This is an optimization exercise on Yosys and OpenROAD, whose aim is small area, not a production implementation.
RTL that was checked went through simulation tests only; none was proved equivalent to the original.
Some runs may be left out. An edit can pass the tests and still lose a function that they never use.
For runs 2 to 5 and 7, only the layout was checked, not whether the RTL still works.
In runs 7 to 11 the design's own scripts or RTL, not TritonCTS, make the clock network.
The clock port is modelled as an ideal driver, which makes a skipped or thinned clock tree look cheaper than it is; a real chip needs a root buffer or a tree.

==> flow/design.v <==
`timescale 1ns / 1ps
module parking_system( 
  input clk,reset_n,
  input sensor_entrance, sensor_exit, 
  input pushbutton_0,input pushbutton_1,
  output reg [3:0] digit_out,
  output reg GREEN_LED,output reg RED_LED,output reg IDLE_LED
);
parameter IDLE = 3'b000, WAIT_PASSWORD = 3'b001, WRONG_PASS = 3'b010, RIGHT_PASS = 3'b011,STOP = 3'b100;
parameter WAIT_EXIT_PASSWORD = 3'b101, RIGHT_EXIT_PASS = 3'b111;
parameter pass1=4'b1100, pass2=4'b1001, pass3=4'b1010, pass4=4'b0101;  
parameter CAPACITY=4;
parameter GATE_DELAY=11'd1935, SHOW_DELAY=15'd1935;
parameter TICK_01=15'd8079, TICK_23=15'd1935;
reg[2:0] current_state;
reg red_tmp,green_tmp,idle_temp;
reg[4:0] num_cars;
reg [3:0] password_temp;
reg button_old_0;
reg button_old_1;
reg [3:0] temp_counter;
reg [10:0] delay;
reg [3:0] flag;
reg [3:0] change_flag;
reg [3:0]counter[0:3];
reg [14:0]delays[0:3];
reg [14:0]show_delay;
always @(posedge clk)
begin
  if(reset_n==1)
  begin
    current_state<=IDLE;
    red_tmp<=1'b0;
    green_tmp<=1'b0;
    idle_temp<=1'b0;
    RED_LED<=1'b0;
    GREEN_LED<=1'b0;
    IDLE_LED<=1'b0;
    num_cars<=0;
    password_temp<=0;
    button_old_0<=0;
    button_old_1<=0;
    temp_counter<=0;
    delay<=0;
    flag<=0;
    change_flag<=0;
    counter[0]<=0; counter[1]<=0; counter[2]<=0; counter[3]<=0;
    delays[0]<=0; delays[1]<=0; delays[2]<=0; delays[3]<=0;
    show_delay<=0;
    digit_out<=0;
  end
  else
  begin
    if(current_state==WAIT_PASSWORD || current_state==WAIT_EXIT_PASSWORD)
    begin
        if (pushbutton_0 == 1'b1 && button_old_0 == 0)
        begin
            password_temp<=password_temp*2;
            temp_counter<=temp_counter+1;  
            button_old_0<=1;
        end
        else if (pushbutton_0 == 1'b0 && button_old_0 == 1)
        begin
          button_old_0<=0;
        end   
      if (pushbutton_1 == 1'b1 && button_old_1 == 0)
        begin
            password_temp<=password_temp*2+1;  
            temp_counter<=temp_counter+1;
            button_old_1<=1;
        end
      else if (pushbutton_1 == 1'b0 && button_old_1 == 1)
        begin
          button_old_1<=0;
        end
    end
    case(current_state)
    IDLE: 
      begin
          temp_counter <= 3'b000;
          password_temp <= 4'b0000;
          if(sensor_entrance == 1 && num_cars < CAPACITY)
              current_state <= WAIT_PASSWORD;
          else if(sensor_exit == 1 && num_cars > 0)
              current_state <= WAIT_EXIT_PASSWORD;
          else
              current_state <= IDLE;
      end
    WAIT_PASSWORD: 
      begin
        if((temp_counter==4)&&((password_temp==pass1)||(password_temp==pass2)||(password_temp==pass3)||(password_temp==pass4)))
        begin
             if(password_temp==pass1)
                flag[0]<=1;
             else if(password_temp==pass2)
                flag[1]<=1;
             else if(password_temp==pass3)
                flag[2]<=1;
             else if(password_temp==pass4)
                flag[3]<=1;   
             current_state <= RIGHT_PASS;
             temp_counter<=0;
             password_temp<=4'b0000;
             num_cars<=num_cars+1;
        end
        else if((temp_counter==4)&&(password_temp!=pass1)&&(password_temp!=pass2)&&(password_temp!=pass3)&&(password_temp!=pass4))
        begin
            current_state <= IDLE;
            temp_counter<=0;
            password_temp<=4'b0000;
        end
        else
            current_state<=WAIT_PASSWORD;
      end
    WAIT_EXIT_PASSWORD: 
      begin
        if((temp_counter==4)&&((password_temp==pass1)||(password_temp==pass2)||(password_temp==pass3)||(password_temp==pass4)))
        begin
             if(password_temp==pass1)
             begin
                flag[0]<=0;
                change_flag[0]<=1;
             end   
             else if(password_temp==pass2)
             begin
                flag[1]<=0;
                change_flag[1]<=1;
             end   
             else if(password_temp==pass3)
             begin
                flag[2]<=0;
                change_flag[2]<=1;
             end   
             else if(password_temp==pass4)
             begin
                flag[3]<=0;
                change_flag[3]<=1;
             end      
             current_state <= RIGHT_EXIT_PASS;
             temp_counter<=0;
             password_temp<=4'b0000;
             num_cars<=num_cars-1;
        end
        else if((temp_counter==4)&&(password_temp!=pass1)&&(password_temp!=pass2)&&(password_temp!=pass3)&&(password_temp!=pass4))
        begin
            current_state <= IDLE;
            temp_counter<=0;
            password_temp<=4'b0000;
        end
        else
            current_state<=WAIT_EXIT_PASSWORD;
      end
    RIGHT_PASS: 
    begin
      delay <= delay+1;
      if(delay==GATE_DELAY)  
      begin
          delay <= 0;
          current_state <= IDLE;
      end
      else
        current_state<=RIGHT_PASS;
    end
    RIGHT_EXIT_PASS: 
    begin
      delay <= delay+1;
      if(delay==GATE_DELAY)
      begin
          delay <= 0;
          current_state <= IDLE;
      end
      else
        current_state<=RIGHT_EXIT_PASS;
    end
    default: 
      current_state <= IDLE;
    endcase
    case(current_state)
       IDLE: 
       begin
         idle_temp<=1'b1;
         red_tmp <= 1'b0;
         green_tmp <= 1'b0;
       end
       WAIT_PASSWORD: 
       begin
         idle_temp<=1'b0;
         red_tmp <= 1'b1;
         green_tmp <= 1'b1;
       end
       WAIT_EXIT_PASSWORD: 
       begin
         idle_temp<=1'b1;
         red_tmp <= 1'b1;
         green_tmp <= 1'b1;
       end
       RIGHT_EXIT_PASS: 
       begin
         idle_temp<=1'b1;
         red_tmp <= 1'b0;
         green_tmp <= 1'b1;
       end
       RIGHT_PASS: 
       begin
         idle_temp<=1'b0;
         red_tmp <= 1'b0;
         green_tmp <= 1'b1;
       end
       default: ;
    endcase
    RED_LED <=red_tmp;
    GREEN_LED <= green_tmp;
    IDLE_LED <= idle_temp;
    if(flag[0]==1)
    begin
      delays[0]<=delays[0]+1;
      if(delays[0]==TICK_01)
      begin
        delays[0]<=0;
        counter[0]<=counter[0]+1;
      end
    end
    if(flag[1]==1)
    begin
      delays[1]<=delays[1]+1;
      if(delays[1]==TICK_01)
      begin
        delays[1]<=0;
        counter[1]<=counter[1]+1;
      end
    end
    if(flag[2]==1)
    begin
      delays[2]<=delays[2]+1;
      if(delays[2]==TICK_23)
      begin
        delays[2]<=0;
        counter[2]<=counter[2]+1;
      end
    end
    if(flag[3]==1)
    begin
      delays[3]<=delays[3]+1;
      if(delays[3]==TICK_23)
      begin
        delays[3]<=0;
        counter[3]<=counter[3]+1;
      end
    end 
    if(change_flag[0]==1)
    begin
      if(show_delay==SHOW_DELAY)
      begin
        digit_out<=num_cars;
        show_delay<=0;
        change_flag[0]<=0;
        delays[0]<=0;
        counter[0]<=0;
      end  
      else
      begin
        digit_out<=(counter[0]/5);
        show_delay<=show_delay+1;      
      end
    end
    else if(change_flag[1]==1)
    begin
      if(show_delay==SHOW_DELAY)
      begin
        digit_out<=num_cars;
        show_delay<=0;
        change_flag[1]<=0;
        delays[1]<=0;
        counter[1]<=0;
      end  
      else
      begin
        digit_out<=(counter[1]/5);
        show_delay<=show_delay+1;      
      end
    end  
    else if(change_flag[2]==1)
    begin
      if(show_delay==SHOW_DELAY)
      begin
        digit_out<=num_cars;
        show_delay<=0;
        change_flag[2]<=0;
        delays[2]<=0;
        counter[2]<=0;
      end  
      else
      begin
        digit_out<=(counter[2]/5);
        show_delay<=show_delay+1;      
      end
    end  
    else if(change_flag[3]==1)
    begin
      if(show_delay==SHOW_DELAY)
      begin
        digit_out<=num_cars;
        show_delay<=0;
        change_flag[3]<=0;
        delays[3]<=0;
        counter[3]<=0;
      end  
      else
      begin
        digit_out<=counter[3]/5;
        show_delay<=show_delay+1;      
      end
    end    
    else
        digit_out<=num_cars;
  end
end
endmodule
==> flow/run.sh <==
#!/bin/bash
# synth_recipe.tcl (not shown) runs the flow's synth.tcl, then flattens the netlist and writes it again
# the make line also repeats each setting of config.mk as NAME=value (left out here)
make -C /OpenROAD-flow-scripts/flow DESIGN_CONFIG=/design/flow/config.mk WORK_HOME=/design/flow/orfs CLKGATE_MAP_FILE= SYNTH_SCRIPT=/design/flow/synth_recipe.tcl finish
==> flow/config.mk <==
export PLATFORM = sky130hd
export DESIGN_NAME = parking_system
export DESIGN_NICKNAME = parking_system
export VERILOG_FILES = /design/flow/design.v
export SDC_FILE = /design/flow/constraint.sdc
export NUM_CORES = 4
export LEC_CHECK = 0
export CAP_MARGIN = 20
export CORE_MARGIN = 2
export CORE_UTILIZATION = 40
export SLEW_MARGIN = 20
==> flow/constraint.sdc <==
create_clock -name core_clock -period 10.0 [get_ports {clk}]
set_input_delay 2.0000 -clock core_clock [delete_from_list [all_inputs] [get_ports {clk}]]
set_output_delay 2.0000 -clock core_clock [all_outputs]
set_load 0.01 [all_outputs]
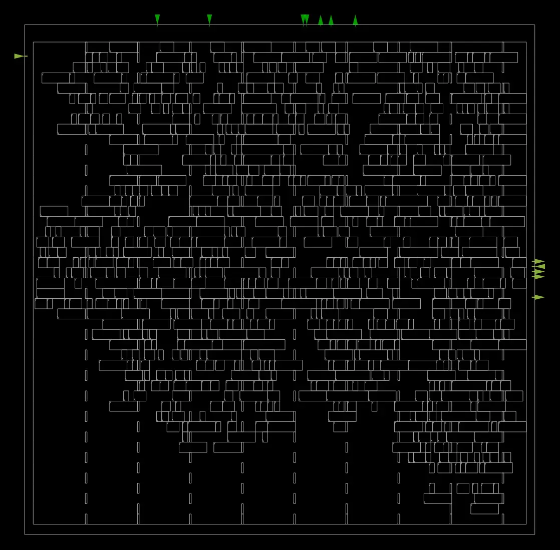
*Placement view, run 1*
Fillers: 1,640
Tapcell Cnt: 220
final cell count without fillers: 1,040
Layout Utilization: 46.64%

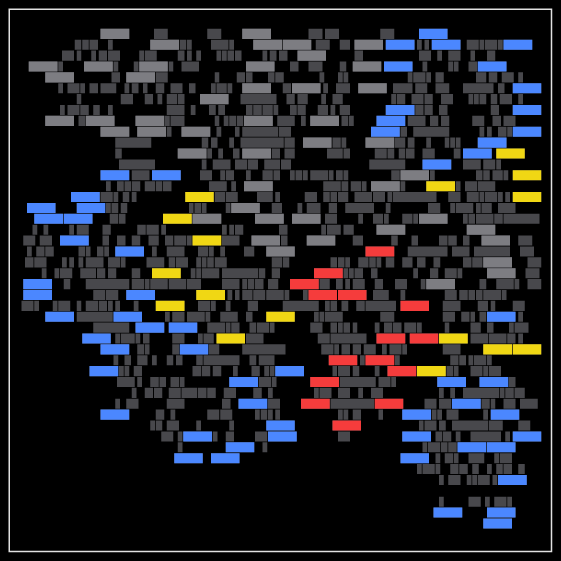
*Sequential cells grouped by signal name, run 1*
Drawn at 4 px/µm. Other sequential cells in the stronger grey, the rest of the logic in the fainter grey.
[yellow] `counter` | placed flops: 16
[blue] `delays` | placed flops: 60 | where: all over the die
[red] `show_delay` | placed flops: 15

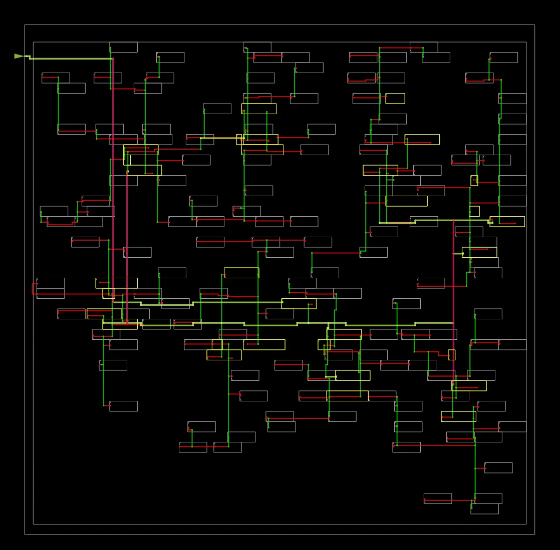
*Clock wiring as the flow saved it, run 1*
FF+latch count: 138
clock latency on the worst-skew pair: 0.42 ns
Clock Skew: 0.005851 ns

==> out/qor.txt, run 1 <==
hold depth: 1
Post-CTS Repair Setup Buffers: 0
critical path type: primary input to register
Fin. Hold Viols: 0
metal3 WL: 253 µm
row cnt: 47
outcome: finished clean
Critical Path Source Type: primary input
worst hold path type: register to register
compound-gate portion of the synthesized area: 9.327%
yosys warns: 3
Crit. End Element: register
die footprint: 0.01827 mm²
post_cts resized: 0
Pre-antenna DRT Iters: 4
nonclk inv count: 33
Yosys top cell area share: 40.15%
fin nets: 852
PortBufs: 12
number of clock sinks: 138
die width: 135.2 µm
Post-synth EDFFs: 0
share of cells above drive strength 1: 5.976%
### Zoomed window, run 1

Region (76, 76) to (126, 126) µm. Cells in grey, sequential cells in the stronger grey; small squares are vias.
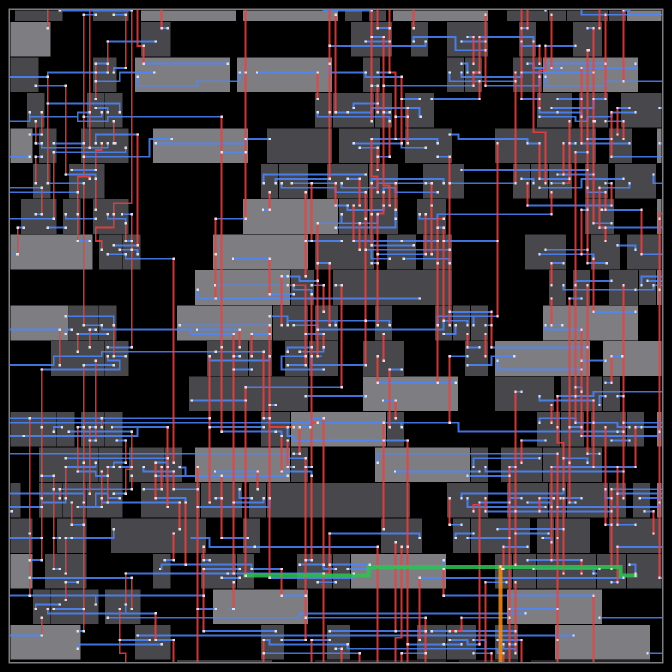

==> run 2: changes to the inputs <==
==> flow/design.v (replaced) <==
`timescale 1ns / 1ps
module parking_system(
  input clk,reset_n,
  input sensor_entrance, sensor_exit,
  input pushbutton_0,input pushbutton_1,
  output [3:0] digit_out,
  output reg GREEN_LED,output reg RED_LED,output reg IDLE_LED
);
localparam [2:0] S_IDLE = 3'b100, S_WP = 3'b011, S_WEP = 3'b111,
                 S_RP = 3'b001, S_REP = 3'b101;
localparam [10:0] L11_END = 11'd1837;
localparam [12:0] L13_END = 13'd2280;
localparam [10:0] G_END = L11_END;
function [10:0] l11;   
  input [10:0] s;
  l11 = {s[9:0], ~(s[10] ^ s[8])};
endfunction
function [12:0] l13;   
  input [12:0] s;
  l13 = {s[11:0], ~(s[12] ^ s[1] ^ s[0])};
endfunction
reg [2:0] st;
reg [2:0] led_tmp;
reg [2:0] num_cars;
reg [4:0] sh;             
reg old0, old1;
reg [3:0] flag;
reg [3:0] cflag;
reg [3:0] cnt0, cnt1, cnt2, cnt3;
reg [12:0] d0, d1;
reg [10:0] d2, d3;
reg [10:0] show;
reg [10:0] gate;
reg [2:0] dig;
assign digit_out = {1'b0, dig};
wire is_idle  = ~st[0];
wire is_wait  = st[1];
wire is_right = st[0] & ~st[1];
wire exit_dir = st[2];
wire r0 = is_wait & pushbutton_0 & ~old0;
wire r1 = is_wait & pushbutton_1 & ~old1;
wire [3:0] pw = sh[3:0];
wire check = is_wait & sh[4];
wire v0 = pw == 4'b1100;
wire v1 = pw == 4'b1001;
wire v2 = pw == 4'b1010;
wire v3 = pw == 4'b0101;
wire valid = v0 | v1 | v2 | v3;
wire ok = check & valid;
wire [3:0] vs = {v3, v2, v1, v0};
wire gate_end = gate == G_END;
wire show_end = show == G_END;
wire pending = |cflag;
wire [3:0] sel = cflag[0] ? 4'b0001 : cflag[1] ? 4'b0010 : cflag[2] ? 4'b0100 :
                 cflag[3] ? 4'b1000 : 4'b0000;
wire [3:0] csel = cflag[0] ? cnt0 : cflag[1] ? cnt1 : cflag[2] ? cnt2 : cnt3;
wire [3:0] dclr = sel & {4{show_end}};
wire e0 = d0 == L13_END;
wire e1 = d1 == L13_END;
wire e2 = d2 == L11_END;
wire e3 = d3 == L11_END;
always @(posedge clk) begin
  if (reset_n) begin
    st <= S_IDLE;
    led_tmp <= 3'b000;
    {IDLE_LED, RED_LED, GREEN_LED} <= 3'b000;
    num_cars <= 0;
    old0 <= 0; old1 <= 0;
    flag <= 0; cflag <= 0;
    cnt0 <= 0; cnt1 <= 0; cnt2 <= 0; cnt3 <= 0;
    d0 <= 0; d1 <= 0; d2 <= 0; d3 <= 0;
    dig <= 0;
  end else begin
    led_tmp <= st;
    {IDLE_LED, RED_LED, GREEN_LED} <= led_tmp;
    if (is_wait) begin
      old0 <= pushbutton_0;
      old1 <= pushbutton_1;
    end
    if (is_idle) begin
      if (sensor_entrance && !num_cars[2]) st <= S_WP;
      else if (sensor_exit && num_cars != 0) st <= S_WEP;
    end else if (is_wait) begin
      if (check) st <= valid ? {exit_dir, 2'b01} : S_IDLE;
    end else begin
      if (gate_end) st <= S_IDLE;
    end
    if (ok) begin
      if (exit_dir) begin
        num_cars <= num_cars - 1'b1;
        flag <= flag & ~vs;
      end else begin
        num_cars <= num_cars + 1'b1;
        flag <= flag | vs;
      end
    end
    cflag <= (cflag | (vs & {4{ok & exit_dir}})) & ~dclr;
    if (flag[0]) begin d0 <= e0 ? 13'd0 : l13(d0); if (e0) cnt0 <= cnt0 + 1'b1; end
    if (flag[1]) begin d1 <= e1 ? 13'd0 : l13(d1); if (e1) cnt1 <= cnt1 + 1'b1; end
    if (flag[2]) begin d2 <= e2 ? 11'd0 : l11(d2); if (e2) cnt2 <= cnt2 + 1'b1; end
    if (flag[3]) begin d3 <= e3 ? 11'd0 : l11(d3); if (e3) cnt3 <= cnt3 + 1'b1; end
    if (dclr[0]) begin d0 <= 0; cnt0 <= 0; end
    if (dclr[1]) begin d1 <= 0; cnt1 <= 0; end
    if (dclr[2]) begin d2 <= 0; cnt2 <= 0; end
    if (dclr[3]) begin d3 <= 0; cnt3 <= 0; end
    if (pending && !show_end) dig <= csel / 3'd5;
    else dig <= num_cars;
  end
end
always @(posedge clk) begin
  if (!is_wait || sh[4]) sh <= 5'b00001;
  else if (r1) sh <= {sh[3:0], 1'b1};
  else if (r0) sh <= {sh[3:0], 1'b0};
  gate <= (is_right && !gate_end) ? l11(gate) : 11'd0;
  show <= (pending && !show_end) ? l11(show) : 11'd0;
end
endmodule
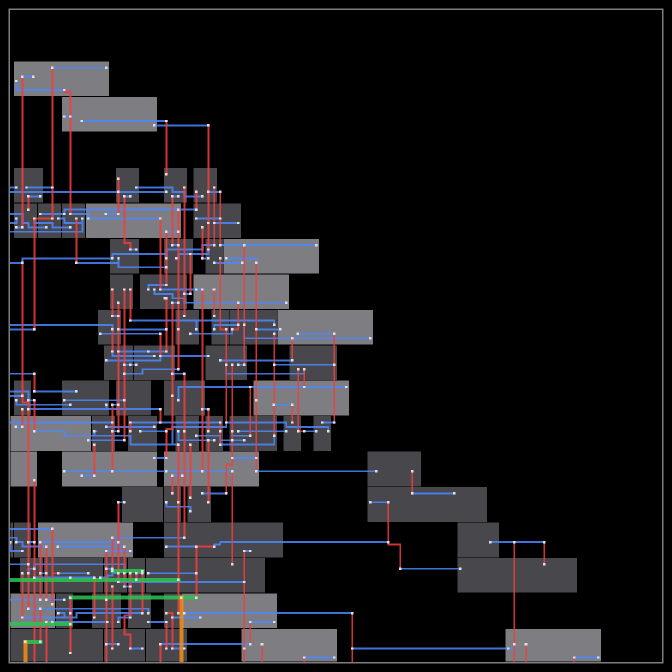
*Zoomed window, run 2*
Region (60, 60) to (110, 110) µm. Cells in grey, sequential cells in the stronger grey; small squares are vias.
[red] met2
[green] met3
[orange] met4
[blue] met1
sequential cells in the window: 14
cells with their middle in the window: 67
netlist names of flops here include: `d1` (10), `cnt1` (2)
most frequent: dfxtp_1 (14), nand3_1 (9), nor2_1 (8)

==> run 2 against run 1 <==
Against the previous run: still clean on timing, DRC and antenna; wire length is 34% lower; register-to-register slack better by 0.59 ns; non-clock buffer count is 2 lower; count of clock-buffer cells in the layout is 1 lower; critical path depth is 2 lower; maximum frequency is 2.2% lower; design area is 28% lower; via count is 34% lower; highest routed layer unchanged.
==> out/qor.txt, run 2 <==
outcome: finished clean
grt met3 use: 5.579%
R2R Path Start: cflag[0]
worst hold path type: register to register
share of cells above drive strength 1: 9.346%
sequential portion of the cell area: 41.34%
Fin. Hold Viols: 0
Num CTS Buffers: 17
post_cts resized: 0
clk tree area frac: 10.98%
final cell count without fillers: 682
PortBufs: 11
Multi-input gate area: 0.002328 mm²
Pre-antenna DRT Iters: 5
Post-CTS Hold Buffers: 0
Post-synth EDFFs: 0
fin nets: 535
Critical Path Source Type: primary input
hold depth: 1
nonclk inv count: 15
Mapped Area: 0.004822 mm²
GP Congestion: 0.7379
metal3 WL: 282 µm
Yosys top cell area share: 48.16%
Crit. End Element: register
clock latency on the worst-skew pair: 0.41 ns
most frequent cells in the layout: dfxtp_1, nor2_1, a21oi_1
Layout Utilization: 47.16%
remaining antenna violation count: 0
largest net degree at the start of global routing: 26
number of clock sinks: 116
Setup WS pre-CTS: 6.154 ns
Leading cell kind: multi-input gates
die footprint: 0.01295 mm²
critical path type: primary input to register
Clock Skew: 0.007397 ns
compound-gate portion of the synthesized area: 9.185%
yosys warns: 1
Post-CTS Repair Setup Buffers: 0
Root Driver: clkbuf_16
commonest non-fill, non-tap cell in the layout: dfxtp_1
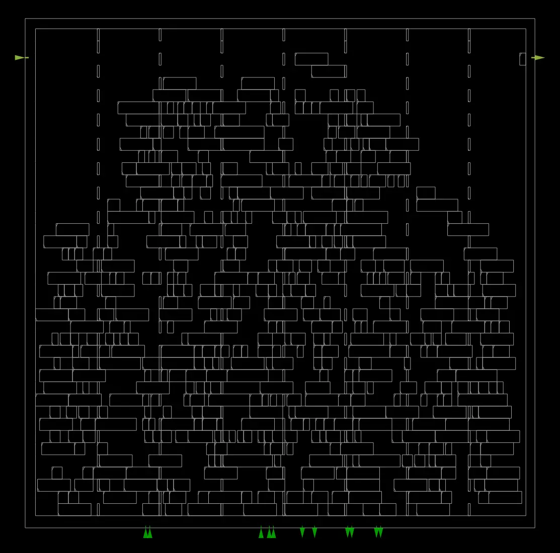
*Placement view, run 2*
area of the core: 0.01191 mm²
row cnt: 40
Fillers: 1,143
FF+latch count: 116
Tapcell Cnt: 147

### Signal wires on met2, run 2

Drawn at 4 px/µm.
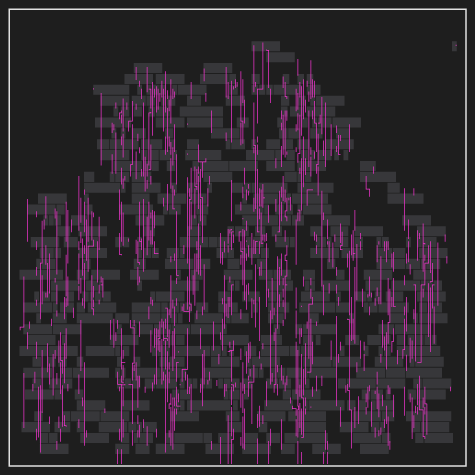

==> run 3: changes to the inputs <==
--- a/flow/config.mk
+++ b/flow/config.mk
@@ -9,3 +9,6 @@
 export CORE_MARGIN = 2
 export CORE_UTILIZATION = 40
+export CTS_BUF_LIST = sky130_fd_sc_hd__clkbuf_4
+export CTS_CLUSTER_DIAMETER = 150
+export CTS_CLUSTER_SIZE = 40
 export SLEW_MARGIN = 20
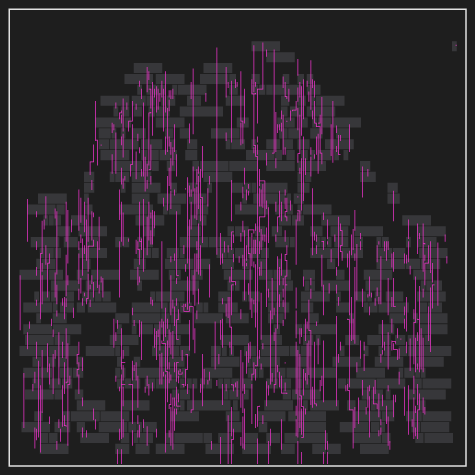
*Signal wires on met2, run 3*
Drawn at 4 px/µm.
share of all routed wire: 46%
wire length on this layer: 3,780 µm
nets with wire on the layer: 443

==> run 3 against run 2 <==
Against the previous run: die area is the same; maximum frequency grew 1.6%; count of clock-buffer cells in the layout shrank 1; sequential share of layout area grew 2.4 points; largest cell class unchanged; clock skew grew 0.0096 ns; cell count grew 0.15%; hold slack gained 0.013 ns; synthesized cell count is the same; via count shrank 0.26%; setup slack gained 0.054 ns; wire length shrank 0.24%.
==> out/qor.txt, run 3 <==
outcome: finished clean
Num CTS Buffers: 17
Fillers: 1,186
multi-input combinational area share: 43.83%
Critical Path Source Type: register
Tapcell Cnt: 147
Root Driver: clkbuf_4
hold depth: 1
Setup WS pre-CTS: 6.154 ns
PortBufs: 11
clk tree area frac: 5.817%
sequential portion of the cell area: 43.71%
Clock Skew: 0.01699 ns
remaining antenna violation count: 0
largest net degree at the start of global routing: 26
R2R Path Start: cflag[0]
grt met3 use: 5.420%
Leading cell kind: multi-input gates
worst hold path type: register to register
most frequent cells in the layout: dfxtp_1, nor2_1, a21oi_1
compound-gate portion of the synthesized area: 9.185%
Post-CTS Repair Setup Buffers: 0
Pre-antenna DRT Iters: 4
yosys warns: 1
WL/cell: 12.14 µm
Multi-input gate area: 0.002328 mm²
Crit. path cell count: 1
Mapped Area: 0.004822 mm²
clock latency on the worst-skew pair: 0.52 ns
fin nets: 535
Hold Slack: 0.4455 ns
nonclk inv count: 15
synth top area cells: dfxtp_1, mux2i_1, nor2_1
clk buf depth: 2
number of clock sinks: 116
Layout Utilization: 44.60%
GP Congestion: 0.7379
Post-CTS Hold Buffers: 0
Yosys top cell area share: 48.16%
metal3 WL: 239 µm
area of the core: 0.01191 mm²
row cnt: 40
final cell count without fillers: 683
die width: 113.8 µm
FF+latch count: 116
critical path type: register to output port
Post-synth EDFFs: 0
synthesis-to-layout area growth: 10.17%
Crit. End Element: output port
Post-Synth XOR/XNOR Area: 3.814%
share of cells above drive strength 1: 9.159%
Fin. Hold Viols: 0
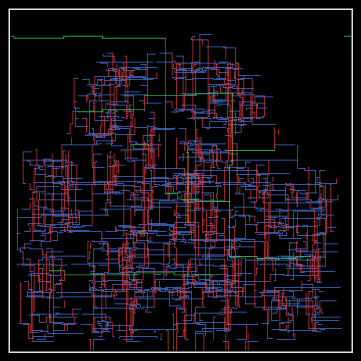
*Routed metal, one colour a layer, run 3*
Drawn at 3 px/µm.
[orange] met4 | wire length: 78.4 µm
[red] met2 | wire length: 3,780 µm
[green] met3 | wire length: 239 µm
[blue] met1 | wire length: 4,190 µm

### Placement view, run 3

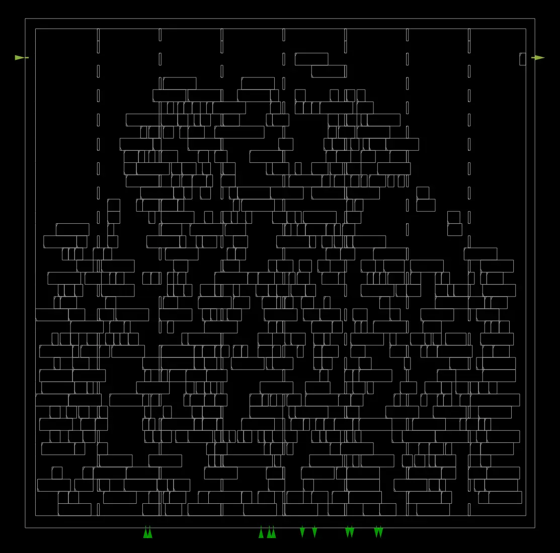

==> run 4: changes to the inputs <==
--- a/flow/config.mk
+++ b/flow/config.mk
@@ -8,7 +8,7 @@
 export CAP_MARGIN = 20
 export CORE_MARGIN = 2
-export CORE_UTILIZATION = 40
-export CTS_BUF_LIST = sky130_fd_sc_hd__clkbuf_4
-export CTS_CLUSTER_DIAMETER = 150
-export CTS_CLUSTER_SIZE = 40
+export CORE_UTILIZATION = 70
+export CTS_BUF_LIST = sky130_fd_sc_hd__clkbuf_8
+export CTS_CLUSTER_DIAMETER = 300
+export CTS_CLUSTER_SIZE = 60
 export SLEW_MARGIN = 20
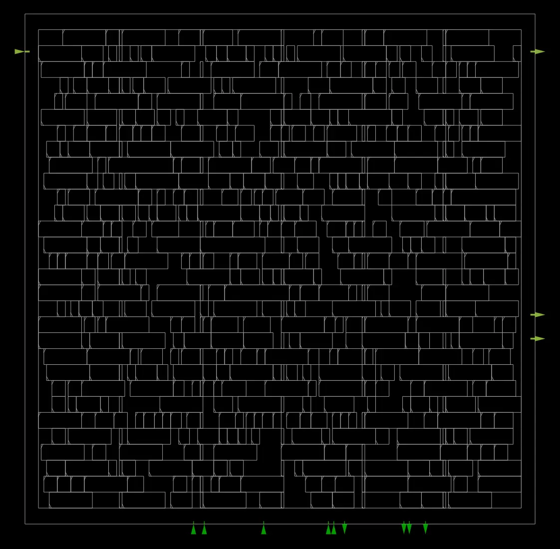
*Placement view, run 4*
sequential portion of the cell area: 43.37%
area of the core: 0.006719 mm²
Tapcell Cnt: 80
Fillers: 446

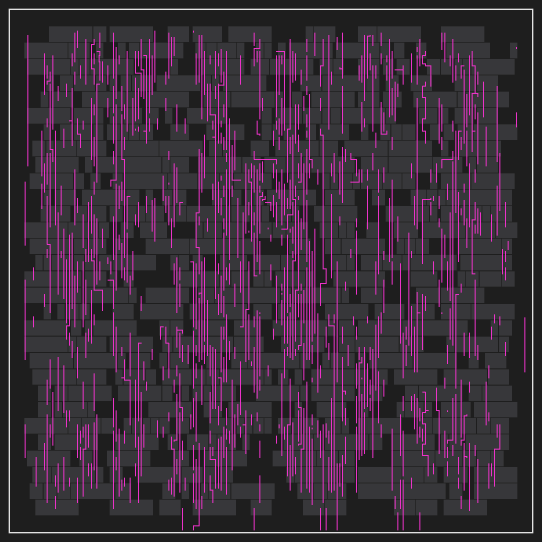
*Signal wires on met2, run 4*
Drawn at 6 px/µm.
wire length on this layer: 3,990 µm
main direction: vertical
share of all routed wire: 48%
longest straight run: 30.6 µm

==> run 4 against run 3 <==
Against the previous run: clock skew down 0.0093 ns; global-route usage up 9.5 points; flip-flop and latch count unchanged; synthesized cell count unchanged; die area down 42%; highest routed layer unchanged; count of clock-buffer cells in the layout up 3; setup slack worse by 0.039 ns; sequential share of layout area down 0.34 points; wire length up 1.1%.
==> out/qor.txt, run 4 <==
Fin. Hold Viols: 0
share of cells above drive strength 1: 8.785%
Hold Slack: 0.4364 ns
Crit. path cell count: 3
grt met3 use: 7.678%
Critical Path Source Type: primary input
Layout Utilization: 79.68%
PortBufs: 11
Mapped Area: 0.004822 mm²
WL/cell: 13.62 µm
synthesis-to-layout area growth: 11.03%
fin nets: 535
row cnt: 30
nonclk inv count: 15
Multi-input gate area: 0.002328 mm²
remaining antenna violation count: 0
Clock Skew: 0.007664 ns
Pre-antenna DRT Iters: 5
compound-gate portion of the synthesized area: 9.185%
Num CTS Buffers: 17
FF+latch count: 116
outcome: finished clean
commonest non-fill, non-tap cell in the layout: dfxtp_1
clk tree area frac: 8.156%
### Zoomed window, run 4

Region (37, 37) to (87, 87) µm. Cells in grey, sequential cells in the stronger grey; small squares are vias.
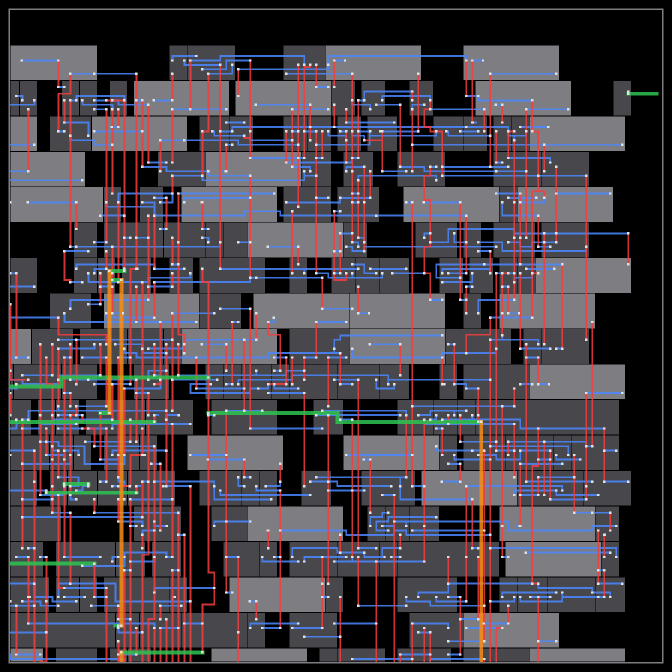

==> run 5: a larger rewrite; changed files in full <==
==> flow/design.v <==
`timescale 1ns / 1ps
module parking_system(
  input clk,reset_n,
  input sensor_entrance, sensor_exit,
  input pushbutton_0,input pushbutton_1,
  output [3:0] digit_out,
  output reg GREEN_LED,output reg RED_LED,output reg IDLE_LED
);
localparam [2:0] S_IDLE = 3'b100, S_WP = 3'b011, S_WEP = 3'b111,
                 S_RP = 3'b001, S_REP = 3'b101;
localparam [10:0] G_START = 11'd1490;
localparam [12:0] A_START = 13'd1322;
localparam [10:0] B_START = 11'd1490;
function [10:0] lg;
  input [10:0] s;
  lg = {s[9:0], ~(s[10] ^ s[1])};
endfunction
function [12:0] la;
  input [12:0] s;
  la = {s[11:0], ~(s[12] ^ s[0] ^ s[1])};
endfunction
function [10:0] lb;
  input [10:0] s;
  lb = {s[9:0], ~(s[10] ^ s[1])};
endfunction
reg [2:0] st;
reg [2:0] led_tmp;       
reg [2:0] ncd;           
reg [4:0] sh;
reg old0, old1;
reg [3:0] flag;
reg [3:0] cnt0, cnt1, cnt2, cnt3;
reg [12:0] d0, d1;
reg [10:0] d2, d3;
reg [10:0] gate;
wire is_idle  = ~st[0];
wire is_wait  = st[1];
wire is_right = st[0] & ~st[1];
wire exit_dir = st[2];
wire is_rep   = is_right & exit_dir;
wire first    = is_right & led_tmp[1];    
wire r0 = is_wait & pushbutton_0 & ~old0;
wire r1 = is_wait & pushbutton_1 & ~old1;
wire [3:0] pw = sh[3:0];
wire check = is_wait & sh[4];
wire v0 = pw == 4'b1100;
wire v1 = pw == 4'b1001;
wire v2 = pw == 4'b1010;
wire v3 = pw == 4'b0101;
wire valid = v0 | v1 | v2 | v3;
wire ok = check & valid;
wire [3:0] vs = {v3, v2, v1, v0};
wire gate_end = &{gate[9], ~gate[8], ~gate[7], gate[6], ~gate[5], ~gate[4], gate[3], gate[1], ~gate[0]};
wire e0 = &{~d0[12], ~d0[11], d0[10], ~d0[9], d0[8], ~d0[7], d0[6], d0[5], d0[3], ~d0[2], d0[1], ~d0[0]};
wire e1 = &{~d1[12], ~d1[11], d1[10], ~d1[9], d1[8], ~d1[7], d1[6], d1[5], d1[3], ~d1[2], d1[1], ~d1[0]};
wire e2 = &{d2[9], ~d2[8], ~d2[7], d2[6], ~d2[5], ~d2[4], d2[3], d2[1], ~d2[0]};
wire e3 = &{d3[9], ~d3[8], ~d3[7], d3[6], ~d3[5], ~d3[4], d3[3], d3[1], ~d3[0]};
wire [3:0] tend = {e3, e2, e1, e0};
wire show = is_rep & ~first;
wire [3:0] csel = ({4{v0}} & cnt0) | ({4{v1}} & cnt1) | ({4{v2}} & cnt2) | ({4{v3}} & cnt3);
wire [1:0] q5 = csel / 3'd5;
assign digit_out = show ? {2'b00, q5} : {1'b0, ncd};
always @(posedge clk) begin
  if (reset_n) begin
    st <= S_IDLE;
    led_tmp <= 3'b000;
    {IDLE_LED, RED_LED, GREEN_LED} <= 3'b000;
    ncd <= 0;
    old0 <= 0; old1 <= 0;
    flag <= 0;
  end else begin
    led_tmp <= st;
    {IDLE_LED, RED_LED, GREEN_LED} <= led_tmp;
    if (is_wait) begin
      old0 <= pushbutton_0;
      old1 <= pushbutton_1;
    end
    if (is_idle) begin
      if (sensor_entrance && !ncd[2]) st <= S_WP;
      else if (sensor_exit && ncd != 0) st <= S_WEP;
    end else if (is_wait) begin
      if (check) st <= valid ? {exit_dir, 2'b01} : S_IDLE;
    end else begin
      if (gate_end) st <= S_IDLE;
    end
    if (first) ncd <= exit_dir ? ncd - 1'b1 : ncd + 1'b1;
    if (ok) flag <= exit_dir ? flag & ~vs : flag | vs;
  end
end
always @(posedge clk) begin
  if (is_idle) sh <= 5'b00001;
  else if (is_wait && !sh[4]) begin
    if (r1) sh <= {sh[3:0], 1'b1};
    else if (r0) sh <= {sh[3:0], 1'b0};
  end
  gate <= (is_right && !gate_end) ? lg(gate) : G_START;
  d0 <= (flag[0] && !e0) ? la(d0) : A_START;
  d1 <= (flag[1] && !e1) ? la(d1) : A_START;
  d2 <= (flag[2] && !e2) ? lb(d2) : B_START;
  d3 <= (flag[3] && !e3) ? lb(d3) : B_START;
  if (flag[0]) cnt0 <= cnt0 + e0; else if (!(is_rep && v0 && !gate_end)) cnt0 <= 0;
  if (flag[1]) cnt1 <= cnt1 + e1; else if (!(is_rep && v1 && !gate_end)) cnt1 <= 0;
  if (flag[2]) cnt2 <= cnt2 + e2; else if (!(is_rep && v2 && !gate_end)) cnt2 <= 0;
  if (flag[3]) cnt3 <= cnt3 + e3; else if (!(is_rep && v3 && !gate_end)) cnt3 <= 0;
end
endmodule
==> flow/config.mk <==
export PLATFORM = sky130hd
export DESIGN_NAME = parking_system
export DESIGN_NICKNAME = parking_system
export VERILOG_FILES = /design/flow/design.v
export SDC_FILE = /design/flow/constraint.sdc
export NUM_CORES = 4
export LEC_CHECK = 0
export CAP_MARGIN = 20
export CORE_MARGIN = 2
export CORE_UTILIZATION = 40
export CTS_BUF_LIST = sky130_fd_sc_hd__clkbuf_4 sky130_fd_sc_hd__clkbuf_8
export SLEW_MARGIN = 20
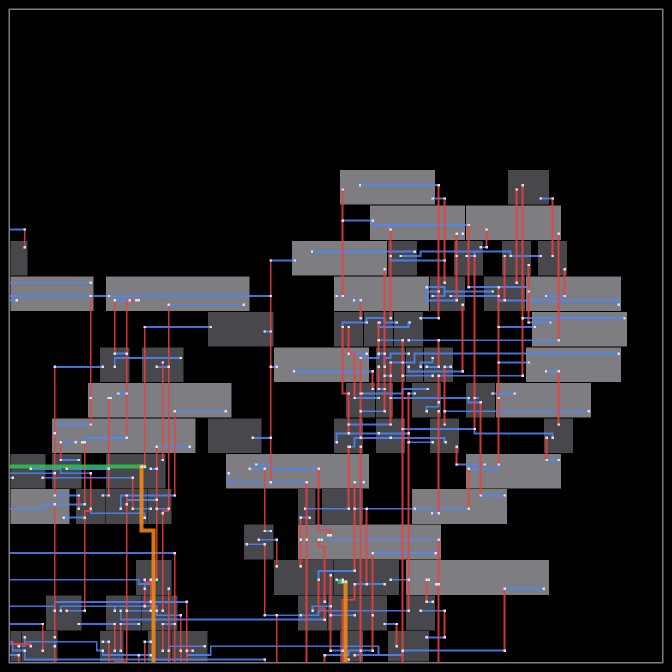
*Zoomed window, run 5*
Region (52, 52) to (102, 102) µm. Cells in grey, sequential cells in the stronger grey; small squares are vias.
[green] met3
[red] met2
[orange] met4
[blue] met1
sequential cells in the window: 19
most frequent: dfxtp_1 (13), and2_1 (8)
cells with their middle in the window: 69
netlist names of flops here include: `d0` (12), `cnt0` (3), `cnt1` (3)

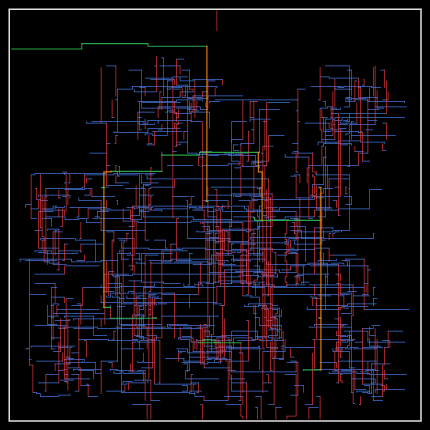
*Routed metal, one colour a layer, run 5*
Drawn at 4 px/µm.
[orange] met4 | wire length: 138 µm
[blue] met1 | wire length: 3,330 µm
[red] met2 | wire length: 2,990 µm
[green] met3 | wire length: 138 µm

==> run 5 against run 4 <==
Against the previous run: highest routed layer unchanged; critical path depth up 3; critical endpoint is now digit_out[0]; design area is 20% lower; setup slack worse by 1.7 ns; first-iteration DRC count down 43%; maximum frequency fell by 33%.
==> out/qor.txt, run 5 <==
outcome: finished clean
critical path type: register to output port
number of clock sinks: 98
Layout Utilization: 46.17%
Leading cell kind: flip-flops and latches
Post-CTS Repair Setup Buffers: 0
area of the core: 0.009328 mm²
Root Driver: clkbuf_8
WL/cell: 12.93 µm
hold depth: 1
most frequent cells in the layout: dfxtp_1, and2_1, nand2b_1
Critical Path Source Type: register
Multi-input gate area: 0.001659 mm²
clk buf depth: 2
share of cells above drive strength 1: 9.186%
commonest non-fill, non-tap cell in the layout: dfxtp_1
Mapped Area: 0.003886 mm²
Post-synth EDFFs: 16
final cell count without fillers: 510
remaining antenna violation count: 0
largest net degree at the start of global routing: 19
synth top area cells: dfxtp_1, edfxtp_1, and2_1
sequential portion of the cell area: 49.27%
worst hold path type: register to register
R2R Path Start: st[0]
grt met3 use: 3.864%
PortBufs: 11
die width: 102.6 µm
Post-Synth XOR/XNOR Area: 4.057%
Hold Slack: 0.4167 ns
Post-CTS Hold Buffers: 0
Setup WS pre-CTS: 5.275 ns
synthesis-to-layout area growth: 10.82%
row cnt: 35
metal3 WL: 138 µm
Crit. path cell count: 6
yosys warns: 1
clock latency on the worst-skew pair: 0.37 ns
nonclk inv count: 12
clk tree area frac: 4.852%
### Signal wires on met2, run 5

Drawn at 4 px/µm.
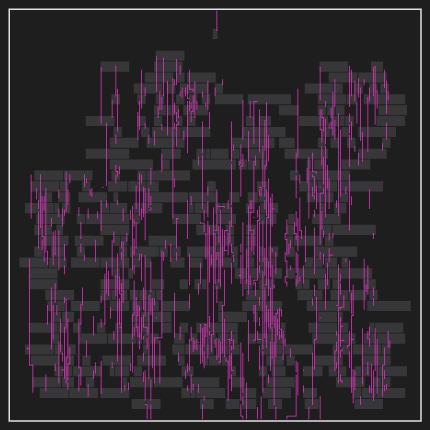

==> run 6: changes to the inputs <==
--- a/flow/design.v
+++ b/flow/design.v
@@ -9,18 +9,30 @@
 localparam [2:0] S_IDLE = 3'b100, S_WP = 3'b011, S_WEP = 3'b111,
                  S_RP = 3'b001, S_REP = 3'b101;
-localparam [10:0] G_START = 11'd1490;
-localparam [12:0] A_START = 13'd1322;
-localparam [10:0] B_START = 11'd1490;
-function [10:0] lg;
+localparam [10:0] G_START = 11'd1912;
+localparam [12:0] A_START = 13'd3968;
+localparam [10:0] B_START = 11'd1912;
+function [10:0] lg;   
   input [10:0] s;
-  lg = {s[9:0], ~(s[10] ^ s[1])};
+  reg [10:0] v;
+  begin
+    v = s ^ 11'd682;
+    lg = {v[9:0], ~(v[10] ^ v[1])} ^ 11'd682;
+  end
 endfunction
-function [12:0] la;
+function [12:0] la;   
   input [12:0] s;
-  la = {s[11:0], ~(s[12] ^ s[0] ^ s[1])};
+  reg [12:0] v;
+  begin
+    v = s ^ 13'd2730;
+    la = {v[11:0], ~(v[12] ^ v[0] ^ v[1])} ^ 13'd2730;
+  end
 endfunction
-function [10:0] lb;
+function [10:0] lb;   
   input [10:0] s;
-  lb = {s[9:0], ~(s[10] ^ s[1])};
+  reg [10:0] v;
+  begin
+    v = s ^ 11'd682;
+    lb = {v[9:0], ~(v[10] ^ v[1])} ^ 11'd682;
+  end
 endfunction
 reg [2:0] st;
@@ -51,9 +63,9 @@
 wire ok = check & valid;
 wire [3:0] vs = {v3, v2, v1, v0};
-wire gate_end = &{gate[9], ~gate[8], ~gate[7], gate[6], ~gate[5], ~gate[4], gate[3], gate[1], ~gate[0]};
-wire e0 = &{~d0[12], ~d0[11], d0[10], ~d0[9], d0[8], ~d0[7], d0[6], d0[5], d0[3], ~d0[2], d0[1], ~d0[0]};
-wire e1 = &{~d1[12], ~d1[11], d1[10], ~d1[9], d1[8], ~d1[7], d1[6], d1[5], d1[3], ~d1[2], d1[1], ~d1[0]};
-wire e2 = &{d2[9], ~d2[8], ~d2[7], d2[6], ~d2[5], ~d2[4], d2[3], d2[1], ~d2[0]};
-wire e3 = &{d3[9], ~d3[8], ~d3[7], d3[6], ~d3[5], ~d3[4], d3[3], d3[1], ~d3[0]};
+wire gate_end = &{~gate[9], ~gate[8], gate[7], gate[6], gate[5], ~gate[4], ~gate[3], ~gate[1], ~gate[0]};
+wire e0 = &{~d0[12], d0[11], d0[10], d0[9], d0[8], d0[7], d0[6], ~d0[5], ~d0[3], ~d0[2], ~d0[1], ~d0[0]};
+wire e1 = &{~d1[12], d1[11], d1[10], d1[9], d1[8], d1[7], d1[6], ~d1[5], ~d1[3], ~d1[2], ~d1[1], ~d1[0]};
+wire e2 = &{~d2[9], ~d2[8], d2[7], d2[6], d2[5], ~d2[4], ~d2[3], ~d2[1], ~d2[0]};
+wire e3 = &{~d3[9], ~d3[8], d3[7], d3[6], d3[5], ~d3[4], ~d3[3], ~d3[1], ~d3[0]};
 wire [3:0] tend = {e3, e2, e1, e0};
 wire show = is_rep & ~first;
==> flow/flow/run.sh (new file) <==
#!/bin/bash
set -e
export BUFFER_PORTS_ARGS="-buffer_cell sky130_fd_sc_hd__buf_1"
export CTS_ARGS="-sink_clustering_enable -repair_clock_nets -buf_list sky130_fd_sc_hd__clkbuf_8 -dont_use_dummy_load"
bash standard.sh > standard.log 2>&1
==> flow/standard.sh (new file) <==
#!/bin/bash
# synth_recipe.tcl (not shown) runs the flow's synth.tcl, then flattens the netlist and writes it again
# the make line also repeats each setting of config.mk as NAME=value (left out here)
make -C /OpenROAD-flow-scripts/flow DESIGN_CONFIG=/design/flow/config.mk WORK_HOME=/design/flow/orfs CLKGATE_MAP_FILE= SYNTH_SCRIPT=/design/flow/synth_recipe.tcl "${@:-finish}"
--- a/flow/config.mk
+++ b/flow/config.mk
@@ -9,4 +9,4 @@
 export CORE_MARGIN = 2
 export CORE_UTILIZATION = 40
-export CTS_BUF_LIST = sky130_fd_sc_hd__clkbuf_4 sky130_fd_sc_hd__clkbuf_8
+export CTS_BUF_LIST = sky130_fd_sc_hd__clkbuf_8
 export SLEW_MARGIN = 20
removed: flow/run.sh
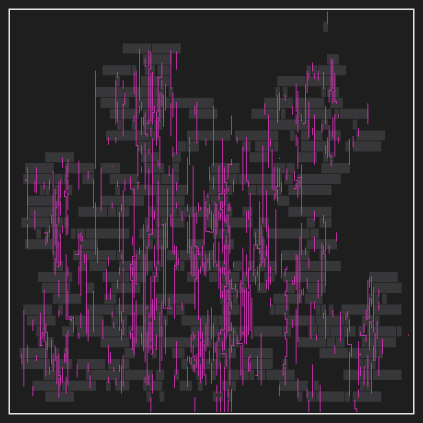
*Signal wires on met2, run 6*
Drawn at 4 px/µm.
nets with wire on the layer: 333
share of all routed wire: 47%
main direction: vertical
longest straight run: 31.6 µm
wire length on this layer: 2,970 µm

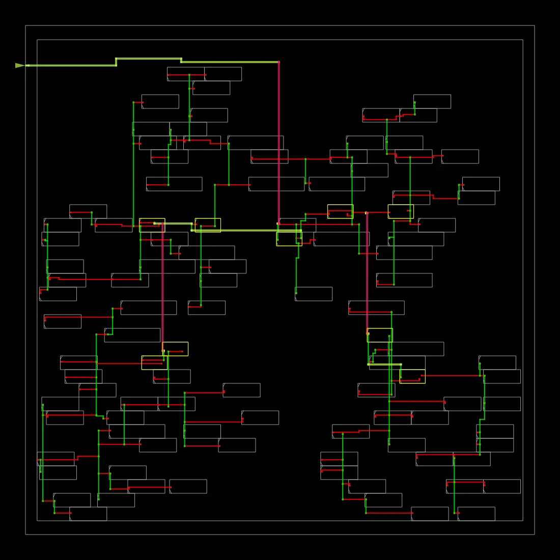
*Clock wiring as the flow saved it, run 6*
FF+latch count: 98
Clock Skew: 0.02342 ns
Num CTS Buffers: 9

==> run 6 against run 5 <==
Against the previous run: still clean on timing, DRC and antenna; clock skew is 0.011 ns higher; flip-flop and latch count stayed put; register-to-register slack better by 0.34 ns; non-clock buffer count stayed put.
==> out/qor.txt, run 6 <==
outcome: finished clean
hold depth: 1
PortBufs: 11
nonclk inv count: 13
largest net degree at the start of global routing: 19
clock latency on the worst-skew pair: 0.34 ns
Pre-antenna DRT Iters: 6
Layout Utilization: 43.55%
synth top area cells: dfxtp_1, edfxtp_1, nand2_1
Root Driver: clkbuf_8
metal3 WL: 170 µm
Post-CTS Hold Buffers: 0
row cnt: 35
worst hold path type: register to register
Post-CTS Repair Setup Buffers: 0
Critical Path Source Type: register
Leading cell kind: flip-flops and latches
number of clock sinks: 98
commonest non-fill, non-tap cell in the layout: dfxtp_1
grt met3 use: 3.467%
remaining antenna violation count: 0
compound-gate portion of the synthesized area: 6.384%
multi-input combinational area share: 37.92%
Crit. End Element: output port
Post-Synth XOR/XNOR Area: 4.211%
Tapcell Cnt: 111
sequential portion of the cell area: 53.23%
R2R Path Start: st[0]
Fillers: 875
### Zoomed window, run 6

Region (51, 51) to (101, 101) µm. Cells in grey, sequential cells in the stronger grey; small squares are vias.
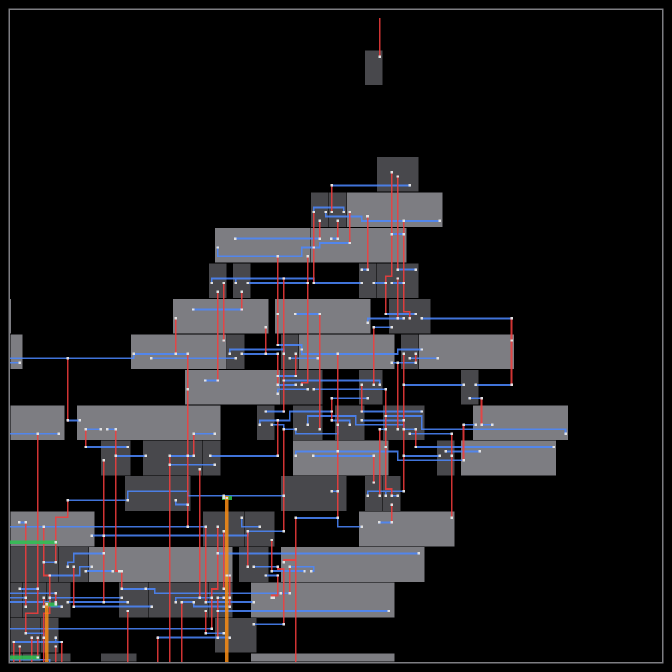

==> run 7: a larger rewrite; changed files in full <==
==> flow/design.v <==
`timescale 1ns / 1ps
module parking_system(
  input clk,reset_n,
  input sensor_entrance, sensor_exit,
  input pushbutton_0,input pushbutton_1,
  output [3:0] digit_out,
  output reg GREEN_LED,output reg RED_LED,output reg IDLE_LED
);
localparam [2:0] S_IDLE = 3'b100, S_WP = 3'b011, S_WEP = 3'b111,
                 S_RP = 3'b001, S_REP = 3'b101;
localparam [10:0] G_START = 11'd1912;
localparam [12:0] A_START = 13'd3968;
localparam [10:0] B_START = 11'd1912;
function [10:0] lg;   
  input [10:0] s;
  reg [10:0] v;
  begin
    v = s ^ 11'd682;
    lg = {v[9:0], ~(v[10] ^ v[1])} ^ 11'd682;
  end
endfunction
function [12:0] la;   
  input [12:0] s;
  reg [12:0] v;
  begin
    v = s ^ 13'd2730;
    la = {v[11:0], ~(v[12] ^ v[0] ^ v[1])} ^ 13'd2730;
  end
endfunction
function [10:0] lb;   
  input [10:0] s;
  reg [10:0] v;
  begin
    v = s ^ 11'd682;
    lb = {v[9:0], ~(v[10] ^ v[1])} ^ 11'd682;
  end
endfunction
function [3:0] cstep;
  input [3:0] s;
  cstep = {s[3] ^ (s[2] & s[1] & s[0]), s[2] ^ (s[1] & s[0]), s[1] ^ s[0], ~s[0]};
endfunction
function [1:0] cq5;
  input [3:0] s;
  begin
    case (s)
      4'd0: cq5 = 2'd0;
      4'd1: cq5 = 2'd0;
      4'd2: cq5 = 2'd0;
      4'd3: cq5 = 2'd0;
      4'd4: cq5 = 2'd0;
      4'd5: cq5 = 2'd1;
      4'd6: cq5 = 2'd1;
      4'd7: cq5 = 2'd1;
      4'd8: cq5 = 2'd1;
      4'd9: cq5 = 2'd1;
      4'd10: cq5 = 2'd2;
      4'd11: cq5 = 2'd2;
      4'd12: cq5 = 2'd2;
      4'd13: cq5 = 2'd2;
      4'd14: cq5 = 2'd2;
      4'd15: cq5 = 2'd3;
      default: cq5 = 2'd0;
    endcase
  end
endfunction
function [2:0] ncd_step;
  input [2:0] n;
  input down;
  case ({down, n})
    4'b0000: ncd_step = 3'd1;
    4'b0001: ncd_step = 3'd2;
    4'b0010: ncd_step = 3'd3;
    4'b0011: ncd_step = 3'd4;
    4'b1001: ncd_step = 3'd0;
    4'b1010: ncd_step = 3'd1;
    4'b1011: ncd_step = 3'd2;
    4'b1100: ncd_step = 3'd3;
    default: ncd_step = 3'd0;   
  endcase
endfunction
reg [2:0] st;
reg [2:0] led_tmp;       
reg [2:0] ncd;           
reg [4:0] sh;
reg old0, old1;
reg [3:0] flag;
reg [3:0] cnt0, cnt1, cnt2, cnt3;
reg [12:0] d0, d1;
reg [10:0] d2, d3;
reg [10:0] gate;
wire is_idle  = ~st[0];
wire is_wait  = st[1];
wire is_right = st[0] & ~st[1];
wire exit_dir = st[2];
wire is_rep   = is_right & exit_dir;
wire first    = is_right & led_tmp[1];    
wire r0 = is_wait & pushbutton_0 & ~old0;
wire r1 = is_wait & pushbutton_1 & ~old1;
wire [3:0] pw = sh[3:0];
wire check = is_wait & sh[4];
wire v0 = pw == 4'b1100;
wire v1 = pw == 4'b1001;
wire v2 = pw == 4'b1010;
wire v3 = pw == 4'b0101;
wire valid = v0 | v1 | v2 | v3;
wire ok = check & valid;
wire [3:0] vs = {v3, v2, v1, v0};
wire gate_end = &{~gate[9], ~gate[8], gate[7], gate[6], gate[5], ~gate[4], ~gate[3], ~gate[1], ~gate[0]};
wire e0 = &{~d0[12], d0[11], d0[10], d0[9], d0[8], d0[7], d0[6], ~d0[5], ~d0[3], ~d0[2], ~d0[1], ~d0[0]};
wire e1 = &{~d1[12], d1[11], d1[10], d1[9], d1[8], d1[7], d1[6], ~d1[5], ~d1[3], ~d1[2], ~d1[1], ~d1[0]};
wire e2 = &{~d2[9], ~d2[8], d2[7], d2[6], d2[5], ~d2[4], ~d2[3], ~d2[1], ~d2[0]};
wire e3 = &{~d3[9], ~d3[8], d3[7], d3[6], d3[5], ~d3[4], ~d3[3], ~d3[1], ~d3[0]};
wire [3:0] tend = {e3, e2, e1, e0};
wire show = is_rep & ~first;
wire [3:0] csel = ({4{v0}} & cnt0) | ({4{v1}} & cnt1) | ({4{v2}} & cnt2) | ({4{v3}} & cnt3);
wire [1:0] q5 = cq5(csel);
assign digit_out = show ? {2'b00, q5} : {1'b0, ncd};
always @(posedge clk) begin
  if (reset_n) begin
    st <= S_IDLE;
    led_tmp <= 3'b000;
    {IDLE_LED, RED_LED, GREEN_LED} <= 3'b000;
    ncd <= 0;
    old0 <= 0; old1 <= 0;
    flag <= 0;
  end else begin
    led_tmp <= st;
    {IDLE_LED, RED_LED, GREEN_LED} <= led_tmp;
    if (is_wait) begin
      old0 <= pushbutton_0;
      old1 <= pushbutton_1;
    end
    if (is_idle) begin
      if (sensor_entrance && !ncd[2]) st <= S_WP;
      else if (sensor_exit && ncd != 0) st <= S_WEP;
    end else if (is_wait) begin
      if (check) st <= valid ? {exit_dir, 2'b01} : S_IDLE;
    end else begin
      if (gate_end) st <= S_IDLE;
    end
    if (first) ncd <= exit_dir ? ncd - 1'b1 : ncd + 1'b1;
    if (ok && v0) flag[0] <= ~exit_dir;
    if (ok && v1) flag[1] <= ~exit_dir;
    if (ok && v2) flag[2] <= ~exit_dir;
    if (ok && v3) flag[3] <= ~exit_dir;
  end
end
always @(posedge clk) begin
  if (is_idle) sh <= 5'b00001;
  else if (is_wait && !sh[4]) begin
    if (r1) sh <= {sh[3:0], 1'b1};
    else if (r0) sh <= {sh[3:0], 1'b0};
  end
  gate <= (is_right && !gate_end) ? lg(gate) : G_START;
  d0 <= (flag[0] && !e0) ? la(d0) : A_START;
  d1 <= (flag[1] && !e1) ? la(d1) : A_START;
  d2 <= (flag[2] && !e2) ? lb(d2) : B_START;
  d3 <= (flag[3] && !e3) ? lb(d3) : B_START;
  if (flag[0]) begin if (e0) cnt0 <= cstep(cnt0); end else if (!(is_rep && v0 && !gate_end)) cnt0 <= 0;
  if (flag[1]) begin if (e1) cnt1 <= cstep(cnt1); end else if (!(is_rep && v1 && !gate_end)) cnt1 <= 0;
  if (flag[2]) begin if (e2) cnt2 <= cstep(cnt2); end else if (!(is_rep && v2 && !gate_end)) cnt2 <= 0;
  if (flag[3]) begin if (e3) cnt3 <= cstep(cnt3); end else if (!(is_rep && v3 && !gate_end)) cnt3 <= 0;
end
endmodule
==> flow/flow/run.sh <==
#!/bin/bash
# The standard layout (standard.sh) with these changes:
# * synthesis is synth_recipe.tcl with an area-oriented abc script
#   (flow/synth_area.tcl, flow/area.abc); registers are untouched;
# * the port buffers are the smallest buffer (buf_1);
# * the clock tree is made by flow/cts_manual.tcl: four buffers, each
#   driving the flip-flops of one quarter of the layout, fed by the clock port.
# Each tool's output goes to a log file in this folder.
set -euo pipefail
W=$(pwd)
R=$W/orfs/results/sky130hd/parking_system/base
export AREA_ABC_SCRIPT=$W/flow/area.abc
export BUFFER_PORTS_ARGS="-buffer_cell sky130_fd_sc_hd__buf_1"
# synthesis: standard.sh's own make command, with our synthesis script
grep '^make ' standard.sh \
  | sed -e "s#SYNTH_SCRIPT=[^ ]*#SYNTH_SCRIPT=$W/flow/synth_area.tcl#" \
        -e 's#"${@:-finish}"#synth#' > synth_cmd.sh
bash synth_cmd.sh > synth.log 2>&1
# floorplan and placement, standard
bash standard.sh place > place.log 2>&1
# clock tree
RESULTS=$R CTS_NX=2 CTS_NY=2 CTS_BUF=sky130_fd_sc_hd__buf_12 \
  openroad -no_init -exit $W/flow/cts_manual.tcl > cts.log 2>&1
cp cts.log $W/orfs/logs/sky130hd/parking_system/base/4_1_cts.log
# routing and the rest, standard
bash standard.sh finish > finish.log 2>&1
==> flow/flow/area.abc <==
&get -n
&deepsyn -T 60
&put
strash
ifraig
dc2
dch -f
amap
==> flow/flow/cts_manual.tcl <==
set plat $::env(FLOW_HOME)/platforms/sky130hd
read_lef $plat/lef/sky130_fd_sc_hd.tlef
read_lef $plat/lef/sky130_fd_sc_hd_merged.lef
read_liberty $plat/lib/sky130_fd_sc_hd__tt_025C_1v80.lib
read_db $::env(RESULTS)/3_place.odb
read_sdc $::env(RESULTS)/3_place.sdc
source $plat/setRC.tcl
set_dont_use [list sky130_fd_sc_hd__probe_p_8 sky130_fd_sc_hd__probec_p_8 sky130_fd_sc_hd__lpflow_*]

set nx $::env(CTS_NX)
set ny $::env(CTS_NY)
set pl {}
foreach p [get_pins -of_objects [get_nets clk]] {
  if { [get_property $p direction] ne "input" } { continue }
  set inst [[sta::sta_to_db_pin $p] getInst]
  set loc [$inst getLocation]
  lappend pl [list [get_full_name $p] [lindex $loc 0] [lindex $loc 1]]
}
puts "clock sinks: [llength $pl]"
set pl [lsort -integer -index 1 $pl]
set n [llength $pl]
set k 0
for {set i 0} {$i < $nx} {incr i} {
  set col [lrange $pl [expr {$i * $n / $nx}] [expr {($i + 1) * $n / $nx - 1}]]
  set col [lsort -integer -index 2 $col]
  set m [llength $col]
  for {set j 0} {$j < $ny} {incr j} {
    set g [lrange $col [expr {$j * $m / $ny}] [expr {($j + 1) * $m / $ny - 1}]]
    set lp {}
    set sx 0
    set sy 0
    foreach e $g {
      lappend lp [get_pins [lindex $e 0]]
      set sx [expr {$sx + [lindex $e 1]}]
      set sy [expr {$sy + [lindex $e 2]}]
    }
    set cx [expr {$sx / [llength $g] / 1000.0}]
    set cy [expr {$sy / [llength $g] / 1000.0}]
    insert_buffer -buffer_cell $::env(CTS_BUF) -net clk -load_pins $lp \
      -location [list $cx $cy] -buffer_name clkbuf_leaf_$k -net_name clknet_leaf_$k
    puts "group $k: [llength $g] sinks, buffer at $cx $cy"
    incr k
  }
}
foreach net [[ord::get_db_block] getNets] {
  if { [string match clknet_leaf_* [$net getName]] || [$net getName] eq "clk" } {
    $net setSigType CLOCK
  }
}
detailed_placement
check_placement -verbose
set_propagated_clock [all_clocks]
estimate_parasitics -placement
report_clock_skew
report_clock_min_period
report_tns
report_wns
report_worst_slack -min
repair_timing -hold -hold_margin 0.05
report_worst_slack -min
foreach pin [get_pins -of_objects [get_nets clknet_leaf_*]] { report_slews $pin }
write_db $::env(RESULTS)/4_1_cts.odb
write_sdc $::env(RESULTS)/4_cts.sdc
==> flow/flow/synth_area.tcl <==
# synth_recipe.tcl with one change: the final abc technology mapping uses the
# area-oriented script flow/area.abc instead of ORFS's speed script. Every
# other step (and so every register, its name and its cell) is the same.
proc synth {args} { yosys synth -nofsm -noshare {*}$args }
proc abc {args} {
  set i [lsearch -exact $args -script]
  if { $i >= 0 } { lset args [expr {$i + 1}] $::env(AREA_ABC_SCRIPT) }
  yosys abc {*}$args
}
source $::env(SCRIPTS_DIR)/synth.tcl
# left out here: clear keep_hierarchy, flatten, clean up, hide names made inside functions, write 1_2_yosys.v
==> flow/config.mk <==
export PLATFORM = sky130hd
export DESIGN_NAME = parking_system
export DESIGN_NICKNAME = parking_system
export VERILOG_FILES = /design/flow/design.v
export SDC_FILE = /design/flow/constraint.sdc
export NUM_CORES = 4
export LEC_CHECK = 0
export CAP_MARGIN = 20
export CORE_MARGIN = 2
export CORE_UTILIZATION = 60
export SLEW_MARGIN = 20
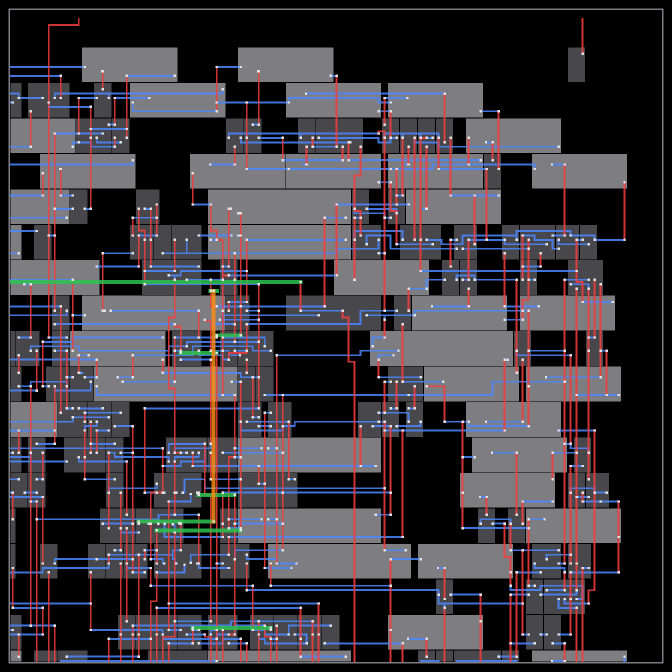
*Zoomed window, run 7*
Region (29, 29) to (79, 79) µm. Cells in grey, sequential cells in the stronger grey; small squares are vias.
[green] met3
[orange] met4
[red] met2
[blue] met1
netlist names of flops here include: `d1` (13), `d0` (7), `gate` (5)
most frequent: dfxtp_1 (27), nor2_1 (24), nand2_1 (16)
cells with their middle in the window: 135
sequential cells in the window: 35

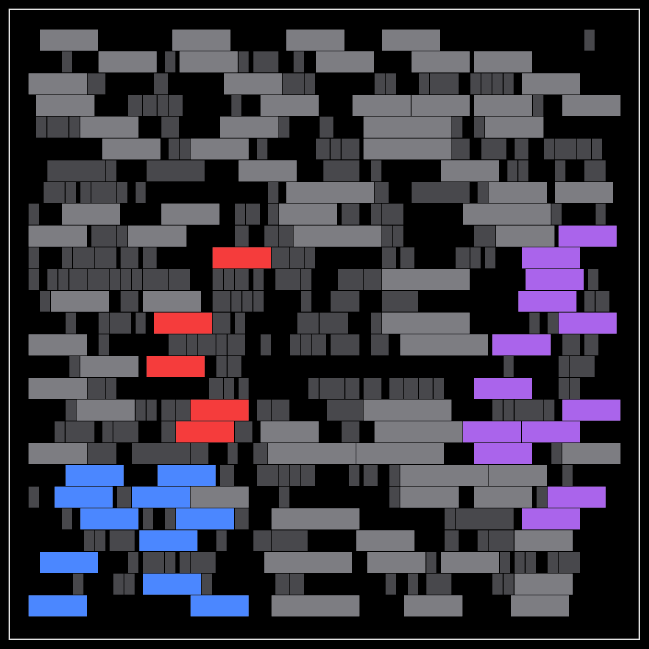
*Sequential cells grouped by signal name, run 7*
Drawn at 8 px/µm. Other sequential cells in the stronger grey, the rest of the logic in the fainter grey.
[purple] `d0` | placed flops: 13
[red] `sh` | placed flops: 5
[blue] `d2` | placed flops: 11 | where: bottom left
not coloured: 69

==> run 7 against run 6 <==
Against the previous run: first-iteration DRC count shrank 9.3%; count of clock-buffer cells in the layout down 5; maximum frequency is 9.7% higher; non-clock buffer count stayed put; wire length down 11%; register-to-register slack lost 0.29 ns; critical endpoint unchanged; largest cell class unchanged; highest routed layer unchanged.
==> out/qor.txt, run 7 <==
remaining antenna violation count: 0
Fillers: 439
Multi-input gate area: 0.001084 mm²
grt met3 use: 1.724%
outcome: finished clean
commonest non-fill, non-tap cell in the layout: dfxtp_1
most frequent cells in the layout: dfxtp_1, nor2_1, nand2_1
Leading cell kind: flip-flops and latches
Clock Skew: 0.005953 ns
die footprint: 0.006174 mm²
clk tree area frac: 2.261%
Post-synth EDFFs: 16
Yosys top cell area share: 49.19%
row cnt: 27
Tapcell Cnt: 72
Pre-antenna DRT Iters: 4
FF+latch count: 98
synthesis-to-layout area growth: 6.112%
final cell count without fillers: 417
nonclk inv count: 33
PortBufs: 11
GP Congestion: 0.7680
die width: 78.58 µm
Post-CTS Hold Buffers: 0
==> run 8: changes to the inputs <==
--- a/flow/design.v
+++ b/flow/design.v
@@ -63,19 +63,4 @@
     endcase
   end
-endfunction
-function [2:0] ncd_step;
-  input [2:0] n;
-  input down;
-  case ({down, n})
-    4'b0000: ncd_step = 3'd1;
-    4'b0001: ncd_step = 3'd2;
-    4'b0010: ncd_step = 3'd3;
-    4'b0011: ncd_step = 3'd4;
-    4'b1001: ncd_step = 3'd0;
-    4'b1010: ncd_step = 3'd1;
-    4'b1011: ncd_step = 3'd2;
-    4'b1100: ncd_step = 3'd3;
-    default: ncd_step = 3'd0;   
-  endcase
 endfunction
 reg [2:0] st;
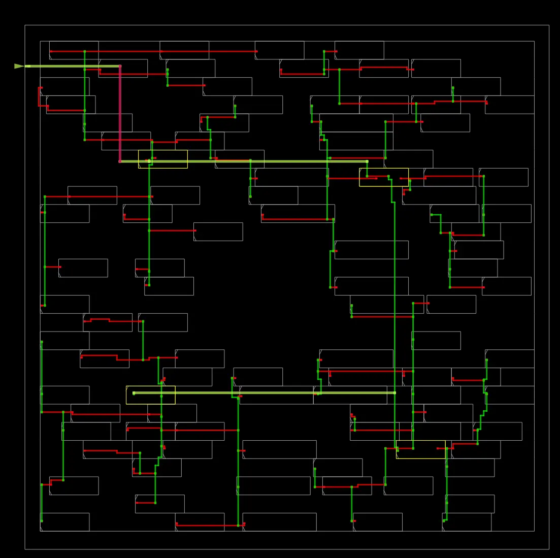
*Clock wiring as the flow saved it, run 8*
Clock Skew: 0.005953 ns
Clock buffer cells: 4

==> run 8 against run 7 <==
Against the previous run: still clean; synthesized cell count stayed put; synthesized area is the same; critical path depth unchanged; via count is the same; register-to-register slack is essentially flat; hold slack unchanged; clock skew did not move.
==> out/qor.txt, run 8 <==
sequential portion of the cell area: 59.93%
Fillers: 439
FF+latch count: 98
clk tree area frac: 2.261%
Post-Synth XOR/XNOR Area: 0%
PortBufs: 11
initial drt markers: 127
Critical Path Source Type: register
Mapped Area: 0.003337 mm²
worst hold path type: register to register
most frequent cells in the layout: dfxtp_1, nor2_1, nand2_1
grt met3 use: 1.724%
metal3 WL: 178 µm
Buffers & Inverters on Critical Path: 2
R2R Path Start: d2[1]
share of cells above drive strength 1: 1.159%
Fin. Hold Viols: 0
GP Congestion: 0.7680
Hold Slack: 0.3713 ns
outcome: finished clean
Post-CTS Hold Buffers: 0
critical path type: register to output port
area of the core: 0.005439 mm²
Setup WS pre-CTS: 5.510 ns
Yosys top cell area share: 49.19%
final cell count without fillers: 417
Pre-antenna DRT Iters: 4
Crit. path cell count: 9
fin nets: 358
Tapcell Cnt: 72
nonclk inv count: 33
synthesis-to-layout area growth: 6.112%
Slew Limit Fails: 0
synth top area cells: dfxtp_1, edfxtp_1, nor2_1
die width: 78.58 µm
Crit. End Element: output port
largest net degree at the start of global routing: 26
commonest non-fill, non-tap cell in the layout: dfxtp_1
GRT met2 Usage: 32.39%
Layout Utilization: 65.10%
remaining antenna violation count: 0
multi-input combinational area share: 30.60%
Leading cell kind: flip-flops and latches
row cnt: 27
hold depth: 1
compound-gate portion of the synthesized area: 13.31%
Top Registers: d0: 13 flops, d1: 13 flops
clock latency on the worst-skew pair: 0.13 ns
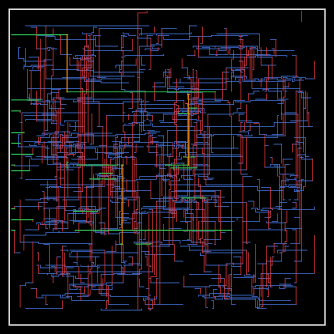
*Routed metal, one colour a layer, run 8*
Drawn at 4 px/µm.
[green] met3 | wire length: 179 µm
[orange] met4 | wire length: 51.7 µm
[blue] met1 | wire length: 2,750 µm
[red] met2 | wire length: 2,650 µm

### Placement view, run 8

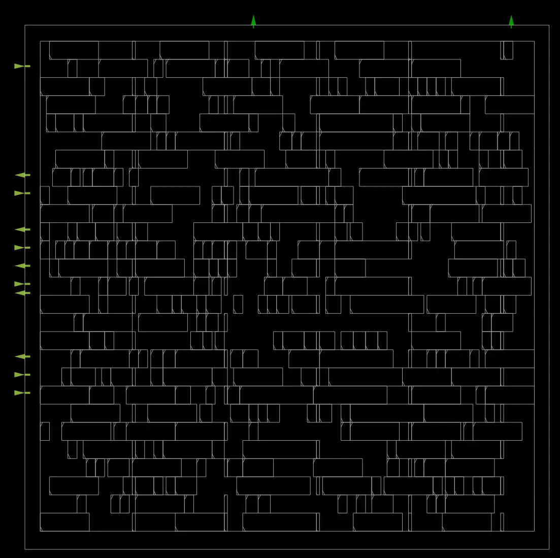

==> run 9: changes to the inputs <==
--- a/flow/design.v
+++ b/flow/design.v
@@ -9,5 +9,5 @@
 localparam [2:0] S_IDLE = 3'b100, S_WP = 3'b011, S_WEP = 3'b111,
                  S_RP = 3'b001, S_REP = 3'b101;
-localparam [10:0] G_START = 11'd1912;
+localparam [10:0] G_START = 11'd1505;
 localparam [12:0] A_START = 13'd3968;
 localparam [10:0] B_START = 11'd1912;
@@ -67,5 +67,4 @@
 reg [2:0] led_tmp;       
 reg [2:0] ncd;           
-reg [4:0] sh;
 reg old0, old1;
 reg [3:0] flag;
@@ -82,6 +81,6 @@
 wire r0 = is_wait & pushbutton_0 & ~old0;
 wire r1 = is_wait & pushbutton_1 & ~old1;
-wire [3:0] pw = sh[3:0];
-wire check = is_wait & sh[4];
+wire [3:0] pw = gate[3:0];
+wire check = is_wait & gate[4];
 wire v0 = pw == 4'b1100;
 wire v1 = pw == 4'b1001;
@@ -91,5 +90,5 @@
 wire ok = check & valid;
 wire [3:0] vs = {v3, v2, v1, v0};
-wire gate_end = &{~gate[9], ~gate[8], gate[7], gate[6], gate[5], ~gate[4], ~gate[3], ~gate[1], ~gate[0]};
+wire gate_end = &{~gate[10], gate[9], gate[8], gate[7], ~gate[6], ~gate[5], ~gate[3], ~gate[2], ~gate[0]};
 wire e0 = &{~d0[12], d0[11], d0[10], d0[9], d0[8], d0[7], d0[6], ~d0[5], ~d0[3], ~d0[2], ~d0[1], ~d0[0]};
 wire e1 = &{~d1[12], d1[11], d1[10], d1[9], d1[8], d1[7], d1[6], ~d1[5], ~d1[3], ~d1[2], ~d1[1], ~d1[0]};
@@ -98,5 +97,5 @@
 wire [3:0] tend = {e3, e2, e1, e0};
 wire show = is_rep & ~first;
-wire [3:0] csel = ({4{v0}} & cnt0) | ({4{v1}} & cnt1) | ({4{v2}} & cnt2) | ({4{v3}} & cnt3);
+wire [3:0] csel = ({4{~flag[0]}} & cnt0) | ({4{~flag[1]}} & cnt1) | ({4{~flag[2]}} & cnt2) | ({4{~flag[3]}} & cnt3);
 wire [1:0] q5 = cq5(csel);
 assign digit_out = show ? {2'b00, q5} : {1'b0, ncd};
@@ -132,18 +131,15 @@
 end
 always @(posedge clk) begin
-  if (is_idle) sh <= 5'b00001;
-  else if (is_wait && !sh[4]) begin
-    if (r1) sh <= {sh[3:0], 1'b1};
-    else if (r0) sh <= {sh[3:0], 1'b0};
-  end
-  gate <= (is_right && !gate_end) ? lg(gate) : G_START;
+  if (is_right && !gate_end) gate <= lg(gate);
+  else if (check || !is_wait) gate <= G_START;
+  else gate <= {G_START[10:5], r1 ? {gate[3:0], 1'b1} : r0 ? {gate[3:0], 1'b0} : gate[4:0]};
   d0 <= (flag[0] && !e0) ? la(d0) : A_START;
   d1 <= (flag[1] && !e1) ? la(d1) : A_START;
   d2 <= (flag[2] && !e2) ? lb(d2) : B_START;
   d3 <= (flag[3] && !e3) ? lb(d3) : B_START;
-  if (flag[0]) begin if (e0) cnt0 <= cstep(cnt0); end else if (!(is_rep && v0 && !gate_end)) cnt0 <= 0;
-  if (flag[1]) begin if (e1) cnt1 <= cstep(cnt1); end else if (!(is_rep && v1 && !gate_end)) cnt1 <= 0;
-  if (flag[2]) begin if (e2) cnt2 <= cstep(cnt2); end else if (!(is_rep && v2 && !gate_end)) cnt2 <= 0;
-  if (flag[3]) begin if (e3) cnt3 <= cstep(cnt3); end else if (!(is_rep && v3 && !gate_end)) cnt3 <= 0;
+  if (flag[0]) begin if (e0) cnt0 <= cstep(cnt0); end else if (!(is_rep && !gate_end)) cnt0 <= 0;
+  if (flag[1]) begin if (e1) cnt1 <= cstep(cnt1); end else if (!(is_rep && !gate_end)) cnt1 <= 0;
+  if (flag[2]) begin if (e2) cnt2 <= cstep(cnt2); end else if (!(is_rep && !gate_end)) cnt2 <= 0;
+  if (flag[3]) begin if (e3) cnt3 <= cstep(cnt3); end else if (!(is_rep && !gate_end)) cnt3 <= 0;
 end
 endmodule
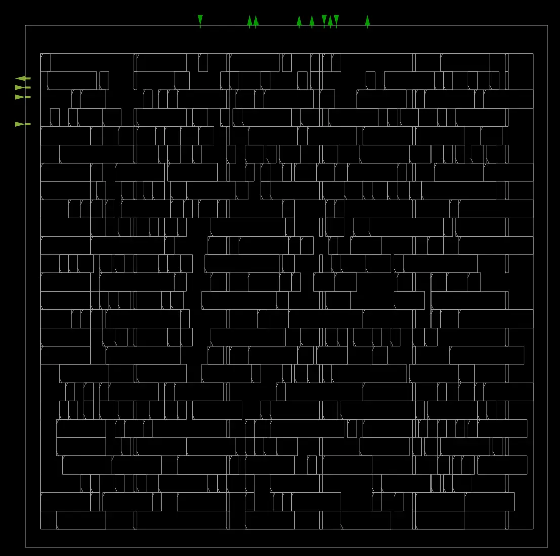
*Placement view, run 9*
area of the core: 0.005172 mm²
sequential portion of the cell area: 60.00%
Fillers: 407

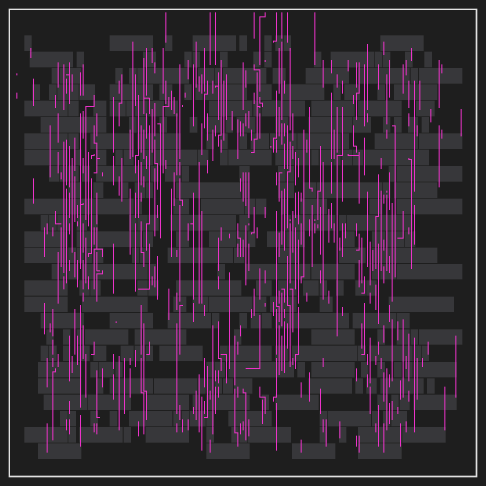
*Signal wires on met2, run 9*
Drawn at 6 px/µm.
longest straight run: 30.1 µm
main direction: vertical
nets with wire on the layer: 298
share of all routed wire: 47%

==> run 9 against run 8 <==
Against the previous run: utilization grew 1.7 points; clock skew grew 0.0044 ns; synthesized cell count shrank 2.7%.
==> out/qor.txt, run 9 <==
yosys warns: 1
most frequent cells in the layout: dfxtp_1, nor2_1, nand2_1
Layout Utilization: 66.76%
grt met3 use: 1.512%
Setup WS pre-CTS: 6.061 ns
Critical Path Source Type: register
GRT met2 Usage: 30.52%
synthesis-to-layout area growth: 6.195%
Clock Skew: 0.01031 ns
Fin. Hold Viols: 0
Leading cell kind: flip-flops and latches
#MultiIn Comb: 200
commonest non-fill, non-tap cell in the layout: dfxtp_1
Crit. End Element: output port
compound-gate portion of the synthesized area: 13.54%
WL/cell: 13.11 µm
Post-synth EDFFs: 21
remaining antenna violation count: 0
Buffers & Inverters on Critical Path: 2
clk tree area frac: 2.319%
hold depth: 1
area of placed instances: 0.003373 mm²
Crit. path cell count: 8
Hold Slack: 0.3753 ns
metal3 WL: 117 µm
Slew Limit Fails: 0
R2R Path Start: d3[1]
largest net degree at the start of global routing: 25
outcome: finished clean
die footprint: 0.006025 mm²
Top Registers: d0: 13 flops, d1: 13 flops
nonclk inv count: 28
die width: 77.62 µm
multi-input combinational area share: 30.91%
min-delay src: d3[2]
final cell count without fillers: 406
Pre-antenna DRT Iters: 5
setup violators final: 0
Post-Synth XOR/XNOR Area: 0%
critical path type: register to output port
unrepaired setup endpoints after global routing: no
row cnt: 26
initial drt markers: 138
clock latency on the worst-skew pair: 0.13 ns
Multi-input gate area: 0.001067 mm²
Tapcell Cnt: 70
Post-CTS Hold Buffers: 0
FF+latch count: 93
### Sequential cells grouped by signal name, run 9

Drawn at 8 px/µm. Other sequential cells in the stronger grey, the rest of the logic in the fainter grey.
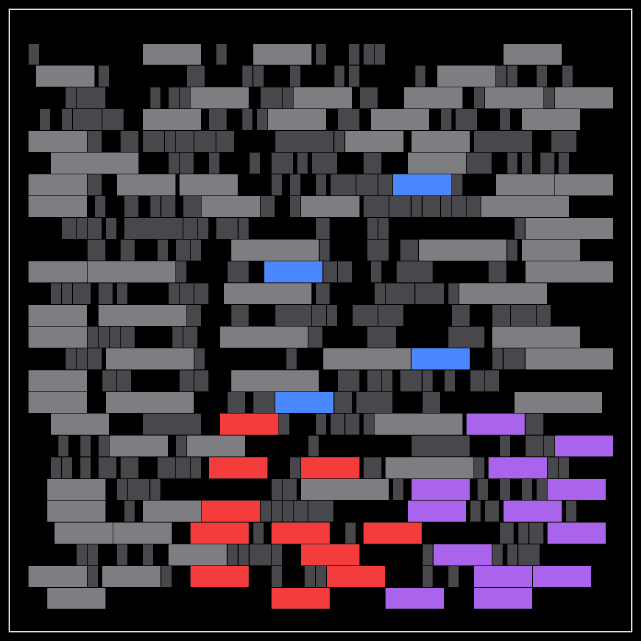

==> run 10: changes to the inputs <==
--- a/flow/flow/run.sh
+++ b/flow/flow/run.sh
@@ -20,5 +20,5 @@
 bash standard.sh place > place.log 2>&1
 # clock tree
-RESULTS=$R CTS_NX=2 CTS_NY=2 CTS_BUF=sky130_fd_sc_hd__buf_12 \
+RESULTS=$R CTS_NX=2 CTS_NY=2 CTS_BUF=sky130_fd_sc_hd__buf_8 \
   openroad -no_init -exit $W/flow/cts_manual.tcl > cts.log 2>&1
 cp cts.log $W/orfs/logs/sky130hd/parking_system/base/4_1_cts.log
--- a/flow/config.mk
+++ b/flow/config.mk
@@ -8,4 +8,4 @@
 export CAP_MARGIN = 20
 export CORE_MARGIN = 2
-export CORE_UTILIZATION = 60
+export CORE_UTILIZATION = 70
 export SLEW_MARGIN = 20
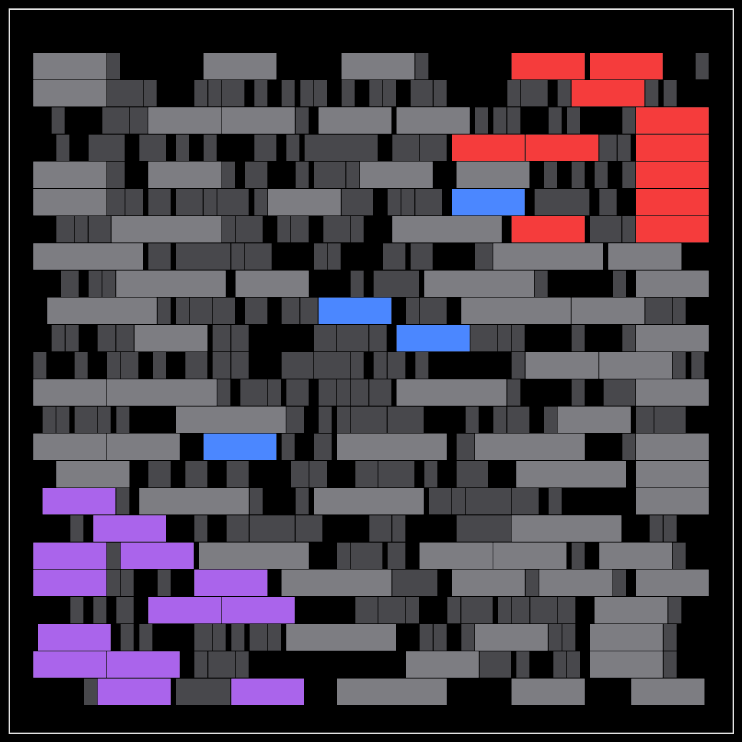
*Sequential cells grouped by signal name, run 10*
Drawn at 10 px/µm. Other sequential cells in the stronger grey, the rest of the logic in the fainter grey.
[blue] `flag` | placed flops: 4 | where: middle
[purple] `d0` | placed flops: 13 | where: bottom left
[red] `d2` | placed flops: 11 | where: top right
not coloured: 65

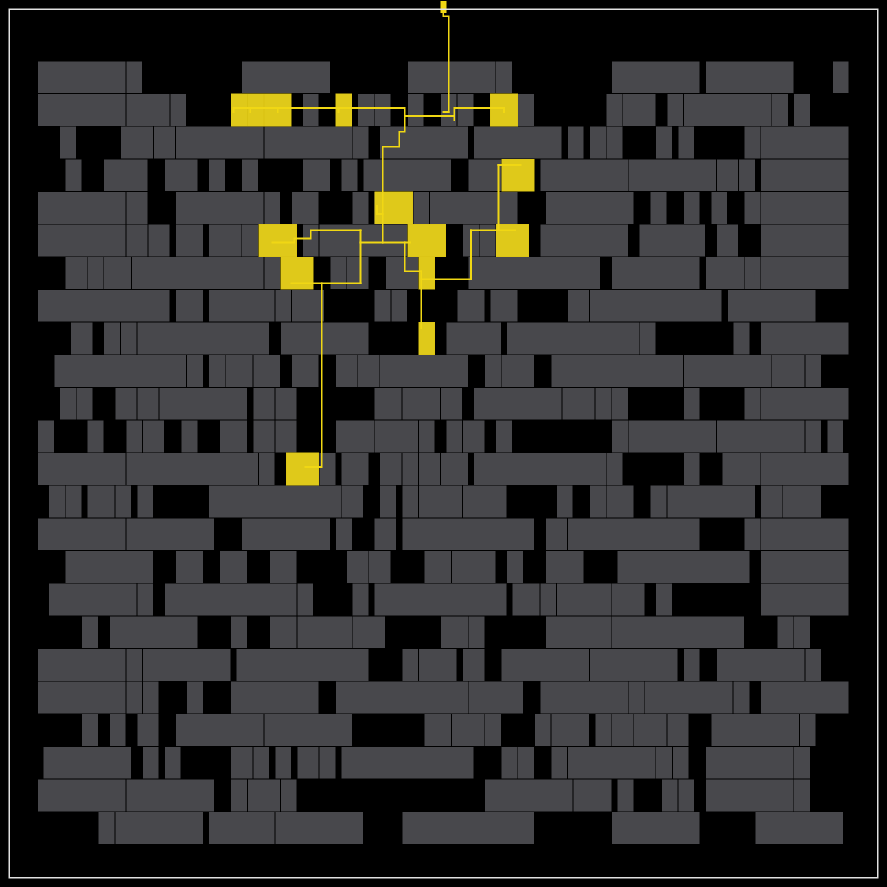
*Wires at chosen ports, followed through buffers, run 10*
Drawn at 12 px/µm.
[yellow] `reset_n` | bits: 1 | direction: input | end cells: 14 | buffers: 1 | wire: 116 µm

==> run 10 against run 9 <==
Against the previous run: design area shrank 0.98%; setup slack gained 0.10 ns; maximum frequency grew 2.6%; non-clock buffer count is the same; global-route usage grew 4.4 points; cell count shrank 4.7%; critical endpoint is now digit_out[1]; highest routed layer unchanged.
==> out/qor.txt, run 10 <==
min-delay src: d3[2]
Crit. path cell count: 7
nonclk inv count: 31
compound-gate portion of the synthesized area: 13.39%
Setup WS pre-CTS: 6.188 ns
Buffers & Inverters on Critical Path: 2
Clock Skew: 0.01216 ns
Post-CTS Hold Buffers: 0
largest net degree at the start of global routing: 25
sequential portion of the cell area: 60.59%
Fin. Hold Viols: 0
clock latency on the worst-skew pair: 0.15 ns
die footprint: 0.005220 mm²
area of the core: 0.004414 mm²
Pre-antenna DRT Iters: 4
area of placed instances: 0.003359 mm²
Multi-input gate area: 0.001065 mm²
outcome: finished clean
Post-synth EDFFs: 21
metal3 WL: 261 µm
Hold Slack: 0.3745 ns
Tapcell Cnt: 52
final cell count without fillers: 387
synth top area cells: dfxtp_1, edfxtp_1, nor2_1
Mapped Area: 0.003261 mm²
unrepaired setup endpoints after global routing: no
FF+latch count: 93
initial drt markers: 163
row cnt: 24
Top Registers: d0: 13 flops, d1: 13 flops
fin nets: 348
Fillers: 314
die width: 72.25 µm
Post-Synth XOR/XNOR Area: 0%
hold depth: 1
Yosys top cell area share: 44.21%
### Clock wiring as the flow saved it, run 10

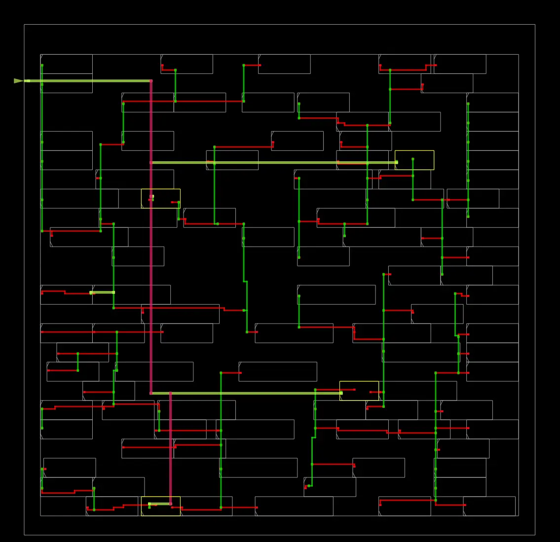

==> run 11: changes to the inputs <==
--- a/flow/config.mk
+++ b/flow/config.mk
@@ -8,4 +8,4 @@
 export CAP_MARGIN = 20
 export CORE_MARGIN = 2
-export CORE_UTILIZATION = 70
+export CORE_UTILIZATION = 80
 export SLEW_MARGIN = 20
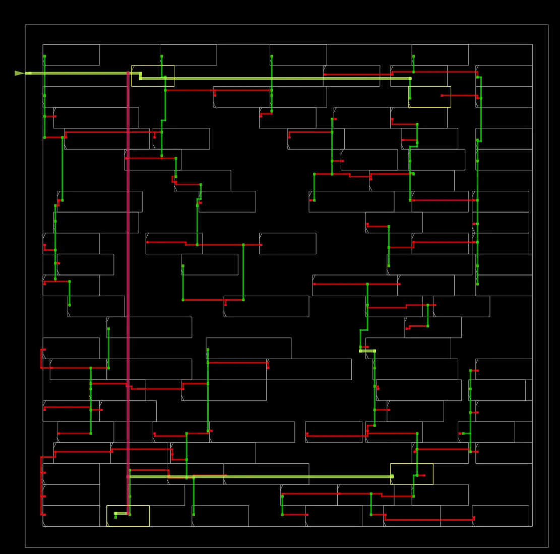
*Clock wiring as the flow saved it, run 11*
Clock Skew: 0.006010 ns

==> run 11 against run 10 <==
Against the previous run: via count increased by 3.1%; highest routed layer unchanged; critical path depth unchanged; maximum frequency decreased by 2.3%; still clean; synthesized cell count unchanged; critical endpoint is now digit_out[0]; setup slack got worse by 0.094 ns.
==> out/qor.txt, run 11 <==
remaining antenna violation count: 0
Leading cell kind: flip-flops and latches
Crit. path cell count: 7
share of cells above drive strength 1: 1.194%
Hold Slack: 0.3746 ns
hold depth: 1
critical path type: register to output port
GRT met2 Usage: 52.70%
metal3 WL: 357 µm
Pre-antenna DRT Iters: 5
Layout Utilization: 86.04%
Post-Synth XOR/XNOR Area: 0%
GP Congestion: 0.9244
setup violators final: 0
Post-synth EDFFs: 21
most frequent cells in the layout: dfxtp_1, nor2_1, nand2_1
outcome: finished clean
Buffers & Inverters on Critical Path: 2
area of placed instances: 0.003357 mm²
clock latency on the worst-skew pair: 0.14 ns
clk tree area frac: 1.758%
worst hold path type: register to register
row cnt: 23
Crit. End Element: output port
Critical Path Source Type: register
nonclk inv count: 31
area of the core: 0.003971 mm²
final cell count without fillers: 385
grt met3 use: 2.632%
synth top area cells: dfxtp_1, edfxtp_1, nor2_1
multi-input combinational area share: 31.16%
commonest non-fill, non-tap cell in the layout: dfxtp_1
PortBufs: 11
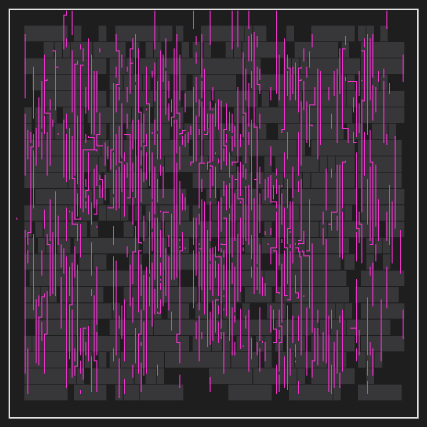
*Signal wires on met2, run 11*
Drawn at 6 px/µm.
longest straight run: 26.5 µm
wire length on this layer: 3,180 µm


==> layout pictures side by side <==
Sequential cells grouped by signal name.
picture 1
Drawn at 6 px/µm. Other sequential cells in the stronger grey, the rest of the logic in the fainter grey.
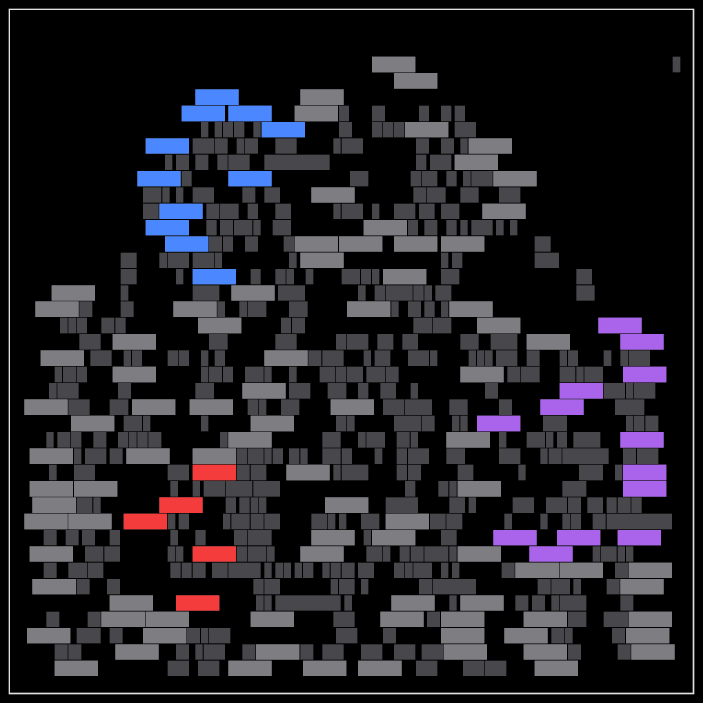
picture 2
Drawn at 8 px/µm. Other sequential cells in the stronger grey, the rest of the logic in the fainter grey.
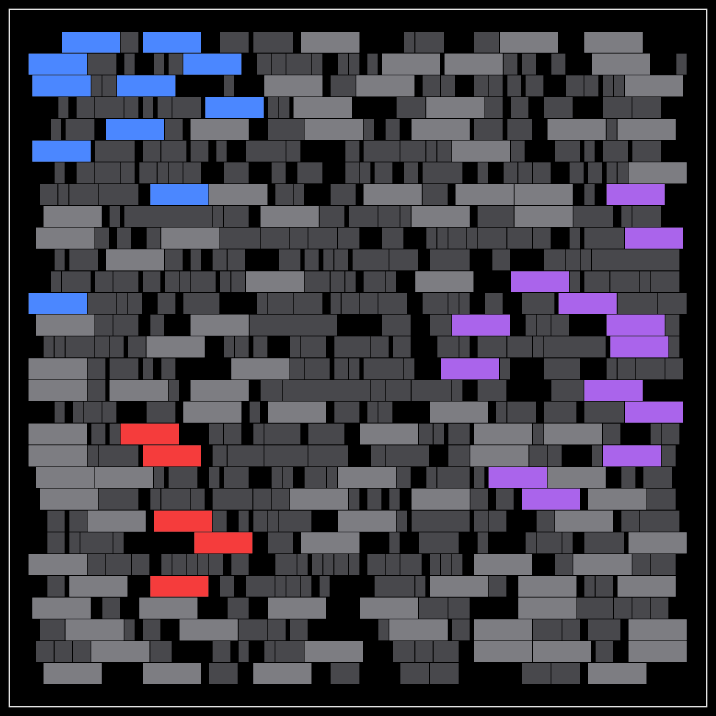
picture 3
Drawn at 10 px/µm. Other sequential cells in the stronger grey, the rest of the logic in the fainter grey.
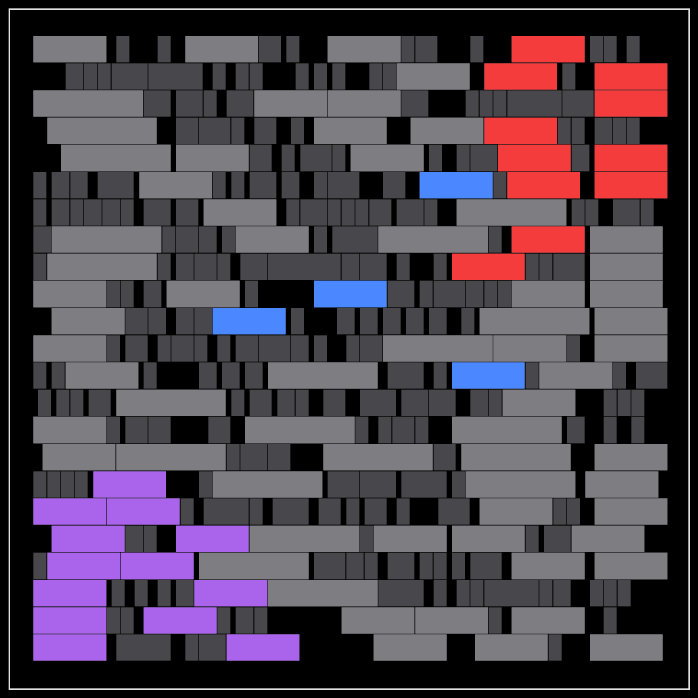
picture 4
Drawn at 6 px/µm. Other sequential cells in the stronger grey, the rest of the logic in the fainter grey.
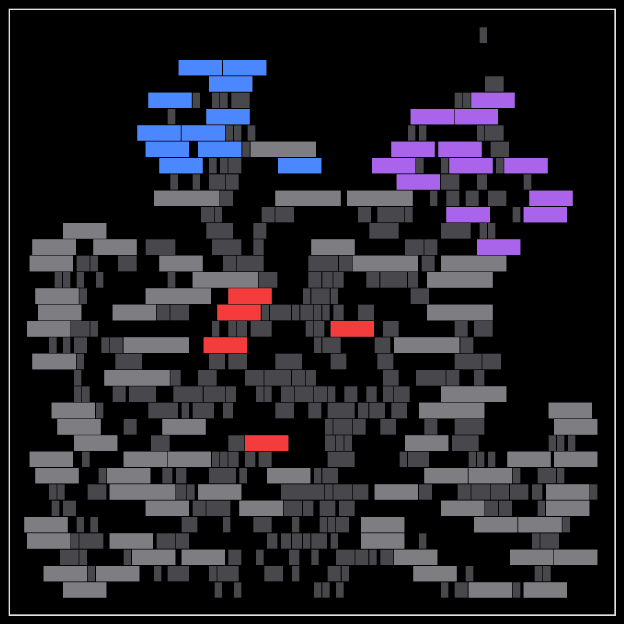
picture 5
Drawn at 6 px/µm. Other sequential cells in the stronger grey, the rest of the logic in the fainter grey.
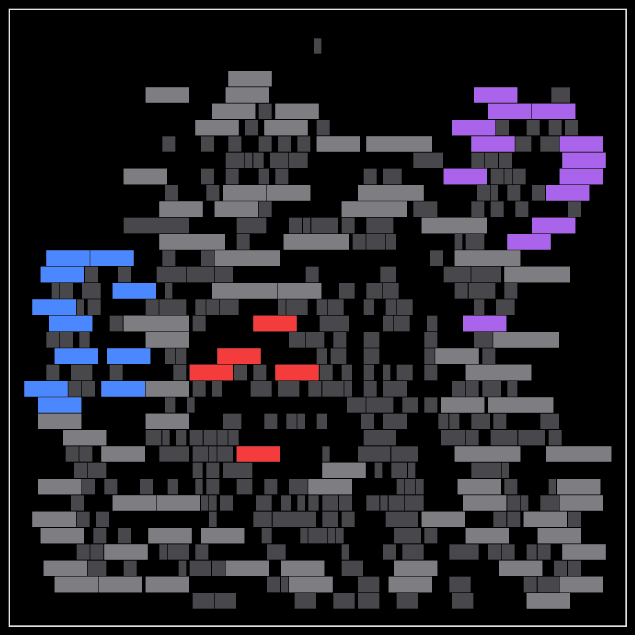
- picture 1 = run 3
- picture 5 = run 5
- picture 4 = run 6
- picture 2 = run 4
- picture 3 = run 11
- largest die: picture 1
- smallest die: picture 3


==> notes/layouts.md <==
Pictures saved along the way, in no particular order.

Routed metal, one colour a layer.
Plate I
Drawn at 4 px/µm.
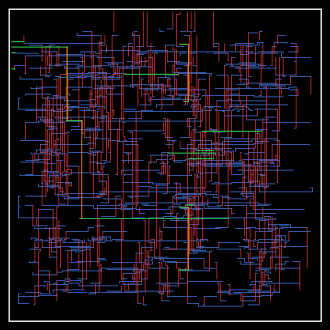
Plate II
Drawn at 3 px/µm.
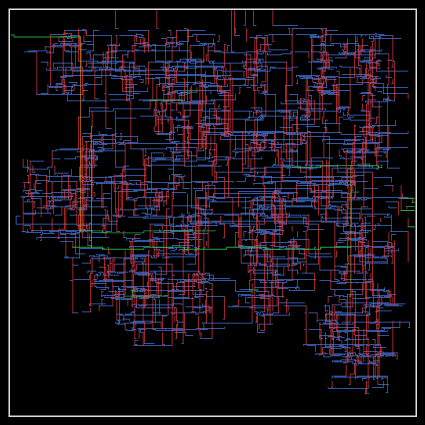
Plate III
Drawn at 4 px/µm.
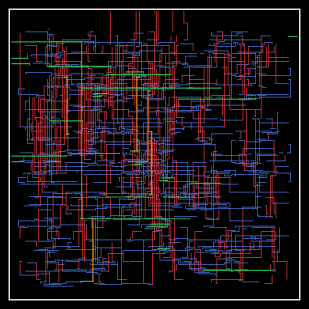
Plate IV
Drawn at 6 px/µm.
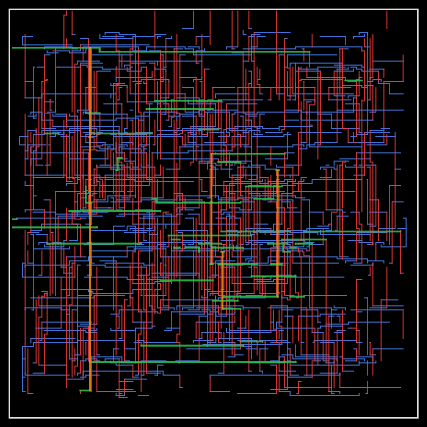
Plate V
Drawn at 3 px/µm.
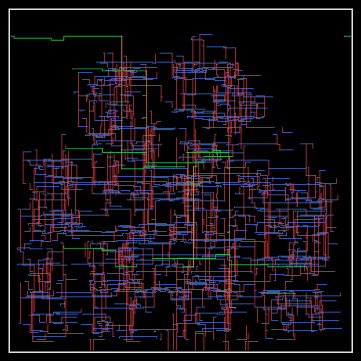
Plate VI
Drawn at 4 px/µm.
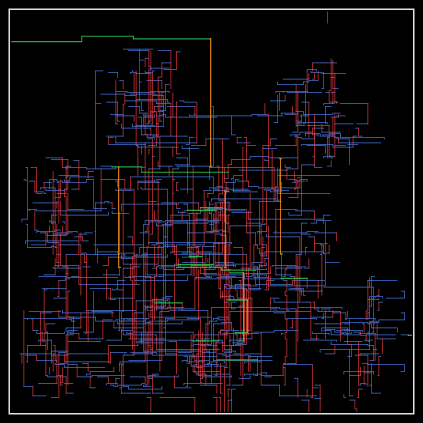
The one with the largest die is Plate II.
The one with the most wire is Plate II.
run 6: Plate VI
run 2: Plate V
run 10: Plate III
run 1: Plate II
run 11: Plate IV
run 9: Plate I

Key to Plate I:
[blue] met1 | wire length: 2,610 µm
[orange] met4 | wire length: 72.8 µm
[red] met2 | wire length: 2,530 µm
[green] met3 | wire length: 118 µm

==> port drivers added, routing unchanged <==
No port has a modelled driver above. Below, the same layouts with a new extraction and two added sets of constraints. Step 1 (the two cells are an assumption about what drives the block):
set clk [get_ports {clk}]
set_driving_cell -lib_cell sky130_fd_sc_hd__clkbuf_16 $clk
set_driving_cell -lib_cell sky130_fd_sc_hd__buf_2 [delete_from_list [all_inputs] $clk]
Step 2 moves the port delays by t, midway between the first and last clock arrival at a register: inputs arrive t later, outputs are due t later. That takes back most of the time a late clock gives input paths. Slacks: ideal ports / drivers / drivers and shift; pairs: ideal ports / drivers.
run | t, ns | slack for setup (ns) | worst hold slack (ns) | worst setup path at the end | slew at the worst register clock pin (ns)
run 1 | 0.460 | 6.630 / 6.651 / 6.191 | 0.463 / 0.463 / 0.463 | input to register | 0.06 / 0.06
run 2 | 0.446 | 6.555 / 6.570 / 6.124 | 0.432 / 0.432 / 0.432 | input to register | 0.06 / 0.06
run 3 | 0.540 | 6.609 / 6.579 / 6.142 | 0.445 / 0.445 / 0.445 | input to register | 0.12 / 0.12
run 4 | 0.446 | 6.570 / 6.581 / 6.135 | 0.436 / 0.436 / 0.436 | input to register | 0.07 / 0.07
run 5 | 0.398 | 4.880 / 4.849 / 5.247 | 0.417 / 0.417 / 0.417 | register to output | 0.10 / 0.10
run 6 | 0.360 | 4.892 / 4.863 / 5.223 | 0.367 / 0.367 / 0.367 | register to output | 0.09 / 0.09
run 7 | 0.205 | 5.344 / 5.265 / 5.470 | 0.371 / 0.371 / 0.371 | register to output | 0.09 / 0.09
run 8 | 0.205 | 5.344 / 5.265 / 5.470 | 0.371 / 0.371 / 0.371 | register to output | 0.09 / 0.09
run 9 | 0.204 | 5.881 / 5.802 / 6.005 | 0.375 / 0.375 / 0.375 | register to output | 0.09 / 0.09
run 10 | 0.211 | 5.984 / 5.912 / 6.123 | 0.374 / 0.374 / 0.374 | register to output | 0.12 / 0.12
run 11 | 0.208 | 5.891 / 5.818 / 6.026 | 0.375 / 0.375 / 0.375 | register to output | 0.12 / 0.11
After both steps setup and hold are still met in every run listed. The setup slack of run 3, which loses most, moves by -0.030 ns with the drivers and by -0.467 ns with both steps.
